What follows belongs to an exercise in optimizing a design on an open flow for a short achievable clock period and few clock cycles; a production flow would make more cautious choices. The RTL was checked by simulation tests, not by an equivalence proof against the original design. Not every run is shown, and edits may drop behaviour that the tests do not exercise.

$ cat design/flow/design.v
`default_nettype none
module processor( input         clk, reset,
                  output [31:0] PC,
                  input  [31:0] instruction,
                  output        WE,
                  output [31:0] address_to_mem,
                  output [31:0] data_to_mem,
                  input  [31:0] data_from_mem
                );
    assign address_to_mem = ALUOut;
    assign data_to_mem = writeData;
    assign PC = program_counter;
    reg [31:0] program_counter;
    wire [31:0] PC_cable;
    wire [31:0] PCPlus4;
    wire [31:0] ALUOut;
    wire [31:0] writeData;
    always @ ( posedge clk )  begin
        program_counter <= PC_cable;
        if ( reset )
            program_counter <= { 32 { 1'b0 } };
    end
    assign PCPlus4 = program_counter + 3'b100;
    wire [31:0] rs1;
    wire [31:0] immOp;
    wire zero;
    wire [31:0] readData = data_from_mem;
    wire [31:0] branchTarget;
    wire [31:0] memToRegRes;
    wire [31:0] AluSrcOut;
    wire [31:0] branchJalReturnAddr;
    wire [31:0] branchJalrMuxIn;
    wire [31:0] srcACable;
    wire [3:0] ALUControl;
    wire [2:0] immControl;
    wire memWriteControl;
    assign WE = memWriteControl;
    wire regWriteControl;
    wire ALUSrcControl;
    wire MemToRegControl;
    wire branchBeqControl;
    wire branchBneControl;
    wire branchJalControl;
    wire branchJalrControl;
    wire branchBltControl;   
    wire auiControl;
    reg_32b registerSet ( instruction[19:15], instruction[24:20], instruction[11:7], memToRegRes, clk, regWriteControl, rs1, writeData );
    imm_decode immediate_decoder ( immControl, instruction[31:7], immOp );
    alu_32b alu ( srcACable, AluSrcOut, ALUControl, ALUOut, zero );
    control_unit cu ( instruction,
                      immControl, ALUControl, 
                      memWriteControl,
                      regWriteControl,
                      ALUSrcControl,
                      MemToRegControl,
                      branchBeqControl,
                      branchJalControl,
                      branchJalrControl,
                      branchBltControl,
                      branchBneControl,
                      auiControl );
    assign branchJalrMuxIn = immOp + program_counter;  
    mux2_1_32b ALUSrc_mux ( ALUSrcControl, writeData, immOp, AluSrcOut );
    mux2_1_32b MemToReg_mux ( MemToRegControl, branchJalReturnAddr, readData, memToRegRes );
    wire branchBX = ( branchBeqControl & zero ) | ( ALUOut & branchBltControl ) | ( branchBneControl & ! zero );
    wire branchOutcome = branchBX | branchJalControl | branchJalrControl;
    mux2_1_32b BranchOutcome_mux ( branchOutcome, PCPlus4, branchTarget, PC_cable );
    mux2_1_32b BranchJalAndJalr_mux ( branchJalControl | branchJalrControl, ALUOut, PCPlus4, branchJalReturnAddr );
    mux2_1_32b BranchJalr_mux ( branchJalrControl, branchJalrMuxIn, ALUOut, branchTarget );
    mux2_1_32b aui_mux ( auiControl, rs1, program_counter, srcACable );
endmodule
module imm_decode ( input [2:0] i_type,
                    input [31:7] imm_in,
                    output reg [31:0] imm_out );
    always @ ( * ) begin
        imm_out = 0;
        case ( i_type )
            3'b000: imm_out = 0;  
            3'b001: begin
                imm_out[11:0] = imm_in[31:20];  
                imm_out[31:12] = { 20 { imm_in[31] } };  
            end
            3'b010: begin  
                imm_out[11:5] = imm_in[31:25]; 
                imm_out[4:0] = imm_in[11:7];
                imm_out[31:12] = { 20 { imm_in[31] } };  
            end
            3'b011: begin  
                imm_out[12] = imm_in[31];
                imm_out[10:5] = imm_in[30:25];
                imm_out[11] = imm_in[7];
                imm_out[4:1] = imm_in[11:8];
                imm_out[0] = 0;
                imm_out[31:13] = { 19 { imm_in[31] } };  
            end
            3'b100: begin  
                imm_out[31:12] = imm_in[31:12]; 
                imm_out[11:0] = { 12 { 1'b0 } };
            end
            3'b101: begin  
                    imm_out[31:21] = { 11 { imm_in[31] } };  
                    imm_out[20] = imm_in[31];
                    imm_out[10:1] = imm_in[30:21];
                    imm_out[11] = imm_in[20];
                    imm_out[19:12] = imm_in[19:12];
                    imm_out[0] = 0;
            end
        endcase
    end
endmodule
module mux2_1_32b ( input sig, input [31:0] a, b,
                    output [31:0] out );
        assign out = sig ? b : a;
endmodule
module reg_32b ( input [4:0] a1, a2, a3,
                 input [31:0] wd3,
                 input clk, we3,
                 output [31:0] rd1, rd2 );
    reg [31:0] registers [31:0];
    assign rd1 = a1 == 0 ? 0 : registers[a1];
    assign rd2 = a2 == 0 ? 0 : registers[a2];
    always @ ( posedge clk )
        if ( we3 && a3 != 0 )
            registers[a3] <= wd3;
endmodule
module alu_32b ( input signed [31:0] srcA, srcB,
                 input [3:0] ALUControl,
                 output reg [31:0] ALUResult,
                 output reg zero );
    wire [31:0] magA = srcA[31] ? -srcA : srcA;
    wire [31:0] magB = srcB[31] ? -srcB : srcB;
    wire [31:0] magQ = magA / magB;
    wire [31:0] magR = magA % magB;
    wire [31:0] quot = ( srcB == 0 ) ? 32'hffffffff :
                       ( srcA[31] ^ srcB[31] ) ? -magQ : magQ;
    wire [31:0] remd = ( srcB == 0 ) ? srcA :
                       srcA[31] ? -magR : magR;
    always @ (*) begin
        ALUResult = 0;
        case ( ALUControl )
            4'b0000: ALUResult = srcA + srcB;
            4'b0001: ALUResult = srcA - srcB;
            4'b0010: ALUResult = srcA & srcB;
            4'b0011: ALUResult = srcA < srcB ? 1 : 0;  
            4'b0100: ALUResult = quot;
            4'b0101: ALUResult = remd;
            4'b0110: ALUResult = srcB;  
            4'b0111: ALUResult = srcA | srcB;
            4'b1000: ALUResult = srcA << srcB;  
            4'b1001: ALUResult = srcA >> srcB;  
            4'b1010: ALUResult = srcA >>> srcB;  
        endcase
    zero = ALUResult == 0 ? 1 : 0;
    end
endmodule
module control_unit ( input [31:0]      instruction,
                      output reg [2:0]  immControl,
                      output reg [3:0]   ALUControl,
                      output reg        memWriteControl,
                                        regWriteControl,
                                        ALUSrcControl,
                                        MemToRegControl,
                                        branchBeqControl,
                                        branchJalControl,
                                        branchJalrControl,
                                        branchBltControl,
                                        branchBneControl,
                                        auiControl );
        wire [6:0] opcode = instruction[6:0];
        wire [14:12] funct3 = instruction[14:12];
        wire [31:25] funct7 = instruction[31:25];
        always @ ( * ) begin
            immControl = 3'b000;
            ALUControl = 4'b0000;
            memWriteControl = 0;
            regWriteControl = 0;
            ALUSrcControl = 0;
            MemToRegControl = 0;
            branchBeqControl = 0;
            branchJalControl = 0;
            branchJalrControl = 0;
            branchBltControl = 0;
            branchBneControl = 0;
            auiControl = 0;
            case ( opcode )
            7'b0000011: begin  
                case ( funct3 )
                    3'b010: begin  
                      immControl = 3'b001;
                      ALUControl = 3'b000;
                      memWriteControl = 0;
                      regWriteControl = 1;
                      ALUSrcControl = 1;
                      MemToRegControl = 1;
                      branchBeqControl = 0;
                      branchJalControl = 0;
                      branchJalrControl = 0;
                      branchBltControl = 0;
                      auiControl = 0;
                      branchBneControl = 0;
                    end
                endcase
            end
            7'b0010011: begin   
                case ( funct3 )
                    3'b000: begin  
                      immControl = 3'b001;
                      ALUControl = 3'b000;
                      memWriteControl = 0;
                      regWriteControl = 1;
                      ALUSrcControl = 1;
                      MemToRegControl = 0;
                      branchBeqControl = 0;
                      branchJalControl = 0;
                      branchJalrControl = 0;
                      branchBltControl = 0;
                      auiControl = 0;
                      branchBneControl = 0;
                    end
                endcase
            end
            7'b0100011: begin   
                case ( funct3 )
                    3'b010: begin  
                        immControl = 3'b010;
                        ALUControl = 3'b000;
                        memWriteControl = 1;
                        regWriteControl = 0;
                        ALUSrcControl = 1;
                        MemToRegControl = 1;
                        branchBeqControl = 0;
                        branchJalControl = 0;
                        branchJalrControl = 0;
                        branchBltControl = 0;
                        auiControl = 0;
                        branchBneControl = 0;
                    end
                endcase
            end
            7'b0110011: begin  
                case ( funct3 )
                    3'b000: case ( funct7 )
                            7'b0000000: begin  
                                immControl = 3'b000;
                                ALUControl = 3'b000;
                                memWriteControl = 0;
                                regWriteControl = 1;
                                ALUSrcControl = 0;
                                MemToRegControl = 0;
                                branchBeqControl = 0;
                                branchJalControl = 0;
                                branchJalrControl = 0;
                                branchBltControl = 0;
                                auiControl = 0;
                                branchBneControl = 0;
                            end
                            7'b0100000: begin  
                                immControl = 3'b000;
                                ALUControl = 3'b001;
                                memWriteControl = 0;
                                regWriteControl = 1;
                                ALUSrcControl = 0;
                                MemToRegControl = 0;
                                branchBeqControl = 0;
                                branchJalControl = 0;
                                branchJalrControl = 0;
                                branchBltControl = 0;
                                auiControl = 0;
                                branchBneControl = 0;
                            end
                        endcase
                    3'b010: begin  
                        immControl = 3'b000;
                        ALUControl = 3'b011;
                        memWriteControl = 0;
                        regWriteControl = 1;
                        ALUSrcControl = 0;
                        MemToRegControl = 0;
                        branchBeqControl = 0;
                        branchJalControl = 0;
                        branchJalrControl = 0;
                        branchBltControl = 0;
                        auiControl = 0;
                        branchBneControl = 0;
                    end
                    3'b110: begin  
                        immControl = 3'b000;
                        ALUControl = 3'b101;
                        memWriteControl = 0;
                        regWriteControl = 1;
                        ALUSrcControl = 0;
                        MemToRegControl = 0;
                        branchBeqControl = 0;
                        branchJalControl = 0;
                        branchJalrControl = 0;
                        branchBltControl = 0;
                        auiControl = 0;
                        branchBneControl = 0;
                    end
                    3'b111: begin  
                        immControl = 3'b000;
                        ALUControl = 3'b010;
                        memWriteControl = 0;
                        regWriteControl = 1;
                        ALUSrcControl = 0;
                        MemToRegControl = 0;
                        branchBeqControl = 0;
                        branchJalControl = 0;
                        branchJalrControl = 0;
                        branchBltControl = 0;
                        auiControl = 0;
                        branchBneControl = 0;
                    end
                    3'b100: begin  
                        immControl = 3'b000;
                        ALUControl = 3'b100;
                        memWriteControl = 0;
                        regWriteControl = 1;
                        ALUSrcControl = 0;
                        MemToRegControl = 0;
                        branchBeqControl = 0;
                        branchJalControl = 0;
                        branchJalrControl = 0;
                        branchBltControl = 0;
                        auiControl = 0;
                        branchBneControl = 0;
                    end
                    3'b101: begin
                        case ( funct7 )
                            7'b0000000: begin  
                                immControl   = 3'b000;
                                ALUControl   = 4'b1001;
                                memWriteControl   = 0;
                                regWriteControl   = 1;
                                ALUSrcControl     = 0;
                                MemToRegControl   = 0;
                                branchBeqControl  = 0;
                                branchJalControl  = 0;
                                branchJalrControl = 0;
                                branchBltControl  = 0;
                                auiControl        = 0;
                                branchBneControl  = 0;
                            end
                            7'b0100000: begin  
                                immControl   = 3'b000;
                                ALUControl   = 4'b1010;
                                memWriteControl   = 0;
                                regWriteControl   = 1;
                                ALUSrcControl     = 0;
                                MemToRegControl   = 0;
                                branchBeqControl  = 0;
                                branchJalControl  = 0;
                                branchJalrControl = 0;
                                branchBltControl  = 0;
                                auiControl        = 0;
                                branchBneControl  = 0;
                            end
                        endcase
                    end
                    3'b001: begin  
                        immControl   = 3'b000;
                        ALUControl   = 4'b1000;
                        memWriteControl   = 0;
                        regWriteControl   = 1;
                        ALUSrcControl     = 0;
                        MemToRegControl   = 0;
                        branchBeqControl  = 0;
                        branchJalControl  = 0;
                        branchJalrControl = 0;
                        branchBltControl  = 0;
                        auiControl        = 0;
                        branchBneControl  = 0;
                    end
                endcase
            end
            7'b1100011: begin  
                case ( funct3 )
                    3'b000: begin  
                        immControl = 3'b011;
                        ALUControl = 3'b001;
                        memWriteControl = 0;
                        regWriteControl = 0;
                        ALUSrcControl = 0;
                        MemToRegControl = 0;
                        branchBeqControl = 1;
                        branchJalControl = 0;
                        branchJalrControl = 0;
                        branchBltControl = 0;
                        auiControl = 0;
                        branchBneControl = 0;
                    end
                    3'b100: begin  
                        immControl = 3'b011;
                        ALUControl = 3'b011;
                        memWriteControl = 0;
                        regWriteControl = 0;
                        ALUSrcControl = 0;
                        MemToRegControl = 0;
                        branchBeqControl = 0;
                        branchJalControl = 0;
                        branchJalrControl = 0;
                        branchBltControl = 1;
                        auiControl = 0;
                        branchBneControl = 0;
                    end
                    3'b001: begin  
                        immControl = 3'b011;
                        ALUControl = 3'b001;
                        memWriteControl = 0;
                        regWriteControl = 0;
                        ALUSrcControl = 0;
                        MemToRegControl = 0;
                        branchBeqControl = 0;
                        branchJalControl = 0;
                        branchJalrControl = 0;
                        branchBltControl = 0;
                        auiControl = 0;
                        branchBneControl = 1;
                    end
                endcase
            end
            7'b1100111: begin  
                immControl = 3'b001;
                ALUControl = 3'b000;
                memWriteControl = 0;
                regWriteControl = 1;
                ALUSrcControl = 1;
                MemToRegControl = 0;
                branchBeqControl = 0;
                branchJalControl = 0;
                branchJalrControl = 1;
                branchBltControl = 0;
                auiControl = 0;
                branchBneControl = 0;
            end
            7'b1101111: begin  
                immControl = 3'b101;
                ALUControl = 3'b000;
                memWriteControl = 0;
                regWriteControl = 1;
                ALUSrcControl = 0;
                MemToRegControl = 0;
                branchBeqControl = 0;
                branchJalControl = 1;
                branchJalrControl = 0;
                branchBltControl = 0;
                auiControl = 0;
                branchBneControl = 0;
            end
            7'b0110111: begin  
                immControl = 3'b100;
                ALUControl = 3'b110;
                memWriteControl = 0;
                regWriteControl = 1;
                ALUSrcControl = 1;
                MemToRegControl = 0;
                branchBeqControl = 0;
                branchJalControl = 0;
                branchJalrControl = 0;
                branchBltControl = 0;
                auiControl = 0;
                branchBneControl = 0;
            end
            7'b0010111: begin  
                immControl = 3'b100;
                ALUControl = 3'b000;
                memWriteControl = 0;
                regWriteControl = 1;
                ALUSrcControl = 1;
                MemToRegControl = 0;
                branchBeqControl = 0;
                branchJalControl = 0;
                branchJalrControl = 0;
                branchBltControl = 0;
                auiControl = 1;
                branchBneControl = 0;
            end
            endcase
        end
endmodule
`default_nettype wire
$ cat design/flow/run.sh
#!/bin/bash
# synth_recipe.tcl (not shown) runs the flow's synth.tcl, then flattens the netlist and writes it again
# the make line also repeats each setting of config.mk as NAME=value (left out here)
make -C /OpenROAD-flow-scripts/flow DESIGN_CONFIG=/design/flow/config.mk WORK_HOME=/design/flow/orfs CLKGATE_MAP_FILE= SYNTH_SCRIPT=/design/flow/synth_recipe.tcl finish
$ cat design/flow/config.mk
export PLATFORM = sky130hd
export DESIGN_NAME = processor
export DESIGN_NICKNAME = processor
export VERILOG_FILES = /design/flow/design.v
export SDC_FILE = /design/flow/constraint.sdc
export NUM_CORES = 4
export LEC_CHECK = 0
export CAP_MARGIN = 20
export CORE_MARGIN = 2
export CORE_UTILIZATION = 40
export SLEW_MARGIN = 20
$ cat design/flow/constraint.sdc
create_clock -name core_clock -period 150.0 [get_ports {clk}]
set_input_delay 30.0000 -clock core_clock [delete_from_list [all_inputs] [get_ports {clk}]]
set_output_delay 30.0000 -clock core_clock [all_outputs]
set_load 0.01 [all_outputs]
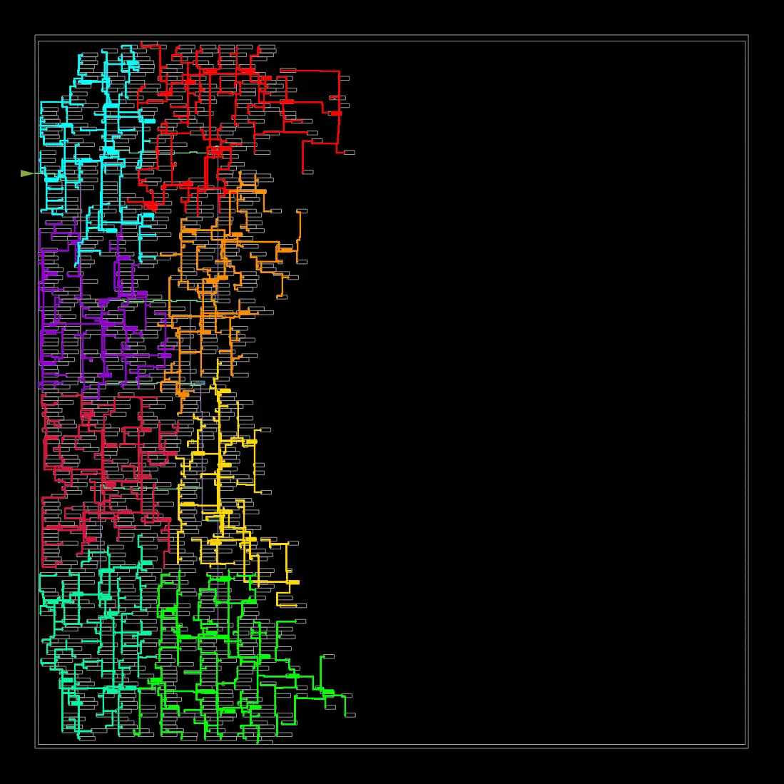
**Above:** run 1 (CTS result over the die).
CTS root buffer: clkbuf_16
htree depth: 3
number of CTS-inserted buffers: 90
FF+latch count: 1,056
CTS sink cnt: 1,056

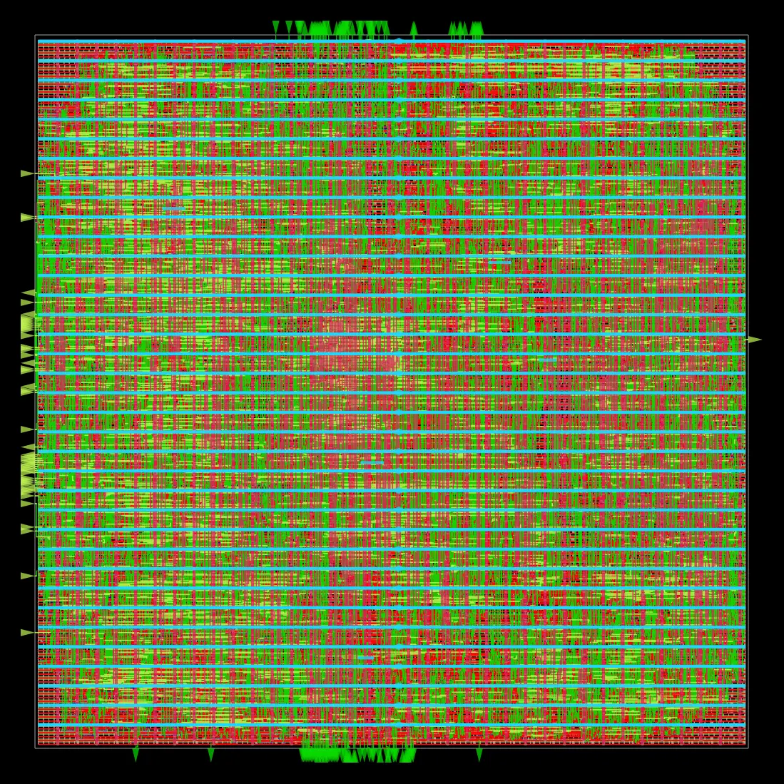
**Above:** run 1 (final layout).
WL final: 537.1 mm
post-route cell area: 116,700 um^2
Die W: 496.7 um

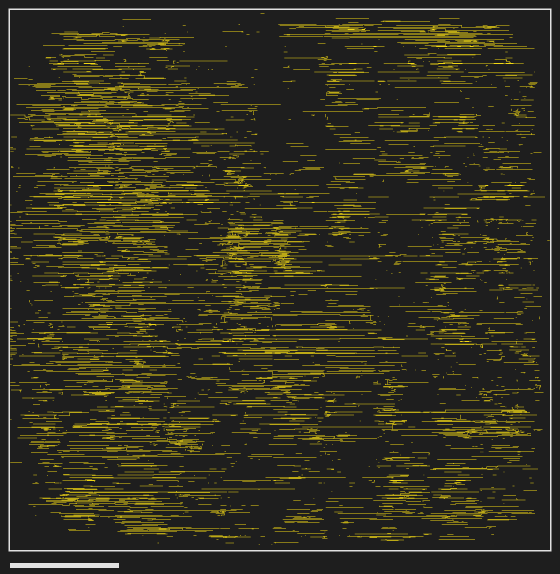
**Above:** run 1 (signal wires on met3).
Bar = 100 um.
The layer carries 51.6 mm of wire. 1,823 nets have wire on it.

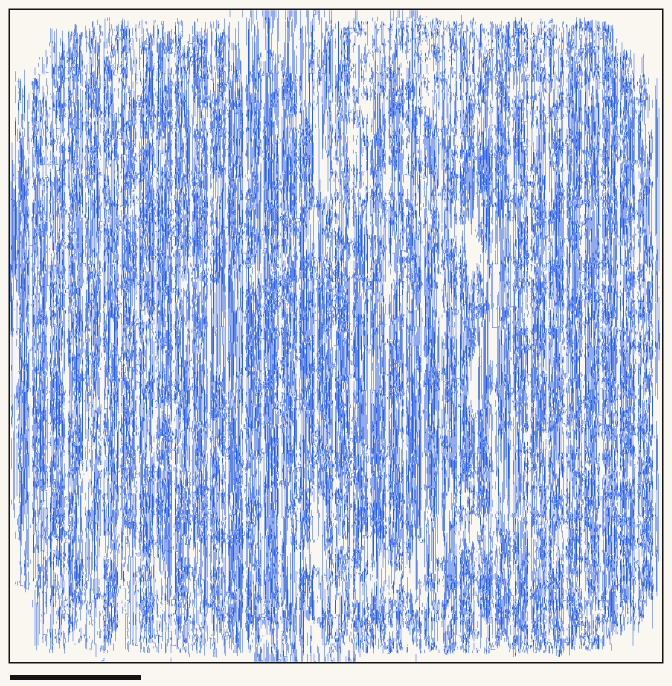
**Above:** run 1 (met2 routing).
Bar = 100 um.
The longest straight run is 139 um. The wires run mostly vertical. The layer holds 45% of the routed length. 10,509 nets have wire on it.

==> flow_summary.toml, run 1 <==
[outcome]
outcome = "complete, no violations"

[worst_setup_path]
crit_path_end_kind = "primary output"
reg2reg_from = "registerSet.registers[3][0]"
r2r_setup_slack_ps = 59450
worstPathMaxFanout = 28
worstSetupStartpointType = "input port"

[die]
row_count = 180

[routing]
post-route-drc-count = 0
ant_nets = 0

[clock_network]
ctsHoldBuffers = 0
clk_latency_ps = 730
cts_buffer_depth = 3

[hold_path]
min_from = "program_counter[0]"
holdPathStages = 2

[timing]
drv_slew = 0
hold_viol_final = 0
setup_violations = 0
fin_crit_ps = 146090
fmax_mhz = 6.845

[synthesis]
syn_area_per_cell_um2 = 9.552
syn-cell-area_um2 = 97080
synthFlopType = "edfxtp_1"
async_flop_share_pct = 0

[grt]
grt_use_total_pct = 42.12
grt_start_max_net_pins = 82
antenna_found_initial = 32

[placement]
placed_area_um2 = 111200

[layout]
nFillCells = 22757
layout_commonest_cell = "buf_4"
final_nets = 12029
Testbench counts for the RTL of run 1, summed over its fixed seeds: cycles 56,608.
==> run 1: synth_stat cells, drive strengths merged, types with 38 or more instances <==
cell,n,area [um^2]
xnor2,312,2740
a21oi,671,3377
a21o,179,1344
a221oi,46,427.9
mux2i,366,3667
nor2b,105,656.9
a22o,48,420.4
o211ai,84,635.6
edfxtp,1024,30750
a211oi,116,880.8
o22ai,76,481.7
clkbuf,286,1074
a22oi,143,1094
mux4,398,8964
or3,100,625.6
a31oi,128,807.0
o21bai,56,420.4
nand2,879,3324
inv,324,1219
xor2,153,1340
o21ai,577,2903
buf,250,1647
nand2b,69,431.7
o31ai,78,623.1
nor4,68,465.5
ha,658,8233
and3,95,595.6
o21a,175,1314
and2,76,476.7
nor2,1068,4031
nor3,314,1634
nand4,100,671.9
mux2,106,1205
or2,85,531.8
a2111oi,38,424.2
nand3,264,1351
==> run 1: cell type report <==
| cell class | instances | area, um^2 | share of cell area [%] |
|---|---|---|---|
| multi-input cells | 8275 | 64400 | 55.19 |
| flip-flops and latches | 1056 | 31390 | 26.90 |
| repair buffers | 1550 | 12790 | 10.96 |
| well taps | 3185 | 3985 | 3.415 |
| clock buffers | 113 | 2359 | 2.021 |
| inverters | 328 | 1236 | 1.059 |
| clock inverters | 53 | 481.7 | 0.4128 |
| diodes | 16 | 40.04 | 0.03431 |
==> run 1: worst max path at each step <==
stage / to / slack (ps) / cells past startpoint
5_1_grt: address_to_mem[30] / -510 / 442
6_report: address_to_mem[30] / 3910 / 415
3_5_place_dp: address_to_mem[18] / -4870 / 404
4_1_cts: address_to_mem[27] / 20 / 416
2_1_floorplan: address_to_mem[24] / 60 / 456
3_3_place_gp: address_to_mem[18] / -3700 / 409
==> run 1: through the flow <==
stage | cells | hold WS (ps) | setup TNS [ps] | worst slack (ps)
2_1_floorplan | 10195 | 515.5 | 0 | 59.87
3_3_place_gp | 14323 | 686.3 | -90330 | -3705
3_5_place_dp | 14324 | 691.3 | -125400 | -4870
4_1_cts | 14502 | 701.7 | 0 | 17.47
5_1_grt | 14560 | 698.2 | -5914 | -510.7
6_report | 14576 | 717.3 | 0 | 3906
==> run 1: state kept, by name, indices dropped and copies added (netlist names) <==
register	cells
registerSet.registers	1024
program_counter	32
==> run 1: kinds of logic (layout without fill, tap and decap cells) <==
| logic type | after synthesis | count (layout) | synth area share, % |
|---|---|---|---|
| AND/OR/NAND/NOR | 3365 | 3365 | 16.46 |
| AO/OA/AOI/OAI | 2881 | 2881 | 20.11 |
| flip-flops | 1056 | 1056 | 32.33 |
| multiplexers | 870 | 870 | 14.25 |
| buffers and inverters | 864 | 2044 | 4.073 |
| adder cells (fa/ha/maj) | 662 | 662 | 8.563 |
| XOR/XNOR | 465 | 465 | 4.203 |
| other | 1 | 48 | 0.003863 |
==> run 1: worst max-delay path: cells and delay by family <==
| family | cells | cell delay [ps] |
|---|---|---|
| compound gates | 195 | 40540 |
| simple gates | 130 | 23350 |
| mux | 5 | 1500 |
| xor+xnor | 2 | 620 |
| fa+ha+maj | 31 | 9710 |
| buf+inv | 52 | 9990 |
==> run 1: layer usage <==
| layer | track usage (%) | routed length [um] |
|---|---|---|
| met3 | 8.747 | 51650 |
| met4 | 32.46 | 51030 |
| met2 | 66.76 | 240700 |
| met5 | 0.1737 | 60 |
| met1 | 50.06 | 193600 |
==> run 1: timing repair <==
item | in CTS | in global routing
gates resized for setup | 88 | 337
pin swaps | 7 | 69
cloned | 3 | 2
hold endpoints to repair | 0 | 0
setup endpoints to repair | 32 | 32
buffers inserted | 9 | 53
**Run 1: clock distribution**

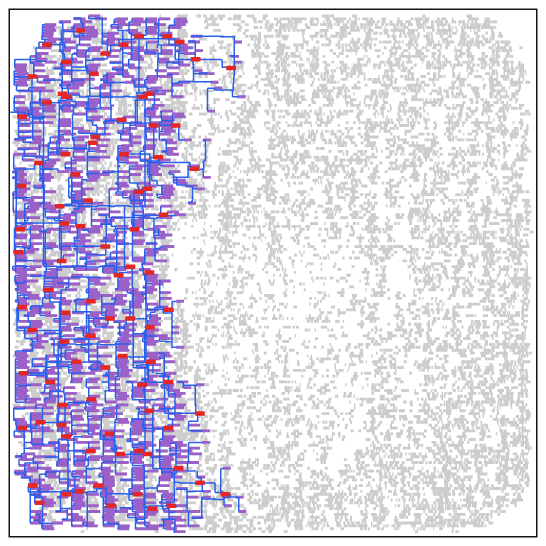

## Run 2: files that changed since run 1, shown whole
==> design/flow/design.v <==
`default_nettype none
module processor( input         clk, reset,
                  output [31:0] PC,
                  input  [31:0] instruction,
                  output        WE,
                  output [31:0] address_to_mem,
                  output [31:0] data_to_mem,
                  input  [31:0] data_from_mem
                );
    reg rst_r;
    always @(posedge clk) rst_r <= reset;
    reg  [31:0] pc_f;                        
    wire [31:0] fpc = rst_r ? 32'd0 : pc_f;
    reg  [31:0] pc_o;                        
    assign PC = pc_o;
    reg  [31:0] ir;                          
    reg  [31:0] ir_pc;
    reg         ir_v;
    reg         we_r;
    reg  [31:0] addr_r, wdata_r;
    assign WE = we_r;
    assign address_to_mem = addr_r;
    assign data_to_mem = wdata_r;
    reg  [31:0] ldr;                         
    always @(posedge clk) ldr <= data_from_mem;
    wire [6:0] opc = ir[6:0];
    wire [2:0] f3  = ir[14:12];
    wire [4:0] rd  = ir[11:7];
    wire [4:0] ra1 = ir[19:15];
    wire [4:0] ra2 = ir[24:20];
    wire is_lw   = opc == 7'b0000011 && f3 == 3'b010;
    wire is_addi = opc == 7'b0010011 && f3 == 3'b000;
    wire is_sw   = opc == 7'b0100011 && f3 == 3'b010;
    wire is_r    = opc == 7'b0110011;
    wire is_add  = is_r && f3 == 3'b000 && ir[31:25] == 7'b0000000;
    wire is_sub  = is_r && f3 == 3'b000 && ir[31:25] == 7'b0100000;
    wire is_slt  = is_r && f3 == 3'b010;
    wire is_rem  = is_r && f3 == 3'b110;
    wire is_and  = is_r && f3 == 3'b111;
    wire is_div  = is_r && f3 == 3'b100;
    wire is_srl  = is_r && f3 == 3'b101 && ir[31:25] == 7'b0000000;
    wire is_sra  = is_r && f3 == 3'b101 && ir[31:25] == 7'b0100000;
    wire is_sll  = is_r && f3 == 3'b001;
    wire is_br   = opc == 7'b1100011;
    wire is_beq  = is_br && f3 == 3'b000;
    wire is_bne  = is_br && f3 == 3'b001;
    wire is_blt  = is_br && f3 == 3'b100;
    wire is_jal  = opc == 7'b1101111;
    wire is_jalr = opc == 7'b1100111;
    wire is_lui  = opc == 7'b0110111;
    wire is_aui  = opc == 7'b0010111;
    wire is_dr   = is_div | is_rem;
    wire [31:0] immI = {{20{ir[31]}}, ir[31:20]};
    wire [31:0] immS = {{20{ir[31]}}, ir[31:25], ir[11:7]};
    wire [31:0] immB = {{20{ir[31]}}, ir[7], ir[30:25], ir[11:8], 1'b0};
    wire [31:0] immU = {ir[31:12], 12'd0};
    wire [31:0] immJ = {{12{ir[31]}}, ir[19:12], ir[20], ir[30:21], 1'b0};
    reg  [31:0] regs [1:31];
    wire [31:0] rs1 = ra1 == 5'd0 ? 32'd0 : regs[ra1];
    wire [31:0] rs2 = ra2 == 5'd0 ? 32'd0 : regs[ra2];
    wire [31:0] sum_ri  = rs1 + immI;
    wire [31:0] sum_rr  = rs1 + rs2;
    wire [31:0] dif_rr  = rs1 - rs2;
    wire        lt      = (rs1[31] ^ rs2[31]) ? rs1[31] : (rs1 < rs2);
    wire        eq      = rs1 == rs2;
    wire        shbig   = |rs2[31:5];
    wire [31:0] sll_r   = shbig ? 32'd0 : rs1 << rs2[4:0];
    wire [31:0] srl_r   = shbig ? 32'd0 : rs1 >> rs2[4:0];
    wire [31:0] sra_r   = shbig ? {32{rs1[31]}} :
                          (srl_r | ({32{rs1[31]}} & ~(32'hffffffff >> rs2[4:0])));
    wire [31:0] pc4     = ir_pc + 32'd4;
    wire [31:0] pcimm   = ir_pc + (is_aui ? immU : is_jal ? immJ : immB);
    reg  [31:0] alu;
    always @(*) begin
        alu = 32'd0;
        if (is_addi)            alu = sum_ri;
        if (is_add)             alu = sum_rr;
        if (is_sub)             alu = dif_rr;
        if (is_slt)             alu = {31'd0, lt};
        if (is_and)             alu = rs1 & rs2;
        if (is_srl)             alu = srl_r;
        if (is_sra)             alu = sra_r;
        if (is_sll)             alu = sll_r;
        if (is_jal | is_jalr)   alu = pc4;
        if (is_lui)             alu = immU;
        if (is_aui)             alu = pcimm;
    end
    localparam DK = 6;
    localparam [2:0] D_IDLE = 3'd0, D_PREP = 3'd1, D_ITER = 3'd2, D_FIX = 3'd3;
    reg  [2:0]  dv_st;
    reg  [2:0]  dv_cnt;                      
    reg  [31:0] dv_r, dv_a, dv_q, dv_b;
    reg  [3:0]  dv_x;
    reg         dv_negq, dv_negr, dv_isrem;
    wire        sa = rs1[31];
    wire        sb = rs2[31];
    wire        bz = rs2 == 32'd0;
    wire        dv_neg0 = (sa | sb) & ~bz;   
    function [5:0] blen(input [31:0] x);
        integer i;
        begin
            blen = 6'd0;
            for (i = 0; i < 32; i = i + 1)
                if (x[i]) blen = i + 1;
        end
    endfunction
    wire        prep = dv_st == D_PREP;
    wire [31:0] pa = prep ? dv_a : rs1;
    wire [31:0] pb = (dv_st == D_IDLE) ? rs2 : dv_b;
    wire [5:0]  la = blen(pa);
    wire [5:0]  lb = blen(pb);
    wire [6:0]  df = {1'b0, la} - {1'b0, lb};       
    wire        dneg = la < lb;
    wire [2:0]  nblk = (dneg | df < 7'd6)  ? 3'd0 :
                       df < 7'd12 ? 3'd1 :
                       df < 7'd18 ? 3'd2 :
                       df < 7'd24 ? 3'd3 :
                       df < 7'd30 ? 3'd4 : 3'd5;
    reg  [31:0] r0;
    reg  [35:0] a0;                          
    always @(*) begin
        case (nblk)
            3'd0: begin r0 = pa >> 6;  a0 = {pa << 26, 4'd0}; end
            3'd1: begin r0 = pa >> 12; a0 = {pa << 20, 4'd0}; end
            3'd2: begin r0 = pa >> 18; a0 = {pa << 14, 4'd0}; end
            3'd3: begin r0 = pa >> 24; a0 = {pa << 8, 4'd0};  end
            3'd4: begin r0 = pa >> 30; a0 = {pa << 2, 4'd0};  end
            default: begin r0 = 32'd0; a0 = {4'd0, pa}; end
        endcase
    end
    wire        iter = dv_st == D_ITER;
    wire [31:0] st_r = iter ? dv_r : r0;
    wire [35:0] st_a = iter ? {dv_a, dv_x} : a0;
    wire [31:0] st_q = iter ? dv_q : 32'd0;
    reg  [31:0] nr, nqv;
    reg  [35:0] na;
    reg  [32:0] t;
    integer k;
    always @(*) begin
        nr = st_r; na = st_a; nqv = st_q;
        for (k = 0; k < DK; k = k + 1) begin
            t = {nr, na[35]} - {1'b0, pb};
            if (!t[32]) nr = t[31:0];
            else        nr = {nr[30:0], na[35]};
            nqv = {nqv[30:0], ~t[32]};
            na = na << 1;
        end
    end
    wire        cur_isrem = (dv_st == D_IDLE) ? is_rem : dv_isrem;
    wire        cur_neg   = cur_isrem ? dv_negr : dv_negq;    
    wire        blk_last  = iter ? (dv_cnt == 3'd0) : (nblk == 3'd0);
    wire [31:0] blk_res   = cur_isrem ? nr : nqv;
    wire        dv_done = (dv_st == D_IDLE) ? (bz | (~dv_neg0 & blk_last)) :
                          (dv_st == D_FIX) ? 1'b1 : (blk_last & ~cur_neg);
    wire [31:0] dv_res  = (dv_st == D_FIX) ? -dv_r :
                          (dv_st == D_IDLE & bz) ? (is_rem ? rs1 : 32'hffffffff) :
                          blk_res;
    reg  [1:0]  ld_ph;
    wire        ex      = ir_v & ~rst_r;
    wire        stall   = ex & ((is_dr & ~dv_done) | (is_lw & ld_ph != 2'd2));
    wire        fire    = ex & ~stall;       
    wire        taken   = is_jal | is_jalr |
                          (is_beq & eq) | (is_bne & ~eq) | (is_blt & lt);
    wire [31:0] tgt     = is_jalr ? sum_ri : pcimm;
    wire [31:0] nxt     = taken ? tgt : pc4;
    wire        mispred = fire & (nxt != pc_f);
    wire        wr_en   = fire & (rd != 5'd0) &
                          (is_lw | is_addi | is_add | is_sub | is_slt | is_and |
                           is_dr | is_srl | is_sra | is_sll | is_jal | is_jalr |
                           is_lui | is_aui);
    wire [31:0] wr_data = is_lw ? ldr : is_dr ? dv_res : alu;
    always @(posedge clk) begin
        if (wr_en) regs[rd] <= wr_data;
    end
    reg         btb_v [0:15];
    reg  [5:0]  btb_tag [0:15];
    reg  [31:0] btb_tgt [0:15];
    wire [3:0]  fidx = fpc[5:2];
    wire        bhit = btb_v[fidx] && btb_tag[fidx] == fpc[11:6];
    wire [31:0] pred = bhit ? btb_tgt[fidx] : fpc + 32'd4;
    wire [3:0]  eidx = ir_pc[5:2];
    integer j;
    always @(posedge clk) begin
        if (rst_r) begin
            for (j = 0; j < 16; j = j + 1) btb_v[j] <= 1'b0;
        end else if (fire & (is_br | is_jal | is_jalr)) begin
            if (taken) begin
                btb_v[eidx]   <= 1'b1;
                btb_tag[eidx] <= ir_pc[11:6];
                btb_tgt[eidx] <= tgt;
            end else if (btb_tag[eidx] == ir_pc[11:6]) begin
                btb_v[eidx]   <= 1'b0;
            end
        end
    end
    always @(posedge clk) begin
        if (rst_r) begin
            pc_f  <= pred;
            ir    <= instruction;
            ir_pc <= 32'd0;
            ir_v  <= 1'b1;
        end else if (mispred) begin
            pc_f  <= nxt;
            ir_v  <= 1'b0;
        end else if (~stall) begin
            pc_f  <= pred;
            ir    <= instruction;
            ir_pc <= pc_f;
            ir_v  <= 1'b1;
        end
    end
    always @(posedge clk) begin
        if (reset)        pc_o <= 32'd0;
        else if (rst_r)   pc_o <= pred;
        else if (mispred) pc_o <= nxt;
        else if (~stall)  pc_o <= pred;
    end
    always @(posedge clk) begin
        we_r <= fire & is_sw & ~reset;
        if (ex & (is_sw | (is_lw & ld_ph == 2'd0))) addr_r <= is_sw ? rs1 + immS : sum_ri;
        if (ex & is_sw) wdata_r <= rs2;
    end
    always @(posedge clk) begin
        if (rst_r | ~ex | ~is_lw) ld_ph <= 2'd0;
        else if (ld_ph != 2'd2) ld_ph <= ld_ph + 2'd1;
        else ld_ph <= 2'd0;
    end
    always @(posedge clk) begin
        if (rst_r | ~ex | ~is_dr | dv_done) begin
            dv_st <= D_IDLE;
        end else begin
            case (dv_st)
            D_IDLE: begin
                dv_negq  <= sa ^ sb;
                dv_negr  <= sa;
                dv_isrem <= is_rem;
                if (dv_neg0) begin
                    dv_st <= D_PREP;
                    dv_a  <= sa ? -rs1 : rs1;
                    dv_b  <= sb ? -rs2 : rs2;
                end else begin
                    dv_st  <= D_ITER;
                    dv_cnt <= nblk - 3'd1;
                    dv_b   <= rs2;
                    dv_r   <= nr;
                    {dv_a, dv_x} <= na;
                    dv_q   <= nqv;
                end
            end
            default: begin       
                if (blk_last) begin
                    dv_st <= D_FIX;
                    dv_r  <= blk_res;
                end else begin
                    dv_st  <= D_ITER;
                    dv_cnt <= iter ? dv_cnt - 3'd1 : nblk - 3'd1;
                    dv_r   <= nr;
                    {dv_a, dv_x} <= na;
                    dv_q   <= nqv;
                end
            end
            endcase
        end
    end
endmodule
`default_nettype wire
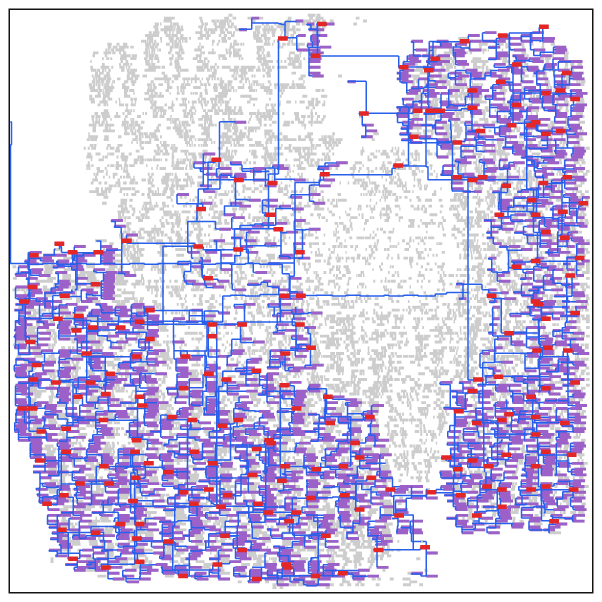
**Above:** run 2 (clock distribution).
clock wires: in blue, length 25.6 mm. cells driving clock nets: in red, count 216. flip-flops: in purple, count 1,989.
There are 217 routed clock nets. Position of the flops: spread over the die.

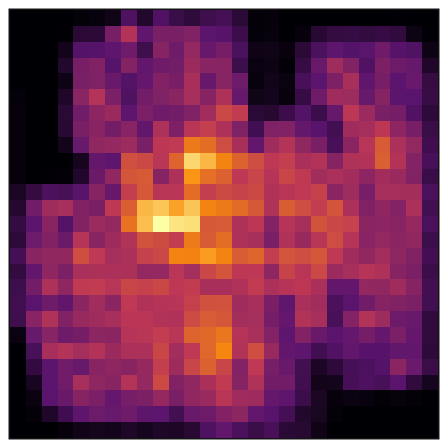
**Above:** run 2 (signal metal coverage by tile).
The die is cut into 27 by 27 equal tiles; black is low, pale yellow is high, scaled to the fullest tile. Values are wire area over tile area, all layers added.
16% of the tiles are over half the peak. The fullest tile reaches 0.93. The mean over all tiles is 0.30.
total track usage: 33.11%
drt wl/cell: 35.46 um
WL final: 512.5 mm
via count: 94,916

==> flow_summary.toml, run 2 <==
[synthesis]
synth_top_area_share_pct = 47.56
syn-cell-area_um2 = 118200
synth_most_common_cell = "edfxtp_1"
async_flop_share_pct = 0
yosys.area.top_type = "edfxtp_1"
synth_commonest_cells = "1,872 x edfxtp_1, 857 x nand2_1, 818 x a21oi_1, 737 x nor2_1, 502 x o21ai_0"
synthFlopType = "edfxtp_1"
syn_area_per_cell_um2 = 11.47

[outcome]
outcome = "complete, no violations"

[timing]
drv_slew = 0
hold_viol_final = 0
fin_crit_ps = 35710
setup_violations = 0
fmax_mhz = 28.01

[layout]
nFillCells = 26708
reg_top3 = "regs: 992 flops, btb_tgt: 512 flops, btb_tag: 96 flops"
largest-register = "regs"
final_nets = 10765

[routing]
wl_met2_mm = 226.2
wl_met1_mm = 196.4
ant_nets = 0

[worst_setup_path]
worstPathMaxFanout = 77
r2r_setup_slack_ps = 114290
worstSetupStartpointType = "flop"

[clock_network]
cts.htree.levels = 4
clk_latency_ps = 990
ctsHoldBuffers = 0
cts_buffer_depth = 4
cts_setup_buffers = 0

[grt]
antenna_found_initial = 27
grt_start_max_net_pins = 122

[hold_path]
min_from = "ld_ph[0]"

[die]
die_width_um = 547.6
Testbench counts for the RTL of run 2, summed over its fixed seeds: cycles 57,982.
[run 2: critical path: cells and delay by family (launching register included)]
family,cells,cell delay [ps]
compound gates,72,17060
buf+inv,14,6570
simple gates,23,5050
fa+ha+maj,8,3050
xor+xnor,4,1290
mux,3,1100
flops,1,880
[run 2: worst max-delay path by stage]
stage	start	to	slack, ps	depth (start not counted)
finish	flop	regs[27][28]	114290	124
floorplan	reset	pc_o[10]	119240	4
detailed placement	flop	regs[21][16]	115000	125
global placement	flop	regs[10][28]	115250	132
CTS	flop	regs[15][28]	114820	125
global route	flop	regs[15][28]	112090	124
[run 2: cells by family after synthesis]
logic type,Yosys count,synth area share (%)
compound gates,2823,15.59
simple gates,2641,10.38
flops,1989,49.54
mux,1084,13.92
buf+inv,947,3.329
xor+xnor,463,3.443
fa+ha+maj,356,3.802
[run 2: cell type report]
cell class / instances / area, um^2 / area share (%)
Clock buffer: 272 / 5718 / 4.314
Inverter: 273 / 1031 / 0.7778
Timing Repair Buffer: 498 / 4243 / 3.201
Tap cell: 3919 / 4903 / 3.699
Sequential cell: 1989 / 58590 / 44.20
Clock inverter: 127 / 1516 / 1.144
Multi-Input combinational cell: 7367 / 56540 / 42.65
Antenna cell: 9 / 22.52 / 0.01699
[run 2: stage by stage]
stage	std cells	setup slack, ps	hold WS (ps)	instance area (um^2)
floorplan	10303	119240	400.6	118200
global placement	14043	115250	410.4	125200
detailed placement	14044	115000	420.5	125300
CTS	14443	114820	428.9	132500
global route	14446	112090	459.7	132500
finish	14454	114290	429.8	132600
[run 2: layer usage]
metal | vias to the layer above | GRT usage [%]
li1 | 39869 | -
met1 | 47748 | 42.68
met2 | 6009 | 50.74
met3 | 1266 | 7.690
met4 | 24 | 19.86
met5 | - | 0.5223
**Run 2: final layout**

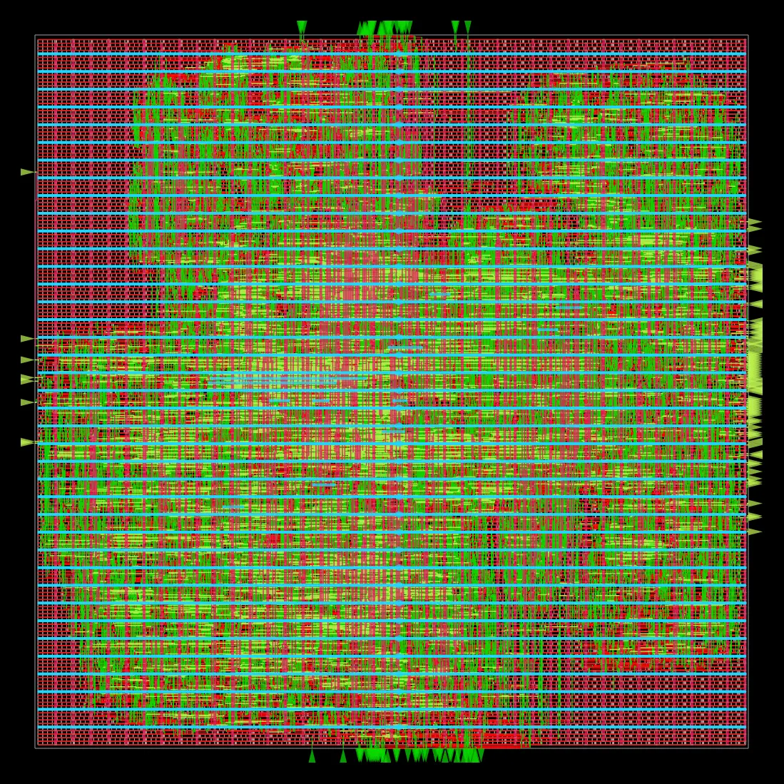

==> inputs of run 3 (changes only) <==
==> design/flow/flow/run.sh (new file) <==
#!/bin/bash
set -euo pipefail
MARGIN=$(cat "$(dirname "$0")/margin.txt")
bash standard.sh SETUP_SLACK_MARGIN="$MARGIN" finish > make_finish.log 2>&1
==> design/flow/flow/margin.txt (new file) <==
117
==> design/flow/standard.sh (new file) <==
#!/bin/bash
# synth_recipe.tcl (not shown) runs the flow's synth.tcl, then flattens the netlist and writes it again
# the make line also repeats each setting of config.mk as NAME=value (left out here)
make -C /OpenROAD-flow-scripts/flow DESIGN_CONFIG=/design/flow/config.mk WORK_HOME=/design/flow/orfs CLKGATE_MAP_FILE= SYNTH_SCRIPT=/design/flow/synth_recipe.tcl "${@:-finish}"
--- a/design/flow/config.mk
+++ b/design/flow/config.mk
@@ -10,2 +10,3 @@
 export CORE_UTILIZATION = 40
 export SLEW_MARGIN = 20
+export TNS_END_PERCENT = 10
removed: design/flow/run.sh
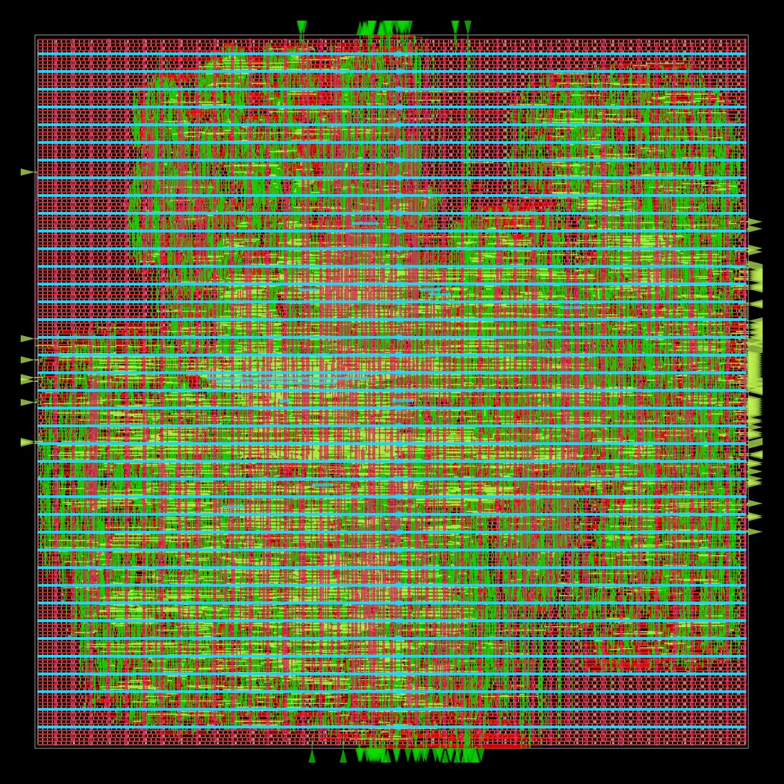
**Above:** run 3 (final layout).
Die W: 547.6 um
row cnt: 199
die area: 299,900 um^2
fin util: 45.23%

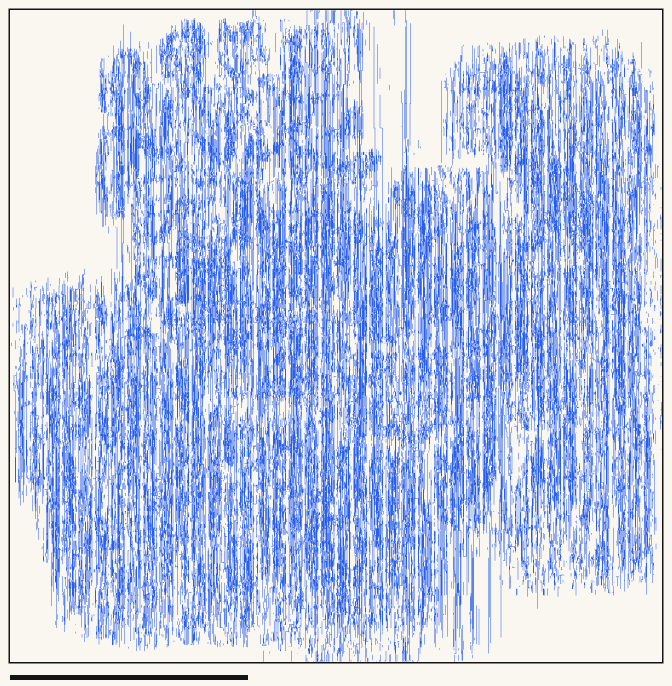
**Above:** run 3 (met2 routing).
Bar = 200 um.
9,103 nets have wire on it. The wires run mostly vertical. The layer carries 226 mm of wire.
met2 Usage GRT: 50.82%
via count: 95,176
WL final: 514.3 mm

==> flow_summary.toml, run 3 <==
[outcome]
outcome = "complete, no violations"

[worst_setup_path]
worstSetupStartpointType = "flop"
crit_family = "buffers and inverters"
cp_data_required_time_ps = 120000
reg2reg_from = "ir[20]"
startpoint = "addr_r[30]"
path_buf_inv = 1
path_cells = "clkdlybuf4s50_1"
crit_path_end_kind = "primary output"
worstPathMaxFanout = 1

[synthesis]
synth_top_area_share_pct = 47.56
synth_cell_types = 116
synthTopCellsByArea = "edfxtp_1 48%, mux4_2 8.2%, mux2i_1 4.1%"
synthFlopType = "edfxtp_1"
async_flop_share_pct = 0
synth_commonest_cells = "1,872 x edfxtp_1, 857 x nand2_1, 818 x a21oi_1, 737 x nor2_1, 502 x o21ai_0"
syn-cell-area_um2 = 118200
yosys.area.top_type = "edfxtp_1"
synth_most_common_cell = "edfxtp_1"
syn_area_per_cell_um2 = 11.47

[timing]
worst_slack_ps = 118060
setup_violations = 0
fin_crit_ps = 31940
hold_ws_ps = 429.1
worst_slew_pin_slew_ps = 1360
hold_viol_final = 0
fmax_mhz = 31.30
final.setup.tns_ps = 0

[layout]
nFillCells = 26651
largest-register = "regs"
layout_commonest_cell = "edfxtp_1"
final_nets = 10775

[clock_network]
cts_buffer_depth = 4
cts.htree.levels = 4
cts_buffers = 216
cts_root_buf = "clkbuf_16"
clock-sinks = 1989
clk_latency_ps = 990
clk_pin_slew_ps = 60

[grt]
grt_start_max_net_pins = 122
grt_pass1_vias = 90183
antenna_found_initial = 24
grt_use_total_pct = 33.13

[routing]
wl_per_cell_um = 35.56
ant_nets = 0
post-route-drc-count = 0

[placement]
io_buffers = 162
dp_slack_ps = 115000

[hold_path]
min_from = "ld_ph[0]"
## run 3: cell types whose count changed in the layout (fill, tap and decap cells not counted), sizes merged
cell | previous run | this run
buf | 336 | 343
bufinv | 26 | 27
clkbuf | 272 | 274
clkinv | 92 | 91
clkinvlp | 9 | 11
diode | 9 | 11
inv | 273 | 272
## run 3: worst paths after layout
kind,endpoint,slack (ps),cells past startpoint
hold / removal,ld_ph[0],430,1
setup / recovery,address_to_mem[30],118060,1
hold reg to reg,ld_ph[0],430,1
setup reg to reg,regs[27][28],118580,123
## run 3: cell families after synthesis
group	count (synthesis)	synth area share (%)
mux	1084	13.92
xor+xnor	463	3.443
fa+ha+maj	356	3.802
simple gates	2641	10.38
buf+inv	947	3.329
flops	1989	49.54
compound gates	2823	15.59
## run 3: final cells by class
class	count	area [um^2]	area share, %
sequential	1989	58590	44.05
clock inverter	127	1516	1.140
multi-input combinational	7367	56660	42.60
timing repair inverter	1	7.507	0.005644
clock buffer	272	5718	4.299
inverter	273	1052	0.7912
antenna	11	27.53	0.02070
tap	3919	4903	3.687
timing repair buffer	507	4528	3.405
## run 3: routing by layer
layer / track usage, % / up-vias / share of wire (%)
met1: 42.55 / 48024 / 38
met5: 0.5223 / - / 0.067
met3: 7.846 / 1313 / 10
met4: 19.90 / 24 / 7.3
li1: - / 39885 / -
met2: 50.82 / 5930 / 44
## run 3: what timing repair did
action,in CTS,in global routing
pin swaps,0,0
hold endpoints to repair,0,0
cloned,1,2
gates resized for setup,29,49
setup endpoints to repair,1025,1025
hold buffers,0,0
buffers inserted,1,5
## run 3: per-stage QoR
step	instance area, um^2	utilization [%]	std cells
after floorplan	118200	-	10303
after global placement	125200	42.57	14043
after detailed placement	125300	42.59	14044
after CTS	132600	45.10	14445
after global routing	133000	45.22	14457
final	133000	45.23	14466
==> run 4: a larger rewrite; changed files in full <==
removed: design/flow/flow/run.sh
removed: design/flow/flow/margin.txt
removed: design/flow/standard.sh
==> design/flow/design.v <==
`default_nettype none
module processor( input         clk, reset,
                  output [31:0] PC,
                  input  [31:0] instruction,
                  output        WE,
                  output [31:0] address_to_mem,
                  output [31:0] data_to_mem,
                  input  [31:0] data_from_mem
                );
    reg rst_r;
    always @(posedge clk) rst_r <= reset;
    reg         c_v   [0:31];
    reg  [4:0]  c_tag [0:31];
    reg  [31:0] c_ins [0:31];
    reg         c_ptk [0:31];               
    reg  [31:0] jr_tgt;                      
    reg  [31:0] pfa_r;
    wire [31:0] pfa = rst_r ? 32'd0 : pfa_r;
    reg  [31:0] pc_o;                        
    assign PC = pc_o;
    reg  [31:0] fill_ins;
    reg  [9:0]  fill_a;
    reg         fill_v;
    always @(posedge clk) begin
        fill_ins <= instruction;
        fill_a   <= pfa[11:2];
        fill_v   <= ~reset;
    end
    reg  [31:0] fpc_r;
    wire [31:0] fpc = rst_r ? 32'd0 : fpc_r;
    wire [31:0] fp0 = fpc;
    wire [31:0] fp1 = fpc + 32'd4;
    wire [31:0] fp2 = fpc + 32'd8;
    wire [4:0]  fx0 = fp0[6:2], fx1 = fp1[6:2], fx2 = fp2[6:2];
    wire        hit0 = c_v[fx0] && c_tag[fx0] == fp0[11:7];
    wire        hit1 = c_v[fx1] && c_tag[fx1] == fp1[11:7];
    wire        hit2 = c_v[fx2] && c_tag[fx2] == fp2[11:7];
    wire [31:0] fi0 = c_ins[fx0], fi1 = c_ins[fx1], fi2 = c_ins[fx2];
    wire        fk0 = c_ptk[fx0], fk1 = c_ptk[fx1], fk2 = c_ptk[fx2];
    wire [31:0] fg0 = ftgt(fi0, fp0), fg1 = ftgt(fi1, fp1), fg2 = ftgt(fi2, fp2);
    wire        w0, w1, w2, u10, u11, u12, u20, u21, u22, m0, m1, m2, d0, d1, d2;
    predec pd0 (fi0, w0, u10, u20, m0, d0);
    predec pd1 (fi1, w1, u11, u21, m1, d1);
    predec pd2 (fi2, w2, u12, u22, m2, d2);
    function [31:0] ftgt(input [31:0] ir, input [31:0] pc);
        if (ir[6:0] == 7'b1100111)
            ftgt = jr_tgt;
        else if (ir[6:0] == 7'b1101111)
            ftgt = pc + {{12{ir[31]}}, ir[19:12], ir[20], ir[30:21], 1'b0};
        else
            ftgt = pc + {{20{ir[31]}}, ir[7], ir[30:25], ir[11:8], 1'b0};
    endfunction
    function dep(input [31:0] ii, input wi, input [31:0] ij, input u1, input u2);
        dep = wi && ii[11:7] != 5'd0 &&
              ((u1 && ij[19:15] == ii[11:7]) || (u2 && ij[24:20] == ii[11:7]));
    endfunction
    wire        s0 = hit0;
    wire        s1 = s0 & hit1 & ~fk0 & ~m0 & ~dep(fi0, w0, fi1, u11, u21) & ~(d0 & d1);
    wire        s2 = s1 & hit2 & ~fk1 & ~m1 & ~dep(fi0, w0, fi2, u12, u22) &
                     ~dep(fi1, w1, fi2, u12, u22) & ~(d2 & (d0 | d1));
    wire [31:0] fnext = s2 ? (fk2 ? fg2 : fpc + 32'd12) :
                        s1 ? (fk1 ? fg1 : fp2) :
                             (fk0 ? fg0 : fp1);
    wire        f_wait = fp0[11:2] == pfa[11:2] || (fill_v && fp0[11:2] == fill_a);
    wire [31:0] pf_ahead = pfa - fpc;
    wire [31:0] pfa_nx = (~hit0 & ~f_wait) ? fp0 :
                         (pf_ahead < 32'd32) ? pfa + 32'd4 : pfa;
    always @(posedge clk) begin
        pfa_r <= pfa_nx;
        if (reset) pc_o <= 32'd0;
        else       pc_o <= pfa_nx;
    end
    reg  [2:0]  e_v;
    reg  [31:0] e_i0, e_i1, e_i2;
    reg  [31:0] e_p0, e_p1, e_p2;
    reg  [31:0] e_pn;                        
    wire [2:0]  ev = e_v & {3{~rst_r}};
    reg  [31:0] regs [1:31];
    wire [31:0] a0 = e_i0[19:15] == 5'd0 ? 32'd0 : regs[e_i0[19:15]];
    wire [31:0] b0 = e_i0[24:20] == 5'd0 ? 32'd0 : regs[e_i0[24:20]];
    wire [31:0] a1 = e_i1[19:15] == 5'd0 ? 32'd0 : regs[e_i1[19:15]];
    wire [31:0] b1 = e_i1[24:20] == 5'd0 ? 32'd0 : regs[e_i1[24:20]];
    wire [31:0] a2 = e_i2[19:15] == 5'd0 ? 32'd0 : regs[e_i2[19:15]];
    wire [31:0] b2 = e_i2[24:20] == 5'd0 ? 32'd0 : regs[e_i2[24:20]];
    wire        wr0, wr1, wr2, tk0, tk1, tk2, lw0, lw1, lw2, sw0, sw1, sw2;
    wire        dr0, dr1, dr2, rm0, rm1, rm2, br0, br1, br2;
    wire [31:0] r0, r1, r2, n0, n1, n2, ma0, ma1, ma2;
    exu x0 (e_i0, e_p0, a0, b0, wr0, tk0, n0, r0, lw0, sw0, ma0, dr0, rm0, br0);
    exu x1 (e_i1, e_p1, a1, b1, wr1, tk1, n1, r1, lw1, sw1, ma1, dr1, rm1, br1);
    exu x2 (e_i2, e_p2, a2, b2, wr2, tk2, n2, r2, lw2, sw2, ma2, dr2, rm2, br2);
    wire        mis0 = ev[0] & (ev[1] ? tk0 : (n0 != e_pn));
    wire        mis1 = ev[1] & (ev[2] ? tk1 : (n1 != e_pn));
    wire        mis2 = ev[2] & (n2 != e_pn);
    wire        c0 = ev[0];
    wire        c1 = ev[1] & ~mis0;
    wire        c2 = ev[2] & ~mis0 & ~mis1;
    wire [31:0] da = dr0 ? a0 : dr1 ? a1 : a2;
    wire [31:0] db = dr0 ? b0 : dr1 ? b1 : b2;
    wire        dis_rem = dr0 ? rm0 : dr1 ? rm1 : rm2;
    wire        dgo = (c0 & dr0) | (c1 & dr1) | (c2 & dr2);
    wire        dv_done;
    wire [31:0] dv_res;
    divider dv (clk, rst_r, dgo, dis_rem, da, db, dv_done, dv_res);
    reg  [1:0]  ld_ph;
    wire        lgo = (c0 & lw0) | (c1 & lw1) | (c2 & lw2);
    reg  [31:0] ldr;
    always @(posedge clk) ldr <= data_from_mem;
    wire        stall = (dgo & ~dv_done) | (lgo & ld_ph != 2'd2);
    wire        go = ~stall;
    always @(posedge clk) begin
        if (~lgo | go) ld_ph <= 2'd0;
        else           ld_ph <= ld_ph + 2'd1;
    end
    wire [31:0] wd0 = lw0 ? ldr : dr0 ? dv_res : r0;
    wire [31:0] wd1 = lw1 ? ldr : dr1 ? dv_res : r1;
    wire [31:0] wd2 = lw2 ? ldr : dr2 ? dv_res : r2;
    wire        we0 = go & c0 & wr0;
    wire        we1 = go & c1 & wr1;
    wire        we2 = go & c2 & wr2;
    wire [4:0]  rd0 = e_i0[11:7], rd1 = e_i1[11:7], rd2 = e_i2[11:7];
    integer q;
    always @(posedge clk) begin
        for (q = 1; q < 32; q = q + 1) begin
            if (we2 && rd2 == q)      regs[q] <= wd2;
            else if (we1 && rd1 == q) regs[q] <= wd1;
            else if (we0 && rd0 == q) regs[q] <= wd0;
        end
    end
    reg         we_r;
    reg  [31:0] addr_r, wdata_r;
    assign WE = we_r;
    assign address_to_mem = addr_r;
    assign data_to_mem = wdata_r;
    wire        sgo = (c0 & sw0) | (c1 & sw1) | (c2 & sw2);
    wire [31:0] mad = (sw0 | lw0) ? ma0 : (sw1 | lw1) ? ma1 : ma2;
    wire [31:0] sdt = sw0 ? b0 : sw1 ? b1 : b2;
    always @(posedge clk) begin
        we_r <= go & sgo & ~reset;
        if (sgo | (lgo & ld_ph == 2'd0)) addr_r <= mad;
        if (sgo) wdata_r <= sdt;
    end
    wire        redir = go & ((c0 & mis0) | (c1 & mis1) | (c2 & mis2));
    wire [31:0] rtgt  = mis0 ? n0 : mis1 ? n1 : n2;
    wire [31:0] rpc   = mis0 ? e_p0 : mis1 ? e_p1 : e_p2;
    wire        rtk   = mis0 ? tk0 : mis1 ? tk1 : tk2;
    wire        rbr   = mis0 ? br0 : mis1 ? br1 : br2;
    wire        rjr   = mis0 ? (e_i0[6:0] == 7'b1100111) :
                        mis1 ? (e_i1[6:0] == 7'b1100111) : (e_i2[6:0] == 7'b1100111);
    always @(posedge clk) begin
        if (rst_r) begin
            e_v   <= 3'b000;
            fpc_r <= 32'd0;
        end else if (redir) begin
            e_v   <= 3'b000;
            fpc_r <= rtgt;
        end else if (go) begin
            e_v   <= {s2, s1, s0};
            e_i0  <= fi0; e_i1 <= fi1; e_i2 <= fi2;
            e_p0  <= fp0; e_p1 <= fp1; e_p2 <= fp2;
            e_pn  <= fnext;
            if (s0) fpc_r <= fnext;
        end
    end
    wire [4:0]  ux = rpc[6:2];
    wire [4:0]  fw = fill_a[4:0];
    wire        fhit = c_v[fw] && c_tag[fw] == fill_a[9:5];
    integer j;
    always @(posedge clk) begin
        if (redir & rjr) jr_tgt <= rtgt;
        if (rst_r) begin
            for (j = 0; j < 32; j = j + 1) c_v[j] <= 1'b0;
        end else begin
            if (redir & rbr & c_v[ux] & c_tag[ux] == rpc[11:7])
                c_ptk[ux] <= rtk;
            if (fill_v & ~fhit) begin
                c_v[fw]   <= 1'b1;
                c_tag[fw] <= fill_a[9:5];
                c_ins[fw] <= fill_ins;
                c_ptk[fw] <= 1'b0;
            end
        end
    end
endmodule
module predec ( input [31:0] ir,
                output wr, u1, u2, mem, dr );
    wire [6:0] opc = ir[6:0];
    wire br  = opc == 7'b1100011;
    wire st  = opc == 7'b0100011;
    wire rr  = opc == 7'b0110011;
    wire ld  = opc == 7'b0000011;
    assign wr  = ~(br | st);
    assign u1  = ~(opc == 7'b0110111 || opc == 7'b0010111 || opc == 7'b1101111);
    assign u2  = br | st | rr;
    assign mem = st | ld | dr;              
    assign dr  = rr && (ir[14:12] == 3'b100 || ir[14:12] == 3'b110);
endmodule
module exu ( input  [31:0] ir, pc, rs1, rs2,
             output        wr,           
             output        taken,
             output [31:0] nxt,          
             output reg [31:0] res,
             output        is_lw, is_sw,
             output [31:0] maddr,
             output        is_dr, is_rem, is_br );
    wire [6:0] opc = ir[6:0];
    wire [2:0] f3  = ir[14:12];
    wire       f7z = ir[31:25] == 7'b0000000;
    wire       f7s = ir[31:25] == 7'b0100000;
    assign is_lw   = opc == 7'b0000011 && f3 == 3'b010;
    wire   is_addi = opc == 7'b0010011 && f3 == 3'b000;
    assign is_sw   = opc == 7'b0100011 && f3 == 3'b010;
    wire   is_r    = opc == 7'b0110011;
    wire   is_add  = is_r && f3 == 3'b000 && f7z;
    wire   is_sub  = is_r && f3 == 3'b000 && f7s;
    wire   is_slt  = is_r && f3 == 3'b010;
    assign is_rem  = is_r && f3 == 3'b110;
    wire   is_and  = is_r && f3 == 3'b111;
    wire   is_div  = is_r && f3 == 3'b100;
    wire   is_srl  = is_r && f3 == 3'b101 && f7z;
    wire   is_sra  = is_r && f3 == 3'b101 && f7s;
    wire   is_sll  = is_r && f3 == 3'b001;
    wire   is_b    = opc == 7'b1100011;
    wire   is_beq  = is_b && f3 == 3'b000;
    wire   is_bne  = is_b && f3 == 3'b001;
    wire   is_blt  = is_b && f3 == 3'b100;
    wire   is_jal  = opc == 7'b1101111;
    wire   is_jalr = opc == 7'b1100111;
    wire   is_lui  = opc == 7'b0110111;
    wire   is_aui  = opc == 7'b0010111;
    assign is_dr   = is_div | is_rem;
    assign is_br   = is_beq | is_bne | is_blt | is_jal | is_jalr;
    assign wr = is_lw | is_addi | is_add | is_sub | is_slt | is_and | is_dr |
                is_srl | is_sra | is_sll | is_jal | is_jalr | is_lui | is_aui;
    wire [31:0] immI = {{20{ir[31]}}, ir[31:20]};
    wire [31:0] immS = {{20{ir[31]}}, ir[31:25], ir[11:7]};
    wire [31:0] immB = {{20{ir[31]}}, ir[7], ir[30:25], ir[11:8], 1'b0};
    wire [31:0] immU = {ir[31:12], 12'd0};
    wire [31:0] immJ = {{12{ir[31]}}, ir[19:12], ir[20], ir[30:21], 1'b0};
    wire [31:0] sum_ri = rs1 + immI;
    wire        lt     = (rs1[31] ^ rs2[31]) ? rs1[31] : (rs1 < rs2);
    wire        eq     = rs1 == rs2;
    wire        shbig  = |rs2[31:5];
    wire [31:0] srl_r  = shbig ? 32'd0 : rs1 >> rs2[4:0];
    wire [31:0] sll_r  = shbig ? 32'd0 : rs1 << rs2[4:0];
    wire [31:0] sra_r  = shbig ? {32{rs1[31]}} :
                         (srl_r | ({32{rs1[31]}} & ~(32'hffffffff >> rs2[4:0])));
    wire [31:0] pc4    = pc + 32'd4;
    wire [31:0] pcimm  = pc + (is_aui ? immU : is_jal ? immJ : immB);
    always @(*) begin
        res = 32'd0;
        if (is_addi)          res = sum_ri;
        if (is_add)           res = rs1 + rs2;
        if (is_sub)           res = rs1 - rs2;
        if (is_slt)           res = {31'd0, lt};
        if (is_and)           res = rs1 & rs2;
        if (is_srl)           res = srl_r;
        if (is_sra)           res = sra_r;
        if (is_sll)           res = sll_r;
        if (is_jal | is_jalr) res = pc4;
        if (is_lui)           res = immU;
        if (is_aui)           res = pcimm;
    end
    assign taken = is_jal | is_jalr | (is_beq & eq) | (is_bne & ~eq) | (is_blt & lt);
    assign nxt   = taken ? (is_jalr ? sum_ri : pcimm) : pc4;
    assign maddr = is_sw ? rs1 + immS : sum_ri;
endmodule
module divider ( input clk, rst, go, is_rem,
                 input [31:0] rs1, rs2,
                 output done,
                 output [31:0] res );
    localparam DK = 6;
    localparam [1:0] D_IDLE = 2'd0, D_PREP = 2'd1, D_ITER = 2'd2, D_FIX = 2'd3;
    reg  [1:0]  st;
    reg  [2:0]  cnt;                         
    reg  [31:0] dr, da, dq, dbv;
    reg  [3:0]  dx;                          
    reg         negq, negr, isrem;
    wire        sa = rs1[31];
    wire        sb = rs2[31];
    wire        bz = rs2 == 32'd0;
    wire        neg0 = (sa | sb) & ~bz;
    function [5:0] blen(input [31:0] x);
        integer i;
        begin
            blen = 6'd0;
            for (i = 0; i < 32; i = i + 1)
                if (x[i]) blen = i + 1;
        end
    endfunction
    wire        idle = st == D_IDLE;
    wire [31:0] pa = idle ? rs1 : da;
    wire [31:0] pb = idle ? rs2 : dbv;
    wire [5:0]  la = blen(pa);
    wire [5:0]  lb = blen(pb);
    wire [6:0]  df = {1'b0, la} - {1'b0, lb};
    wire        dneg = la < lb;
    wire [2:0]  nblk = (dneg | df < 7'd6) ? 3'd0 :
                       df < 7'd12 ? 3'd1 :
                       df < 7'd18 ? 3'd2 :
                       df < 7'd24 ? 3'd3 :
                       df < 7'd30 ? 3'd4 : 3'd5;
    reg  [31:0] r0;
    reg  [35:0] a0;
    always @(*) begin
        case (nblk)
            3'd0: begin r0 = pa >> 6;  a0 = {pa << 26, 4'd0}; end
            3'd1: begin r0 = pa >> 12; a0 = {pa << 20, 4'd0}; end
            3'd2: begin r0 = pa >> 18; a0 = {pa << 14, 4'd0}; end
            3'd3: begin r0 = pa >> 24; a0 = {pa << 8, 4'd0};  end
            3'd4: begin r0 = pa >> 30; a0 = {pa << 2, 4'd0};  end
            default: begin r0 = 32'd0; a0 = {4'd0, pa}; end
        endcase
    end
    wire        iter = st == D_ITER;
    wire [31:0] st_r = iter ? dr : r0;
    wire [35:0] st_a = iter ? {da, dx} : a0;
    wire [31:0] st_q = iter ? dq : 32'd0;
    reg  [31:0] nr, nq;
    reg  [35:0] na;
    reg  [32:0] t;
    integer k;
    always @(*) begin
        nr = st_r; na = st_a; nq = st_q;
        for (k = 0; k < DK; k = k + 1) begin
            t = {nr, na[35]} - {1'b0, pb};
            if (!t[32]) nr = t[31:0];
            else        nr = {nr[30:0], na[35]};
            nq = {nq[30:0], ~t[32]};
            na = na << 1;
        end
    end
    wire        cur_rem  = idle ? is_rem : isrem;
    wire        cur_neg  = cur_rem ? negr : negq;
    wire        blk_last = iter ? (cnt == 3'd0) : (nblk == 3'd0);
    wire [31:0] blk_res  = cur_rem ? nr : nq;
    assign done = idle ? (bz | (~neg0 & blk_last)) :
                  (st == D_FIX) ? 1'b1 : (blk_last & ~cur_neg);
    assign res  = (st == D_FIX) ? -dr :
                  (idle & bz) ? (is_rem ? rs1 : 32'hffffffff) :
                  blk_res;
    always @(posedge clk) begin
        if (rst | ~go | done) begin
            st <= D_IDLE;
        end else begin
            case (st)
            D_IDLE: begin
                negq  <= sa ^ sb;
                negr  <= sa;
                isrem <= is_rem;
                if (neg0) begin
                    st  <= D_PREP;
                    da  <= sa ? -rs1 : rs1;
                    dbv <= sb ? -rs2 : rs2;
                end else begin
                    st  <= D_ITER;
                    cnt <= nblk - 3'd1;
                    dbv <= rs2;
                    dr  <= nr;
                    {da, dx} <= na;
                    dq  <= nq;
                end
            end
            default: begin
                if (blk_last) begin
                    st <= D_FIX;
                    dr <= blk_res;
                end else begin
                    st  <= D_ITER;
                    cnt <= iter ? cnt - 3'd1 : nblk - 3'd1;
                    dr  <= nr;
                    {da, dx} <= na;
                    dq  <= nq;
                end
            end
            endcase
        end
    end
endmodule
`default_nettype wire
==> design/flow/run.sh <==
#!/bin/bash
# synth_recipe.tcl (not shown) runs the flow's synth.tcl, then flattens the netlist and writes it again
# the make line also repeats each setting of config.mk as NAME=value (left out here)
make -C /OpenROAD-flow-scripts/flow DESIGN_CONFIG=/design/flow/config.mk WORK_HOME=/design/flow/orfs CLKGATE_MAP_FILE= SYNTH_SCRIPT=/design/flow/synth_recipe.tcl finish
==> design/flow/config.mk <==
export PLATFORM = sky130hd
export DESIGN_NAME = processor
export DESIGN_NICKNAME = processor
export VERILOG_FILES = /design/flow/design.v
export SDC_FILE = /design/flow/constraint.sdc
export NUM_CORES = 4
export LEC_CHECK = 0
export CAP_MARGIN = 20
export CORE_MARGIN = 2
export CORE_UTILIZATION = 40
export SLEW_MARGIN = 20
==> flow_summary.toml, run 4 <==
[die]
die_width_um = 807.7
die_h_um = 807.7
ios = 163
row_count = 295
start_util_pct = 40.09

[synthesis]
ys_ff_latch = 2863
yosys.area.top_type = "edfxtp_1"
synthTopCellsByArea = "edfxtp_1 30%, mux2i_1 5.5%, mux4_2 5.4%"
syn-cell-area_um2 = 258400
ys_warn_count = 36
synth_top_area_share_pct = 30.44
synthCells = 29753
synth_cell_types = 128
ys_seq_area_share_pct = 32.33
synth_most_common_cell = "nand2_1"
syn_area_per_cell_um2 = 8.685
synth_commonest_cells = "3,042 x nand2_1, 2,619 x edfxtp_1, 2,115 x a21oi_1, 2,016 x nor2_1, 1,914 x clkbuf_1"
async_flop_share_pct = 0
synth_edf_count = 2619
synthFlopType = "edfxtp_1"

[clock_network]
cts_buffers = 347
ctsHoldBuffers = 0
cts.htree.levels = 5
cts_repair_resize_count = 0
cts_root_buf = "clkbuf_16"
cts_buffer_depth = 4
clock-sinks = 2863
cts_setup_buffers = 0

[grt]
globalRoute.totalOverflow = 13446
grt_start_max_net_pins = 104
grt_pass1_vias = 344479
grt_use_total_pct = 83.93
grt_pass1_wl_mm = 3750

[outcome]
outcome = "stopped before the end"
stop_stage = "global routing (5_1_grt)"
error = "[ERROR GRT-0116] Global routing finished with congestion. Check the congestion regions in the DRC Viewer."

[placement]
io_buffers = 162
place_congestion = 1.468
dp_hpwl_mm = 1804
Testbench counts for the RTL of run 4, summed over its fixed seeds: cycles 21,841.
==> run 4: cell types whose count changed after synthesis, sizes merged, moves of 1222 or more <==
cell | previous run | this run
a22oi | 149 | 1371
nand3 | 162 | 1714
a21oi | 820 | 2119
nand2 | 857 | 3043
clkbuf | 433 | 1915
nor2 | 738 | 2023
==> run 4: per-stage QoR <==
| step | instances | hold slack, ps | worst slack [ps] | instance area, um^2 |
|---|---|---|---|---|
| after floorplan | 29753 | 427.3 | 118970 | 258400 |
| after global placement | 37747 | 440.5 | 105750 | 279000 |
| after detailed placement | 37763 | 454.2 | 108550 | 279300 |
| after CTS | 38407 | 464.9 | 108380 | 291400 |
==> run 4: metal layers <==
metal,overflow,global-route usage [%]
met5,249,60.43
met4,2441,75.39
met3,2127,76.96
met2,6117,92.77
met1,2512,86.30
==> run 4: worst max-delay path by stage <==
stage | slack (ps) | end | start | cells past startpoint
2_1_floorplan | 118970 | regs[16][14] | e_i2[21] | 175
3_3_place_gp | 105750 | regs[20][17] | e_i0[24] | 164
3_5_place_dp | 108550 | regs[8][17] | e_i0[24] | 162
4_1_cts | 108380 | regs[23][17] | e_i0[24] | 162
==> run 4: kinds of logic after synthesis <==
kind of cell	share of synthesized area, %
xor gates and xnor gates	3.383
adders and majority gates	3.705
buffers and inverters	5.220
DFF	32.33
and+or+nand+nor	19.15
AOI/OAI and AO/OA	24.25
muxes	11.96
==> run 5: a larger rewrite; changed files in full <==
removed: design/flow/run.sh
==> design/flow/design.v <==
`default_nettype none
module processor( input         clk, reset,
                  output [31:0] PC,
                  input  [31:0] instruction,
                  output        WE,
                  output [31:0] address_to_mem,
                  output [31:0] data_to_mem,
                  input  [31:0] data_from_mem
                );
    localparam W = 6;
    reg rst_r;
    always @(posedge clk) rst_r <= reset;
    reg         c_v   [0:31];
    reg  [4:0]  c_tag [0:31];
    reg  [31:0] c_ins [0:31];
    reg  [31:0] jr_tgt;                      
    reg  [31:0] pfa_r;
    wire [31:0] pfa = rst_r ? 32'd0 : pfa_r;
    reg  [31:0] pc_o;                        
    assign PC = pc_o;
    reg  [31:0] fill_ins;
    reg  [9:0]  fill_a;
    reg         fill_v;
    always @(posedge clk) begin
        fill_ins <= instruction;
        fill_a   <= pfa[11:2];
        fill_v   <= ~reset;
    end
    reg  [31:0] fpc_r;
    wire [31:0] fpc = rst_r ? 32'd0 : fpc_r;
    function [31:0] ftgt(input [31:0] ir, input [31:0] pc);
        if (ir[6:0] == 7'b1100111)
            ftgt = jr_tgt;
        else if (ir[6:0] == 7'b1101111)
            ftgt = pc + {{12{ir[31]}}, ir[19:12], ir[20], ir[30:21], 1'b0};
        else
            ftgt = pc + {{20{ir[31]}}, ir[7], ir[30:25], ir[11:8], 1'b0};
    endfunction
    function dep(input [31:0] ii, input wi, input [31:0] ij, input u1, input u2);
        dep = wi && ii[11:7] != 5'd0 &&
              ((u1 && ij[19:15] == ii[11:7]) || (u2 && ij[24:20] == ii[11:7]));
    endfunction
    function ftk(input [31:0] ir);
        ftk = ir[6:0] == 7'b1101111 || ir[6:0] == 7'b1100111 ||
              (ir[6:0] == 7'b1100011 && ir[31]);
    endfunction
    wire [8*32-1:0] ak_i, bk_i;
    wire [8*5-1:0]  ak_t, bk_t;
    wire [7:0]      ak_v, bk_v;
    wire [31:0]     tb;                      
    genvar gb;
    generate
        for (gb = 0; gb < 8; gb = gb + 1) begin : bank
            wire [2:0] offa = gb - fpc[4:2];
            wire [4:0] wa = fpc[6:2] + {2'b00, offa};
            wire [4:0] xa = {wa[4:3], gb[2:0]};
            assign ak_i[32*gb +: 32] = c_ins[xa];
            assign ak_t[5*gb +: 5]   = c_tag[xa];
            assign ak_v[gb]          = c_v[xa];
            wire [2:0] offb = gb - tb[4:2];
            wire [4:0] wb = tb[6:2] + {2'b00, offb};
            wire [4:0] xb = {wb[4:3], gb[2:0]};
            assign bk_i[32*gb +: 32] = c_ins[xb];
            assign bk_t[5*gb +: 5]   = c_tag[xb];
            assign bk_v[gb]          = c_v[xb];
        end
    endgenerate
    wire [32*W-1:0] ap, ai, ag;
    wire [W-1:0]    ah, atk;
    genvar gj, gi;
    generate
        for (gj = 0; gj < W; gj = gj + 1) begin : asl
            wire [31:0] p = fpc + 4 * gj;
            wire [2:0]  bx = fpc[4:2] + gj;
            wire [31:0] ins = ak_i[32*bx +: 32];
            assign ap[32*gj +: 32] = p;
            assign ai[32*gj +: 32] = ins;
            assign ah[gj] = ak_v[bx] && ak_t[5*bx +: 5] == p[11:7];
            assign atk[gj] = ftk(ins);
            assign ag[32*gj +: 32] = ftgt(ins, p);
        end
    endgenerate
    reg  [W-1:0] fold;
    reg  [31:0]  tbr;
    reg          fdn;
    integer fo;
    always @(*) begin
        fold = {W{1'b0}}; tbr = ag[31:0]; fdn = 1'b0;
        for (fo = 0; fo < W; fo = fo + 1)
            if (!fdn) begin
                if (!ah[fo]) fdn = 1'b1;
                else if (atk[fo]) begin
                    fdn = 1'b1;
                    tbr = ag[32*fo +: 32];
                    if (fo < W - 1) fold[fo] = 1'b1;
                end
            end
    end
    assign tb = tbr;
    wire [32*(W-1)-1:0] bp, bi;
    wire [W-2:0]        bh;
    generate
        for (gj = 0; gj < W - 1; gj = gj + 1) begin : bsl
            wire [31:0] p = tb + 4 * gj;
            wire [2:0]  bx = tb[4:2] + gj;
            assign bp[32*gj +: 32] = p;
            assign bi[32*gj +: 32] = bk_i[32*bx +: 32];
            assign bh[gj] = bk_v[bx] && bk_t[5*bx +: 5] == p[11:7];
        end
    endgenerate
    reg  [32*W-1:0] mp, mi;
    reg  [W-1:0]    mh, aft;
    integer mj, mk;
    always @(*) begin
        mp = ap; mi = ai; mh = ah; aft = {W{1'b0}};
        for (mj = 1; mj < W; mj = mj + 1)
            for (mk = 0; mk < mj; mk = mk + 1)
                if (fold[mk]) begin
                    aft[mj] = 1'b1;
                    mp[32*mj +: 32] = bp[32*(mj-mk-1) +: 32];
                    mi[32*mj +: 32] = bi[32*(mj-mk-1) +: 32];
                    mh[mj] = bh[mj-mk-1];
                end
    end
    wire [32*W-1:0] fp, fi, fg;
    wire [W-1:0]    hit, fk, fw, fu1, fu2, fm, fd, fl, fb, s, ff1, ff2;
    generate
        for (gj = 0; gj < W; gj = gj + 1) begin : fsl
            wire [31:0] p = mp[32*gj +: 32];
            wire [31:0] ins = mi[32*gj +: 32];
            assign fp[32*gj +: 32] = p;
            assign fi[32*gj +: 32] = ins;
            assign hit[gj] = mh[gj];
            assign fk[gj]  = ftk(ins);
            assign fg[32*gj +: 32] = aft[gj] ? ftgt(ins, p) : ag[32*gj +: 32];
            predec pd (ins, fw[gj], fu1[gj], fu2[gj], fm[gj], fd[gj], fl[gj], fb[gj]);
            if (gj == 0) begin : s0
                assign s[0]   = hit[0] & fit[0];
                assign ff1[0] = 1'b0;
                assign ff2[0] = 1'b0;
            end else begin : sj
                wire [31:0] pi = fi[32*(gj-1) +: 32];
                assign ff1[gj] = fw[gj-1] && pi[11:7] != 5'd0 && fu1[gj] && ins[19:15] == pi[11:7];
                assign ff2[gj] = fw[gj-1] && pi[11:7] != 5'd0 && fu2[gj] && ins[24:20] == pi[11:7];
                wire [gj-1:0] old;
                wire [gj-1:0] dvs, mms;
                for (gi = 0; gi < gj; gi = gi + 1) begin : dd
                    if (gi < gj - 1) begin : o
                        assign old[gi] = dep(fi[32*gi +: 32], fw[gi], ins, fu1[gj], fu2[gj]);
                    end else begin : n
                        assign old[gi] = 1'b0;
                    end
                    assign dvs[gi] = fd[gi] | fl[gi];
                    assign mms[gi] = fm[gi];
                end
                assign s[gj] = s[gj-1] & hit[gj] & ~(fk[gj-1] & ~fold[gj-1]) & ~(|old) & fit[gj] &
                               (~(ff1[gj] | ff2[gj]) | (fb[gj] & ~fl[gj-1])) &
                               ~((fd[gj] | fl[gj]) & (|dvs)) &
                               ~(fm[gj] & (|mms));
            end
        end
    endgenerate
    localparam NP = 4;
    reg  [5*NP-1:0] pr;                      
    reg  [NP-1:0]   pv;                      
    reg  [NP*W-1:0] ps1, ps2;                
    reg  [W-1:0]    fit;
    reg  [NP-1:0]   pm;
    reg  [4:0]      rr;
    reg             nd;
    integer aj, ao, ak;
    always @(*) begin
        pr = {5*NP{1'b0}}; pv = {NP{1'b0}};
        ps1 = {NP*W{1'b0}}; ps2 = {NP*W{1'b0}};
        fit = {W{1'b1}};
        for (aj = 0; aj < W; aj = aj + 1)
            for (ao = 0; ao < 2; ao = ao + 1) begin
                rr = ao == 0 ? fi[32*aj+15 +: 5] : fi[32*aj+20 +: 5];
                nd = rr != 5'd0 && (ao == 0 ? (fu1[aj] & ~ff1[aj]) : (fu2[aj] & ~ff2[aj]));
                for (ak = 0; ak < NP; ak = ak + 1)
                    pm[ak] = pv[ak] && pr[5*ak +: 5] == rr;
                if (nd) begin
                    if (pm == {NP{1'b0}}) begin
                        if (pv[NP-1]) fit[aj] = 1'b0;
                        for (ak = NP - 1; ak >= 0; ak = ak - 1)
                            if (!pv[ak]) pm = {{NP-1{1'b0}}, 1'b1} << ak;
                        for (ak = 0; ak < NP; ak = ak + 1)
                            if (pm[ak]) begin pv[ak] = 1'b1; pr[5*ak +: 5] = rr; end
                    end
                    if (ao == 0) ps1[NP*aj +: NP] = pm;
                    else         ps2[NP*aj +: NP] = pm;
                end
            end
    end
    reg  [31:0] fnext;
    integer fj;
    always @(*) begin
        fnext = fpc + 32'd4;
        for (fj = 0; fj < W; fj = fj + 1)
            if (s[fj]) fnext = fk[fj] ? fg[32*fj +: 32] : fp[32*fj +: 32] + 32'd4;
    end
    wire        f_wait = fpc[11:2] == pfa[11:2] || (fill_v && fpc[11:2] == fill_a);
    wire [31:0] pf_ahead = pfa - fpc;
    wire [31:0] pfa_nx = (~hit[0] & ~f_wait) ? fpc :
                         (pf_ahead < 32'd32) ? pfa + 32'd4 : pfa;
    always @(posedge clk) begin
        pfa_r <= pfa_nx;
        if (reset) pc_o <= 32'd0;
        else       pc_o <= pfa_nx;
    end
    reg  [W-1:0]    e_v, e_f1, e_f2, e_ds, e_ms, e_fo;
    reg  [32*NP-1:0] e_pval;                
    reg  [NP*W-1:0] e_s1, e_s2;
    reg  [32*W-1:0] e_i, e_p;
    reg  [31:0]     e_pn;                    
    wire [W-1:0] ev = e_v & {W{~rst_r}};
    reg  [31:0] regs [1:31];
    wire [W-1:0]    wr, tk, lw, sw, dr, rm, br, mis, c;
    wire [32*W-1:0] r, n, ma, rav, rbv, fv;
    wire [31:0]     dv_res;
    wire [32*NP-1:0] pval = e_pval;
    function [31:0] psel(input [NP-1:0] sel, input [32*NP-1:0] v);
        integer i;
        begin
            psel = 32'd0;
            for (i = 0; i < NP; i = i + 1)
                psel = psel | (v[32*i +: 32] & {32{sel[i]}});
        end
    endfunction
    generate
        for (gj = 0; gj < W; gj = gj + 1) begin : esl
            wire [31:0] ir = e_i[32*gj +: 32];
            wire [31:0] ra = psel(e_s1[NP*gj +: NP], pval);
            wire [31:0] rb = psel(e_s2[NP*gj +: NP], pval);
            wire [31:0] a, b;
            if (gj == 0) begin : f0
                assign a = ra;
                assign b = rb;
            end else begin : fj
                assign a = e_f1[gj] ? fv[32*(gj-1) +: 32] : ra;
                assign b = e_f2[gj] ? fv[32*(gj-1) +: 32] : rb;
            end
            assign rav[32*gj +: 32] = ra;
            assign rbv[32*gj +: 32] = rb;
            exu x (ir, e_p[32*gj +: 32], ra, rb, a, b, wr[gj], tk[gj], n[32*gj +: 32],
                   r[32*gj +: 32], lw[gj], sw[gj], ma[32*gj +: 32], dr[gj], rm[gj], br[gj]);
            assign fv[32*gj +: 32] = e_ds[gj] ? dv_res : r[32*gj +: 32];
            if (gj < W - 1) begin : m
                assign mis[gj] = ev[gj] & (ev[gj+1] ? (e_fo[gj] ? n[32*gj +: 32] != e_p[32*(gj+1) +: 32] : tk[gj]) :
                                                      (n[32*gj +: 32] != e_pn));
            end else begin : ml
                assign mis[gj] = ev[gj] & (n[32*gj +: 32] != e_pn);
            end
            if (gj == 0) begin : c0
                assign c[0] = ev[0];
            end else begin : cj
                assign c[gj] = ev[gj] & ~(|mis[gj-1:0]);
            end
        end
    endgenerate
    reg  [31:0] e_da, e_db;
    reg         e_drem;
    wire        dgo = |(c & e_ds);
    wire        dv_done;
    divider dv (clk, rst_r, dgo, e_drem, e_da, e_db, dv_done, dv_res);
    reg         ld_ph;
    wire        lgo = |(c & lw);
    wire        stall = (dgo & ~dv_done) | (lgo & ~ld_ph);
    wire        go = ~stall;
    always @(posedge clk) begin
        if (~lgo | go) ld_ph <= 1'b0;
        else           ld_ph <= 1'b1;
    end
    wire [W-1:0] we = c & wr & ~(lw & {W{~ld_ph}}) & ~(dr & {W{~dv_done}});
    function [32:0] wval(input [4:0] q);
        integer i, j;
        reg [W-1:0] sel;
        reg         ld;
        reg [31:0]  v;
        begin
            for (i = 0; i < W; i = i + 1) begin
                sel[i] = we[i] && e_i[32*i+7 +: 5] == q;
                for (j = i + 1; j < W; j = j + 1)
                    if (we[j] && e_i[32*j+7 +: 5] == q) sel[i] = 1'b0;
            end
            ld = |(sel & lw);
            v = 32'd0;
            for (i = 0; i < W; i = i + 1)
                v = v | (fv[32*i +: 32] & {32{sel[i] & ~lw[i]}});
            wval = {|sel, ld ? data_from_mem : v};
        end
    endfunction
    genvar gq;
    generate
        for (gq = 1; gq < 32; gq = gq + 1) begin : wb
            wire [32:0] w = wval(gq);
            always @(posedge clk)
                if (w[32]) regs[gq] <= w[31:0];
        end
    endgenerate
    function [31:0] rnew(input [4:0] a);
        reg [32:0] w;
        begin
            w = wval(a);
            rnew = a == 5'd0 ? 32'd0 : w[32] ? w[31:0] : regs[a];
        end
    endfunction
    reg  [4:0]  dra, drb;
    reg         drm;
    integer k7;
    always @(*) begin
        dra = 5'd0; drb = 5'd0; drm = 1'b0;
        for (k7 = 0; k7 < W; k7 = k7 + 1)
            if (s[k7] & fd[k7]) begin
                dra = fi[32*k7+15 +: 5]; drb = fi[32*k7+20 +: 5]; drm = fi[32*k7+13];
            end
    end
    wire [31:0] dnew_a = rnew(dra);
    wire [31:0] dnew_b = rnew(drb);
    reg  [32*NP-1:0] pnew;
    reg  [32:0]      pw;
    integer k5;
    always @(*) begin
        for (k5 = 0; k5 < NP; k5 = k5 + 1) begin
            pw = wval(pr[5*k5 +: 5]);
            pnew[32*k5 +: 32] = pr[5*k5 +: 5] == 5'd0 ? 32'd0 :
                                pw[32] ? pw[31:0] : regs[pr[5*k5 +: 5]];
        end
    end
    reg         we_r;
    reg  [31:0] addr_r, wdata_r;
    assign WE = we_r;
    assign address_to_mem = addr_r;
    assign data_to_mem = wdata_r;
    wire        sgo = |(c & sw);
    reg  [31:0] mad, sdt;
    integer k3;
    always @(*) begin
        mad = 32'd0; sdt = 32'd0;
        for (k3 = 0; k3 < W; k3 = k3 + 1)
            if (e_ms[k3]) begin mad = ma[32*k3 +: 32]; sdt = rbv[32*k3 +: 32]; end
    end
    always @(posedge clk) begin
        we_r <= go & sgo & ~reset;
        if (sgo | (lgo & ~ld_ph)) addr_r <= mad;
        if (sgo) wdata_r <= sdt;
    end
    wire        redir = go & |(c & mis);
    reg  [31:0] rtgt;
    reg         rjr;
    integer k4;
    always @(*) begin
        rtgt = 32'd0; rjr = 1'b0;
        for (k4 = W - 1; k4 >= 0; k4 = k4 - 1)
            if (mis[k4]) begin
                rtgt = n[32*k4 +: 32];
                rjr = e_i[32*k4 +: 7] == 7'b1100111;
            end
    end
    always @(posedge clk) begin
        if (go) begin
            e_i   <= fi;
            e_p   <= fp;
            e_f1  <= ff1;
            e_f2  <= ff2;
            e_fo  <= fold;
            e_pval <= pnew;
            e_da  <= dnew_a;
            e_db  <= dnew_b;
            e_drem <= drm;
            e_s1  <= ps1;
            e_s2  <= ps2;
            e_ds  <= s & fd;
            e_ms  <= s & fm;
            e_pn  <= fnext;
        end
        if (rst_r | redir) e_v <= {W{1'b0}};
        else if (go)       e_v <= s;
        if (rst_r)             fpc_r <= 32'd0;
        else if (redir)        fpc_r <= rtgt;
        else if (go & s[0])    fpc_r <= fnext;
    end
    wire [4:0]  fwi = fill_a[4:0];
    wire        fhit = c_v[fwi] && c_tag[fwi] == fill_a[9:5];
    integer j;
    always @(posedge clk) begin
        if (rst_r)             jr_tgt <= 32'd0;
        else if (redir & rjr) jr_tgt <= rtgt;
        if (rst_r) begin
            for (j = 0; j < 32; j = j + 1) c_v[j] <= 1'b0;
        end else begin
            if (fill_v & ~fhit) begin
                c_v[fwi]   <= 1'b1;
                c_tag[fwi] <= fill_a[9:5];
                c_ins[fwi] <= fill_ins;
            end
        end
    end
endmodule
module predec ( input [31:0] ir,
                output wr, u1, u2, mem, dr, ld, cbr );
    wire [6:0] opc = ir[6:0];
    wire br  = opc == 7'b1100011;
    wire st  = opc == 7'b0100011;
    wire rr  = opc == 7'b0110011;
    assign ld  = opc == 7'b0000011;
    assign wr  = ~(br | st);
    assign u1  = ~(opc == 7'b0110111 || opc == 7'b0010111 || opc == 7'b1101111);
    assign u2  = br | st | rr;
    assign mem = st | ld;
    assign dr  = rr && (ir[14:12] == 3'b100 || ir[14:12] == 3'b110);
    assign cbr = br;
endmodule
module exu ( input  [31:0] ir, pc, rs1, rs2, ca, cb,
             output        wr,           
             output        taken,
             output [31:0] nxt,          
             output reg [31:0] res,
             output        is_lw, is_sw,
             output [31:0] maddr,
             output        is_dr, is_rem, is_br );
    wire [6:0] opc = ir[6:0];
    wire [2:0] f3  = ir[14:12];
    wire       f7z = ir[31:25] == 7'b0000000;
    wire       f7s = ir[31:25] == 7'b0100000;
    assign is_lw   = opc == 7'b0000011 && f3 == 3'b010;
    wire   is_addi = opc == 7'b0010011 && f3 == 3'b000;
    assign is_sw   = opc == 7'b0100011 && f3 == 3'b010;
    wire   is_r    = opc == 7'b0110011;
    wire   is_add  = is_r && f3 == 3'b000 && f7z;
    wire   is_sub  = is_r && f3 == 3'b000 && f7s;
    wire   is_slt  = is_r && f3 == 3'b010;
    assign is_rem  = is_r && f3 == 3'b110;
    wire   is_and  = is_r && f3 == 3'b111;
    wire   is_div  = is_r && f3 == 3'b100;
    wire   is_srl  = is_r && f3 == 3'b101 && f7z;
    wire   is_sra  = is_r && f3 == 3'b101 && f7s;
    wire   is_sll  = is_r && f3 == 3'b001;
    wire   is_b    = opc == 7'b1100011;
    wire   is_beq  = is_b && f3 == 3'b000;
    wire   is_bne  = is_b && f3 == 3'b001;
    wire   is_blt  = is_b && f3 == 3'b100;
    wire   is_jal  = opc == 7'b1101111;
    wire   is_jalr = opc == 7'b1100111;
    wire   is_lui  = opc == 7'b0110111;
    wire   is_aui  = opc == 7'b0010111;
    assign is_dr   = is_div | is_rem;
    assign is_br   = is_beq | is_bne | is_blt | is_jal | is_jalr;
    assign wr = is_lw | is_addi | is_add | is_sub | is_slt | is_and | is_dr |
                is_srl | is_sra | is_sll | is_jal | is_jalr | is_lui | is_aui;
    wire [31:0] immI = {{20{ir[31]}}, ir[31:20]};
    wire [31:0] immS = {{20{ir[31]}}, ir[31:25], ir[11:7]};
    wire [31:0] immB = {{20{ir[31]}}, ir[7], ir[30:25], ir[11:8], 1'b0};
    wire [31:0] immU = {ir[31:12], 12'd0};
    wire [31:0] immJ = {{12{ir[31]}}, ir[19:12], ir[20], ir[30:21], 1'b0};
    wire [31:0] sum_ri = rs1 + immI;
    wire        lt     = (rs1[31] ^ rs2[31]) ? rs1[31] : (rs1 < rs2);
    wire        clt    = (ca[31] ^ cb[31]) ? ca[31] : (ca < cb);
    wire        eq     = ca == cb;
    wire        shbig  = |rs2[31:5];
    wire [31:0] srl_r  = shbig ? 32'd0 : rs1 >> rs2[4:0];
    wire [31:0] sll_r  = shbig ? 32'd0 : rs1 << rs2[4:0];
    wire [31:0] sra_r  = shbig ? {32{rs1[31]}} :
                         (srl_r | ({32{rs1[31]}} & ~(32'hffffffff >> rs2[4:0])));
    wire [31:0] pc4    = pc + 32'd4;
    wire [31:0] pcimm  = pc + (is_aui ? immU : is_jal ? immJ : immB);
    always @(*) begin
        res = 32'd0;
        if (is_addi)          res = sum_ri;
        if (is_add)           res = rs1 + rs2;
        if (is_sub)           res = rs1 - rs2;
        if (is_slt)           res = {31'd0, lt};
        if (is_and)           res = rs1 & rs2;
        if (is_srl)           res = srl_r;
        if (is_sra)           res = sra_r;
        if (is_sll)           res = sll_r;
        if (is_jal | is_jalr) res = pc4;
        if (is_lui)           res = immU;
        if (is_aui)           res = pcimm;
    end
    assign taken = is_jal | is_jalr | (is_beq & eq) | (is_bne & ~eq) | (is_blt & clt);
    assign nxt   = taken ? (is_jalr ? sum_ri : pcimm) : pc4;
    assign maddr = is_sw ? rs1 + immS : sum_ri;
endmodule
module divider ( input clk, rst, go, is_rem,
                 input [31:0] rs1, rs2,
                 output done,
                 output [31:0] res );
    parameter  DK = 6;                       
    localparam NB = (32 + DK - 1) / DK;      
    localparam WA = DK * NB;                 
    localparam [1:0] D_IDLE = 2'd0, D_PREP = 2'd1, D_ITER = 2'd2, D_FIX = 2'd3;
    reg  [1:0]  st;
    reg  [2:0]  cnt;                         
    reg  [31:0] dr, da, dq, dbv;
    reg  [WA-33:0] dx;                       
    reg         negq, negr, isrem;
    wire        sa = rs1[31];
    wire        sb = rs2[31];
    wire        bz = rs2 == 32'd0;
    wire        neg0 = (sa | sb) & ~bz;
    wire        idle = st == D_IDLE;
    wire [31:0] pa = idle ? rs1 : da;
    wire [31:0] pb = idle ? rs2 : dbv;
    reg  [2:0]  nblk;
    reg  [31:0] r0;
    reg  [WA-1:0] a0;
    reg         fnd;
    integer m;
    always @(*) begin
        nblk = NB - 1; r0 = 32'd0; a0 = {{WA-32{1'b0}}, pa} << (WA - DK * NB);
        fnd = 1'b0;
        for (m = 0; m < NB - 1; m = m + 1)
            if (!fnd && (pa >> (DK * (m + 1))) < pb) begin
                fnd  = 1'b1;
                nblk = m;
                r0   = pa >> (DK * (m + 1));
                a0   = {{WA-32{1'b0}}, pa} << (WA - DK * (m + 1));
            end
    end
    wire        iter = st == D_ITER;
    wire [31:0] st_r = iter ? dr : r0;
    wire [WA-1:0] st_a = iter ? {da, dx} : a0;
    wire [31:0] st_q = iter ? dq : 32'd0;
    wire [33:0] b3 = {2'b00, pb} + {1'b0, pb, 1'b0};
    reg  [31:0] nr, nq;
    reg  [WA-1:0] na;
    reg  [33:0] rr;
    reg  [34:0] t1, t2, t3;
    integer k;
    always @(*) begin
        nr = st_r; na = st_a; nq = st_q;
        for (k = 0; k < DK / 2; k = k + 1) begin
            rr = {nr, na[WA-1], na[WA-2]};
            t1 = {1'b0, rr} - {3'b000, pb};
            t2 = {1'b0, rr} - {2'b00, pb, 1'b0};
            t3 = {1'b0, rr} - {1'b0, b3};
            if (!t3[34])      begin nr = t3[31:0]; nq = {nq[29:0], 2'd3}; end
            else if (!t2[34]) begin nr = t2[31:0]; nq = {nq[29:0], 2'd2}; end
            else if (!t1[34]) begin nr = t1[31:0]; nq = {nq[29:0], 2'd1}; end
            else              begin nr = rr[31:0]; nq = {nq[29:0], 2'd0}; end
            na = na << 2;
        end
    end
    wire        cur_rem  = idle ? is_rem : isrem;
    wire        cur_neg  = cur_rem ? negr : negq;
    wire        blk_last = iter ? (cnt == 3'd0) : (nblk == 3'd0);
    wire [31:0] blk_res  = cur_rem ? nr : nq;
    assign done = idle ? (bz | (~neg0 & blk_last)) :
                  (st == D_FIX) ? 1'b1 : (blk_last & ~cur_neg);
    assign res  = (st == D_FIX) ? -dr :
                  (idle & bz) ? (is_rem ? rs1 : 32'hffffffff) :
                  blk_res;
    always @(posedge clk) begin
        if (rst | ~go | done) begin
            st <= D_IDLE;
        end else begin
            case (st)
            D_IDLE: begin
                negq  <= sa ^ sb;
                negr  <= sa;
                isrem <= is_rem;
                if (neg0) begin
                    st  <= D_PREP;
                    da  <= sa ? -rs1 : rs1;
                    dbv <= sb ? -rs2 : rs2;
                end else begin
                    st  <= D_ITER;
                    cnt <= nblk - 3'd1;
                    dbv <= rs2;
                    dr  <= nr;
                    {da, dx} <= na;
                    dq  <= nq;
                end
            end
            default: begin
                if (blk_last) begin
                    st <= D_FIX;
                    dr <= blk_res;
                end else begin
                    st  <= D_ITER;
                    cnt <= iter ? cnt - 3'd1 : nblk - 3'd1;
                    dr  <= nr;
                    {da, dx} <= na;
                    dq  <= nq;
                end
            end
            endcase
        end
    end
endmodule
`default_nettype wire
==> design/flow/flow/run.sh <==
#!/bin/bash
set -euo pipefail
MARGIN=$(cat "$(dirname "$0")/margin.txt")
bash standard.sh SETUP_SLACK_MARGIN="$MARGIN" finish > make_finish.log 2>&1
==> design/flow/flow/margin.txt <==
117
==> design/flow/standard.sh <==
#!/bin/bash
# synth_recipe.tcl (not shown) runs the flow's synth.tcl, then flattens the netlist and writes it again
# the make line also repeats each setting of config.mk as NAME=value (left out here)
make -C /OpenROAD-flow-scripts/flow DESIGN_CONFIG=/design/flow/config.mk WORK_HOME=/design/flow/orfs CLKGATE_MAP_FILE= SYNTH_SCRIPT=/design/flow/synth_recipe.tcl "${@:-finish}"
==> design/flow/config.mk <==
export PLATFORM = sky130hd
export DESIGN_NAME = processor
export DESIGN_NICKNAME = processor
export VERILOG_FILES = /design/flow/design.v
export SDC_FILE = /design/flow/constraint.sdc
export NUM_CORES = 4
export LEC_CHECK = 0
export CAP_MARGIN = 20
export CORE_MARGIN = 2
export CORE_UTILIZATION = 25
export PLACE_DENSITY = 0.33
export SLEW_MARGIN = 20
export SYNTH_HIERARCHICAL = 1
export TNS_END_PERCENT = 10
==> flow_summary.toml, run 5 <==
[outcome]
outcome = "stopped before the end"
stop_stage = "global routing (5_1_grt)"
error = "[ERROR GRT-0116] Global routing finished with congestion. Check the congestion regions in the DRC Viewer."

[grt]
grt_pass1_wl_mm = 7135
grt_pass1_vias = 568327
grt_use_total_pct = 64.24
grt_start_max_net_pins = 125
globalRoute.totalOverflow = 125

[clock_network]
cts.htree.levels = 5
ctsHoldBuffers = 0
cts_buffers = 460
clock-sinks = 3260
cts_buffer_depth = 5
cts_root_buf = "clkbuf_16"

[die]
die_h_mm = 1.304
die_width_mm = 1.304
ios = 163
row_count = 477
start_util_pct = 25.07

[synthesis]
syn_area_per_cell_um2 = 8.076
syn-cell-area_um2 = 422600
synthCells = 52331
ys_warn_count = 42

[placement]
place_congestion = 1.206
io_buffers = 162
dp_hpwl_mm = 4040
Testbench counts for the RTL of run 5, summed over its fixed seeds: cycles 11,360.
[run 5: how the worst min path moves through the flow]
stage | from | endpoint | slack, ps | cells after the start
floorplan | e_v[3] | e_v[3] | 450 | 2
global placement | e_v[0] | e_v[0] | 460 | 2
detailed placement | e_v[0] | e_v[0] | 470 | 2
CTS | e_v[0] | e_v[0] | 480 | 2
[run 5: per-layer routing]
layer / track usage, % / overflow
met1: 68.04 / 2
met2: 80.60 / 49
met3: 42.69 / 17
met4: 64.19 / 57
met5: 19.34 / 0
[run 5: repair_timing]
action / 4_1_cts
gates cloned: 3
setup endpoints to repair: 3158
pin swaps: 19
buffers inserted: 41
gates resized for setup: 202
[run 5: per-stage QoR]
stage / cells / worst slack (ps) / utilization [%] / instance area, um^2
after floorplan: 52331 / 117140 / - / 422600
after detailed placement: 73790 / 111540 / 28.07 / 473300
after global placement: 73707 / 107830 / 27.95 / 471200
after CTS: 74692 / 117000 / 29.08 / 490200

## port drivers added, routing unchanged
No port has a modelled driver above. Below, the same layouts with a new extraction and two added sets of constraints. Step 1 (the two cells are an assumption about what drives the block):
set clk [get_ports {clk}]
set_driving_cell -lib_cell sky130_fd_sc_hd__clkbuf_16 $clk
set_driving_cell -lib_cell sky130_fd_sc_hd__buf_2 [delete_from_list [all_inputs] $clk]
Step 2 adds t to the input delays and takes it off the output delays; t is the mean of the earliest and latest rising clock arrival at the registers after step 1. Input paths then give back, and output paths get back, about the clock's delay inside the block. Three values: ideal, step 1, step 2; two values: the first two.
| run | t, ns | slack for setup (ns) | hold slack, ns | clock arrival spread, ns | worst data-port slew with drivers (ns) |
|---|---|---|---|---|---|
| run 1 | 0.779 | 3.906 / 3.869 / 3.869 | 0.717 / 0.717 / 0.717 | 0.037 / 0.038 | 0.12 |
| run 2 | 0.996 | 114.293 / 114.293 / 114.293 | 0.430 / 0.430 / 0.430 | 0.161 / 0.162 | 0.08 |
| run 3 | 0.996 | 118.056 / 117.965 / 118.581 | 0.429 / 0.429 / 0.429 | 0.163 / 0.162 | 0.08 |
After both steps setup and hold are still met in every run listed. For run 1, which loses most, drivers alone change the setup slack by -0.037 ns; drivers and shift together by -0.037 ns.
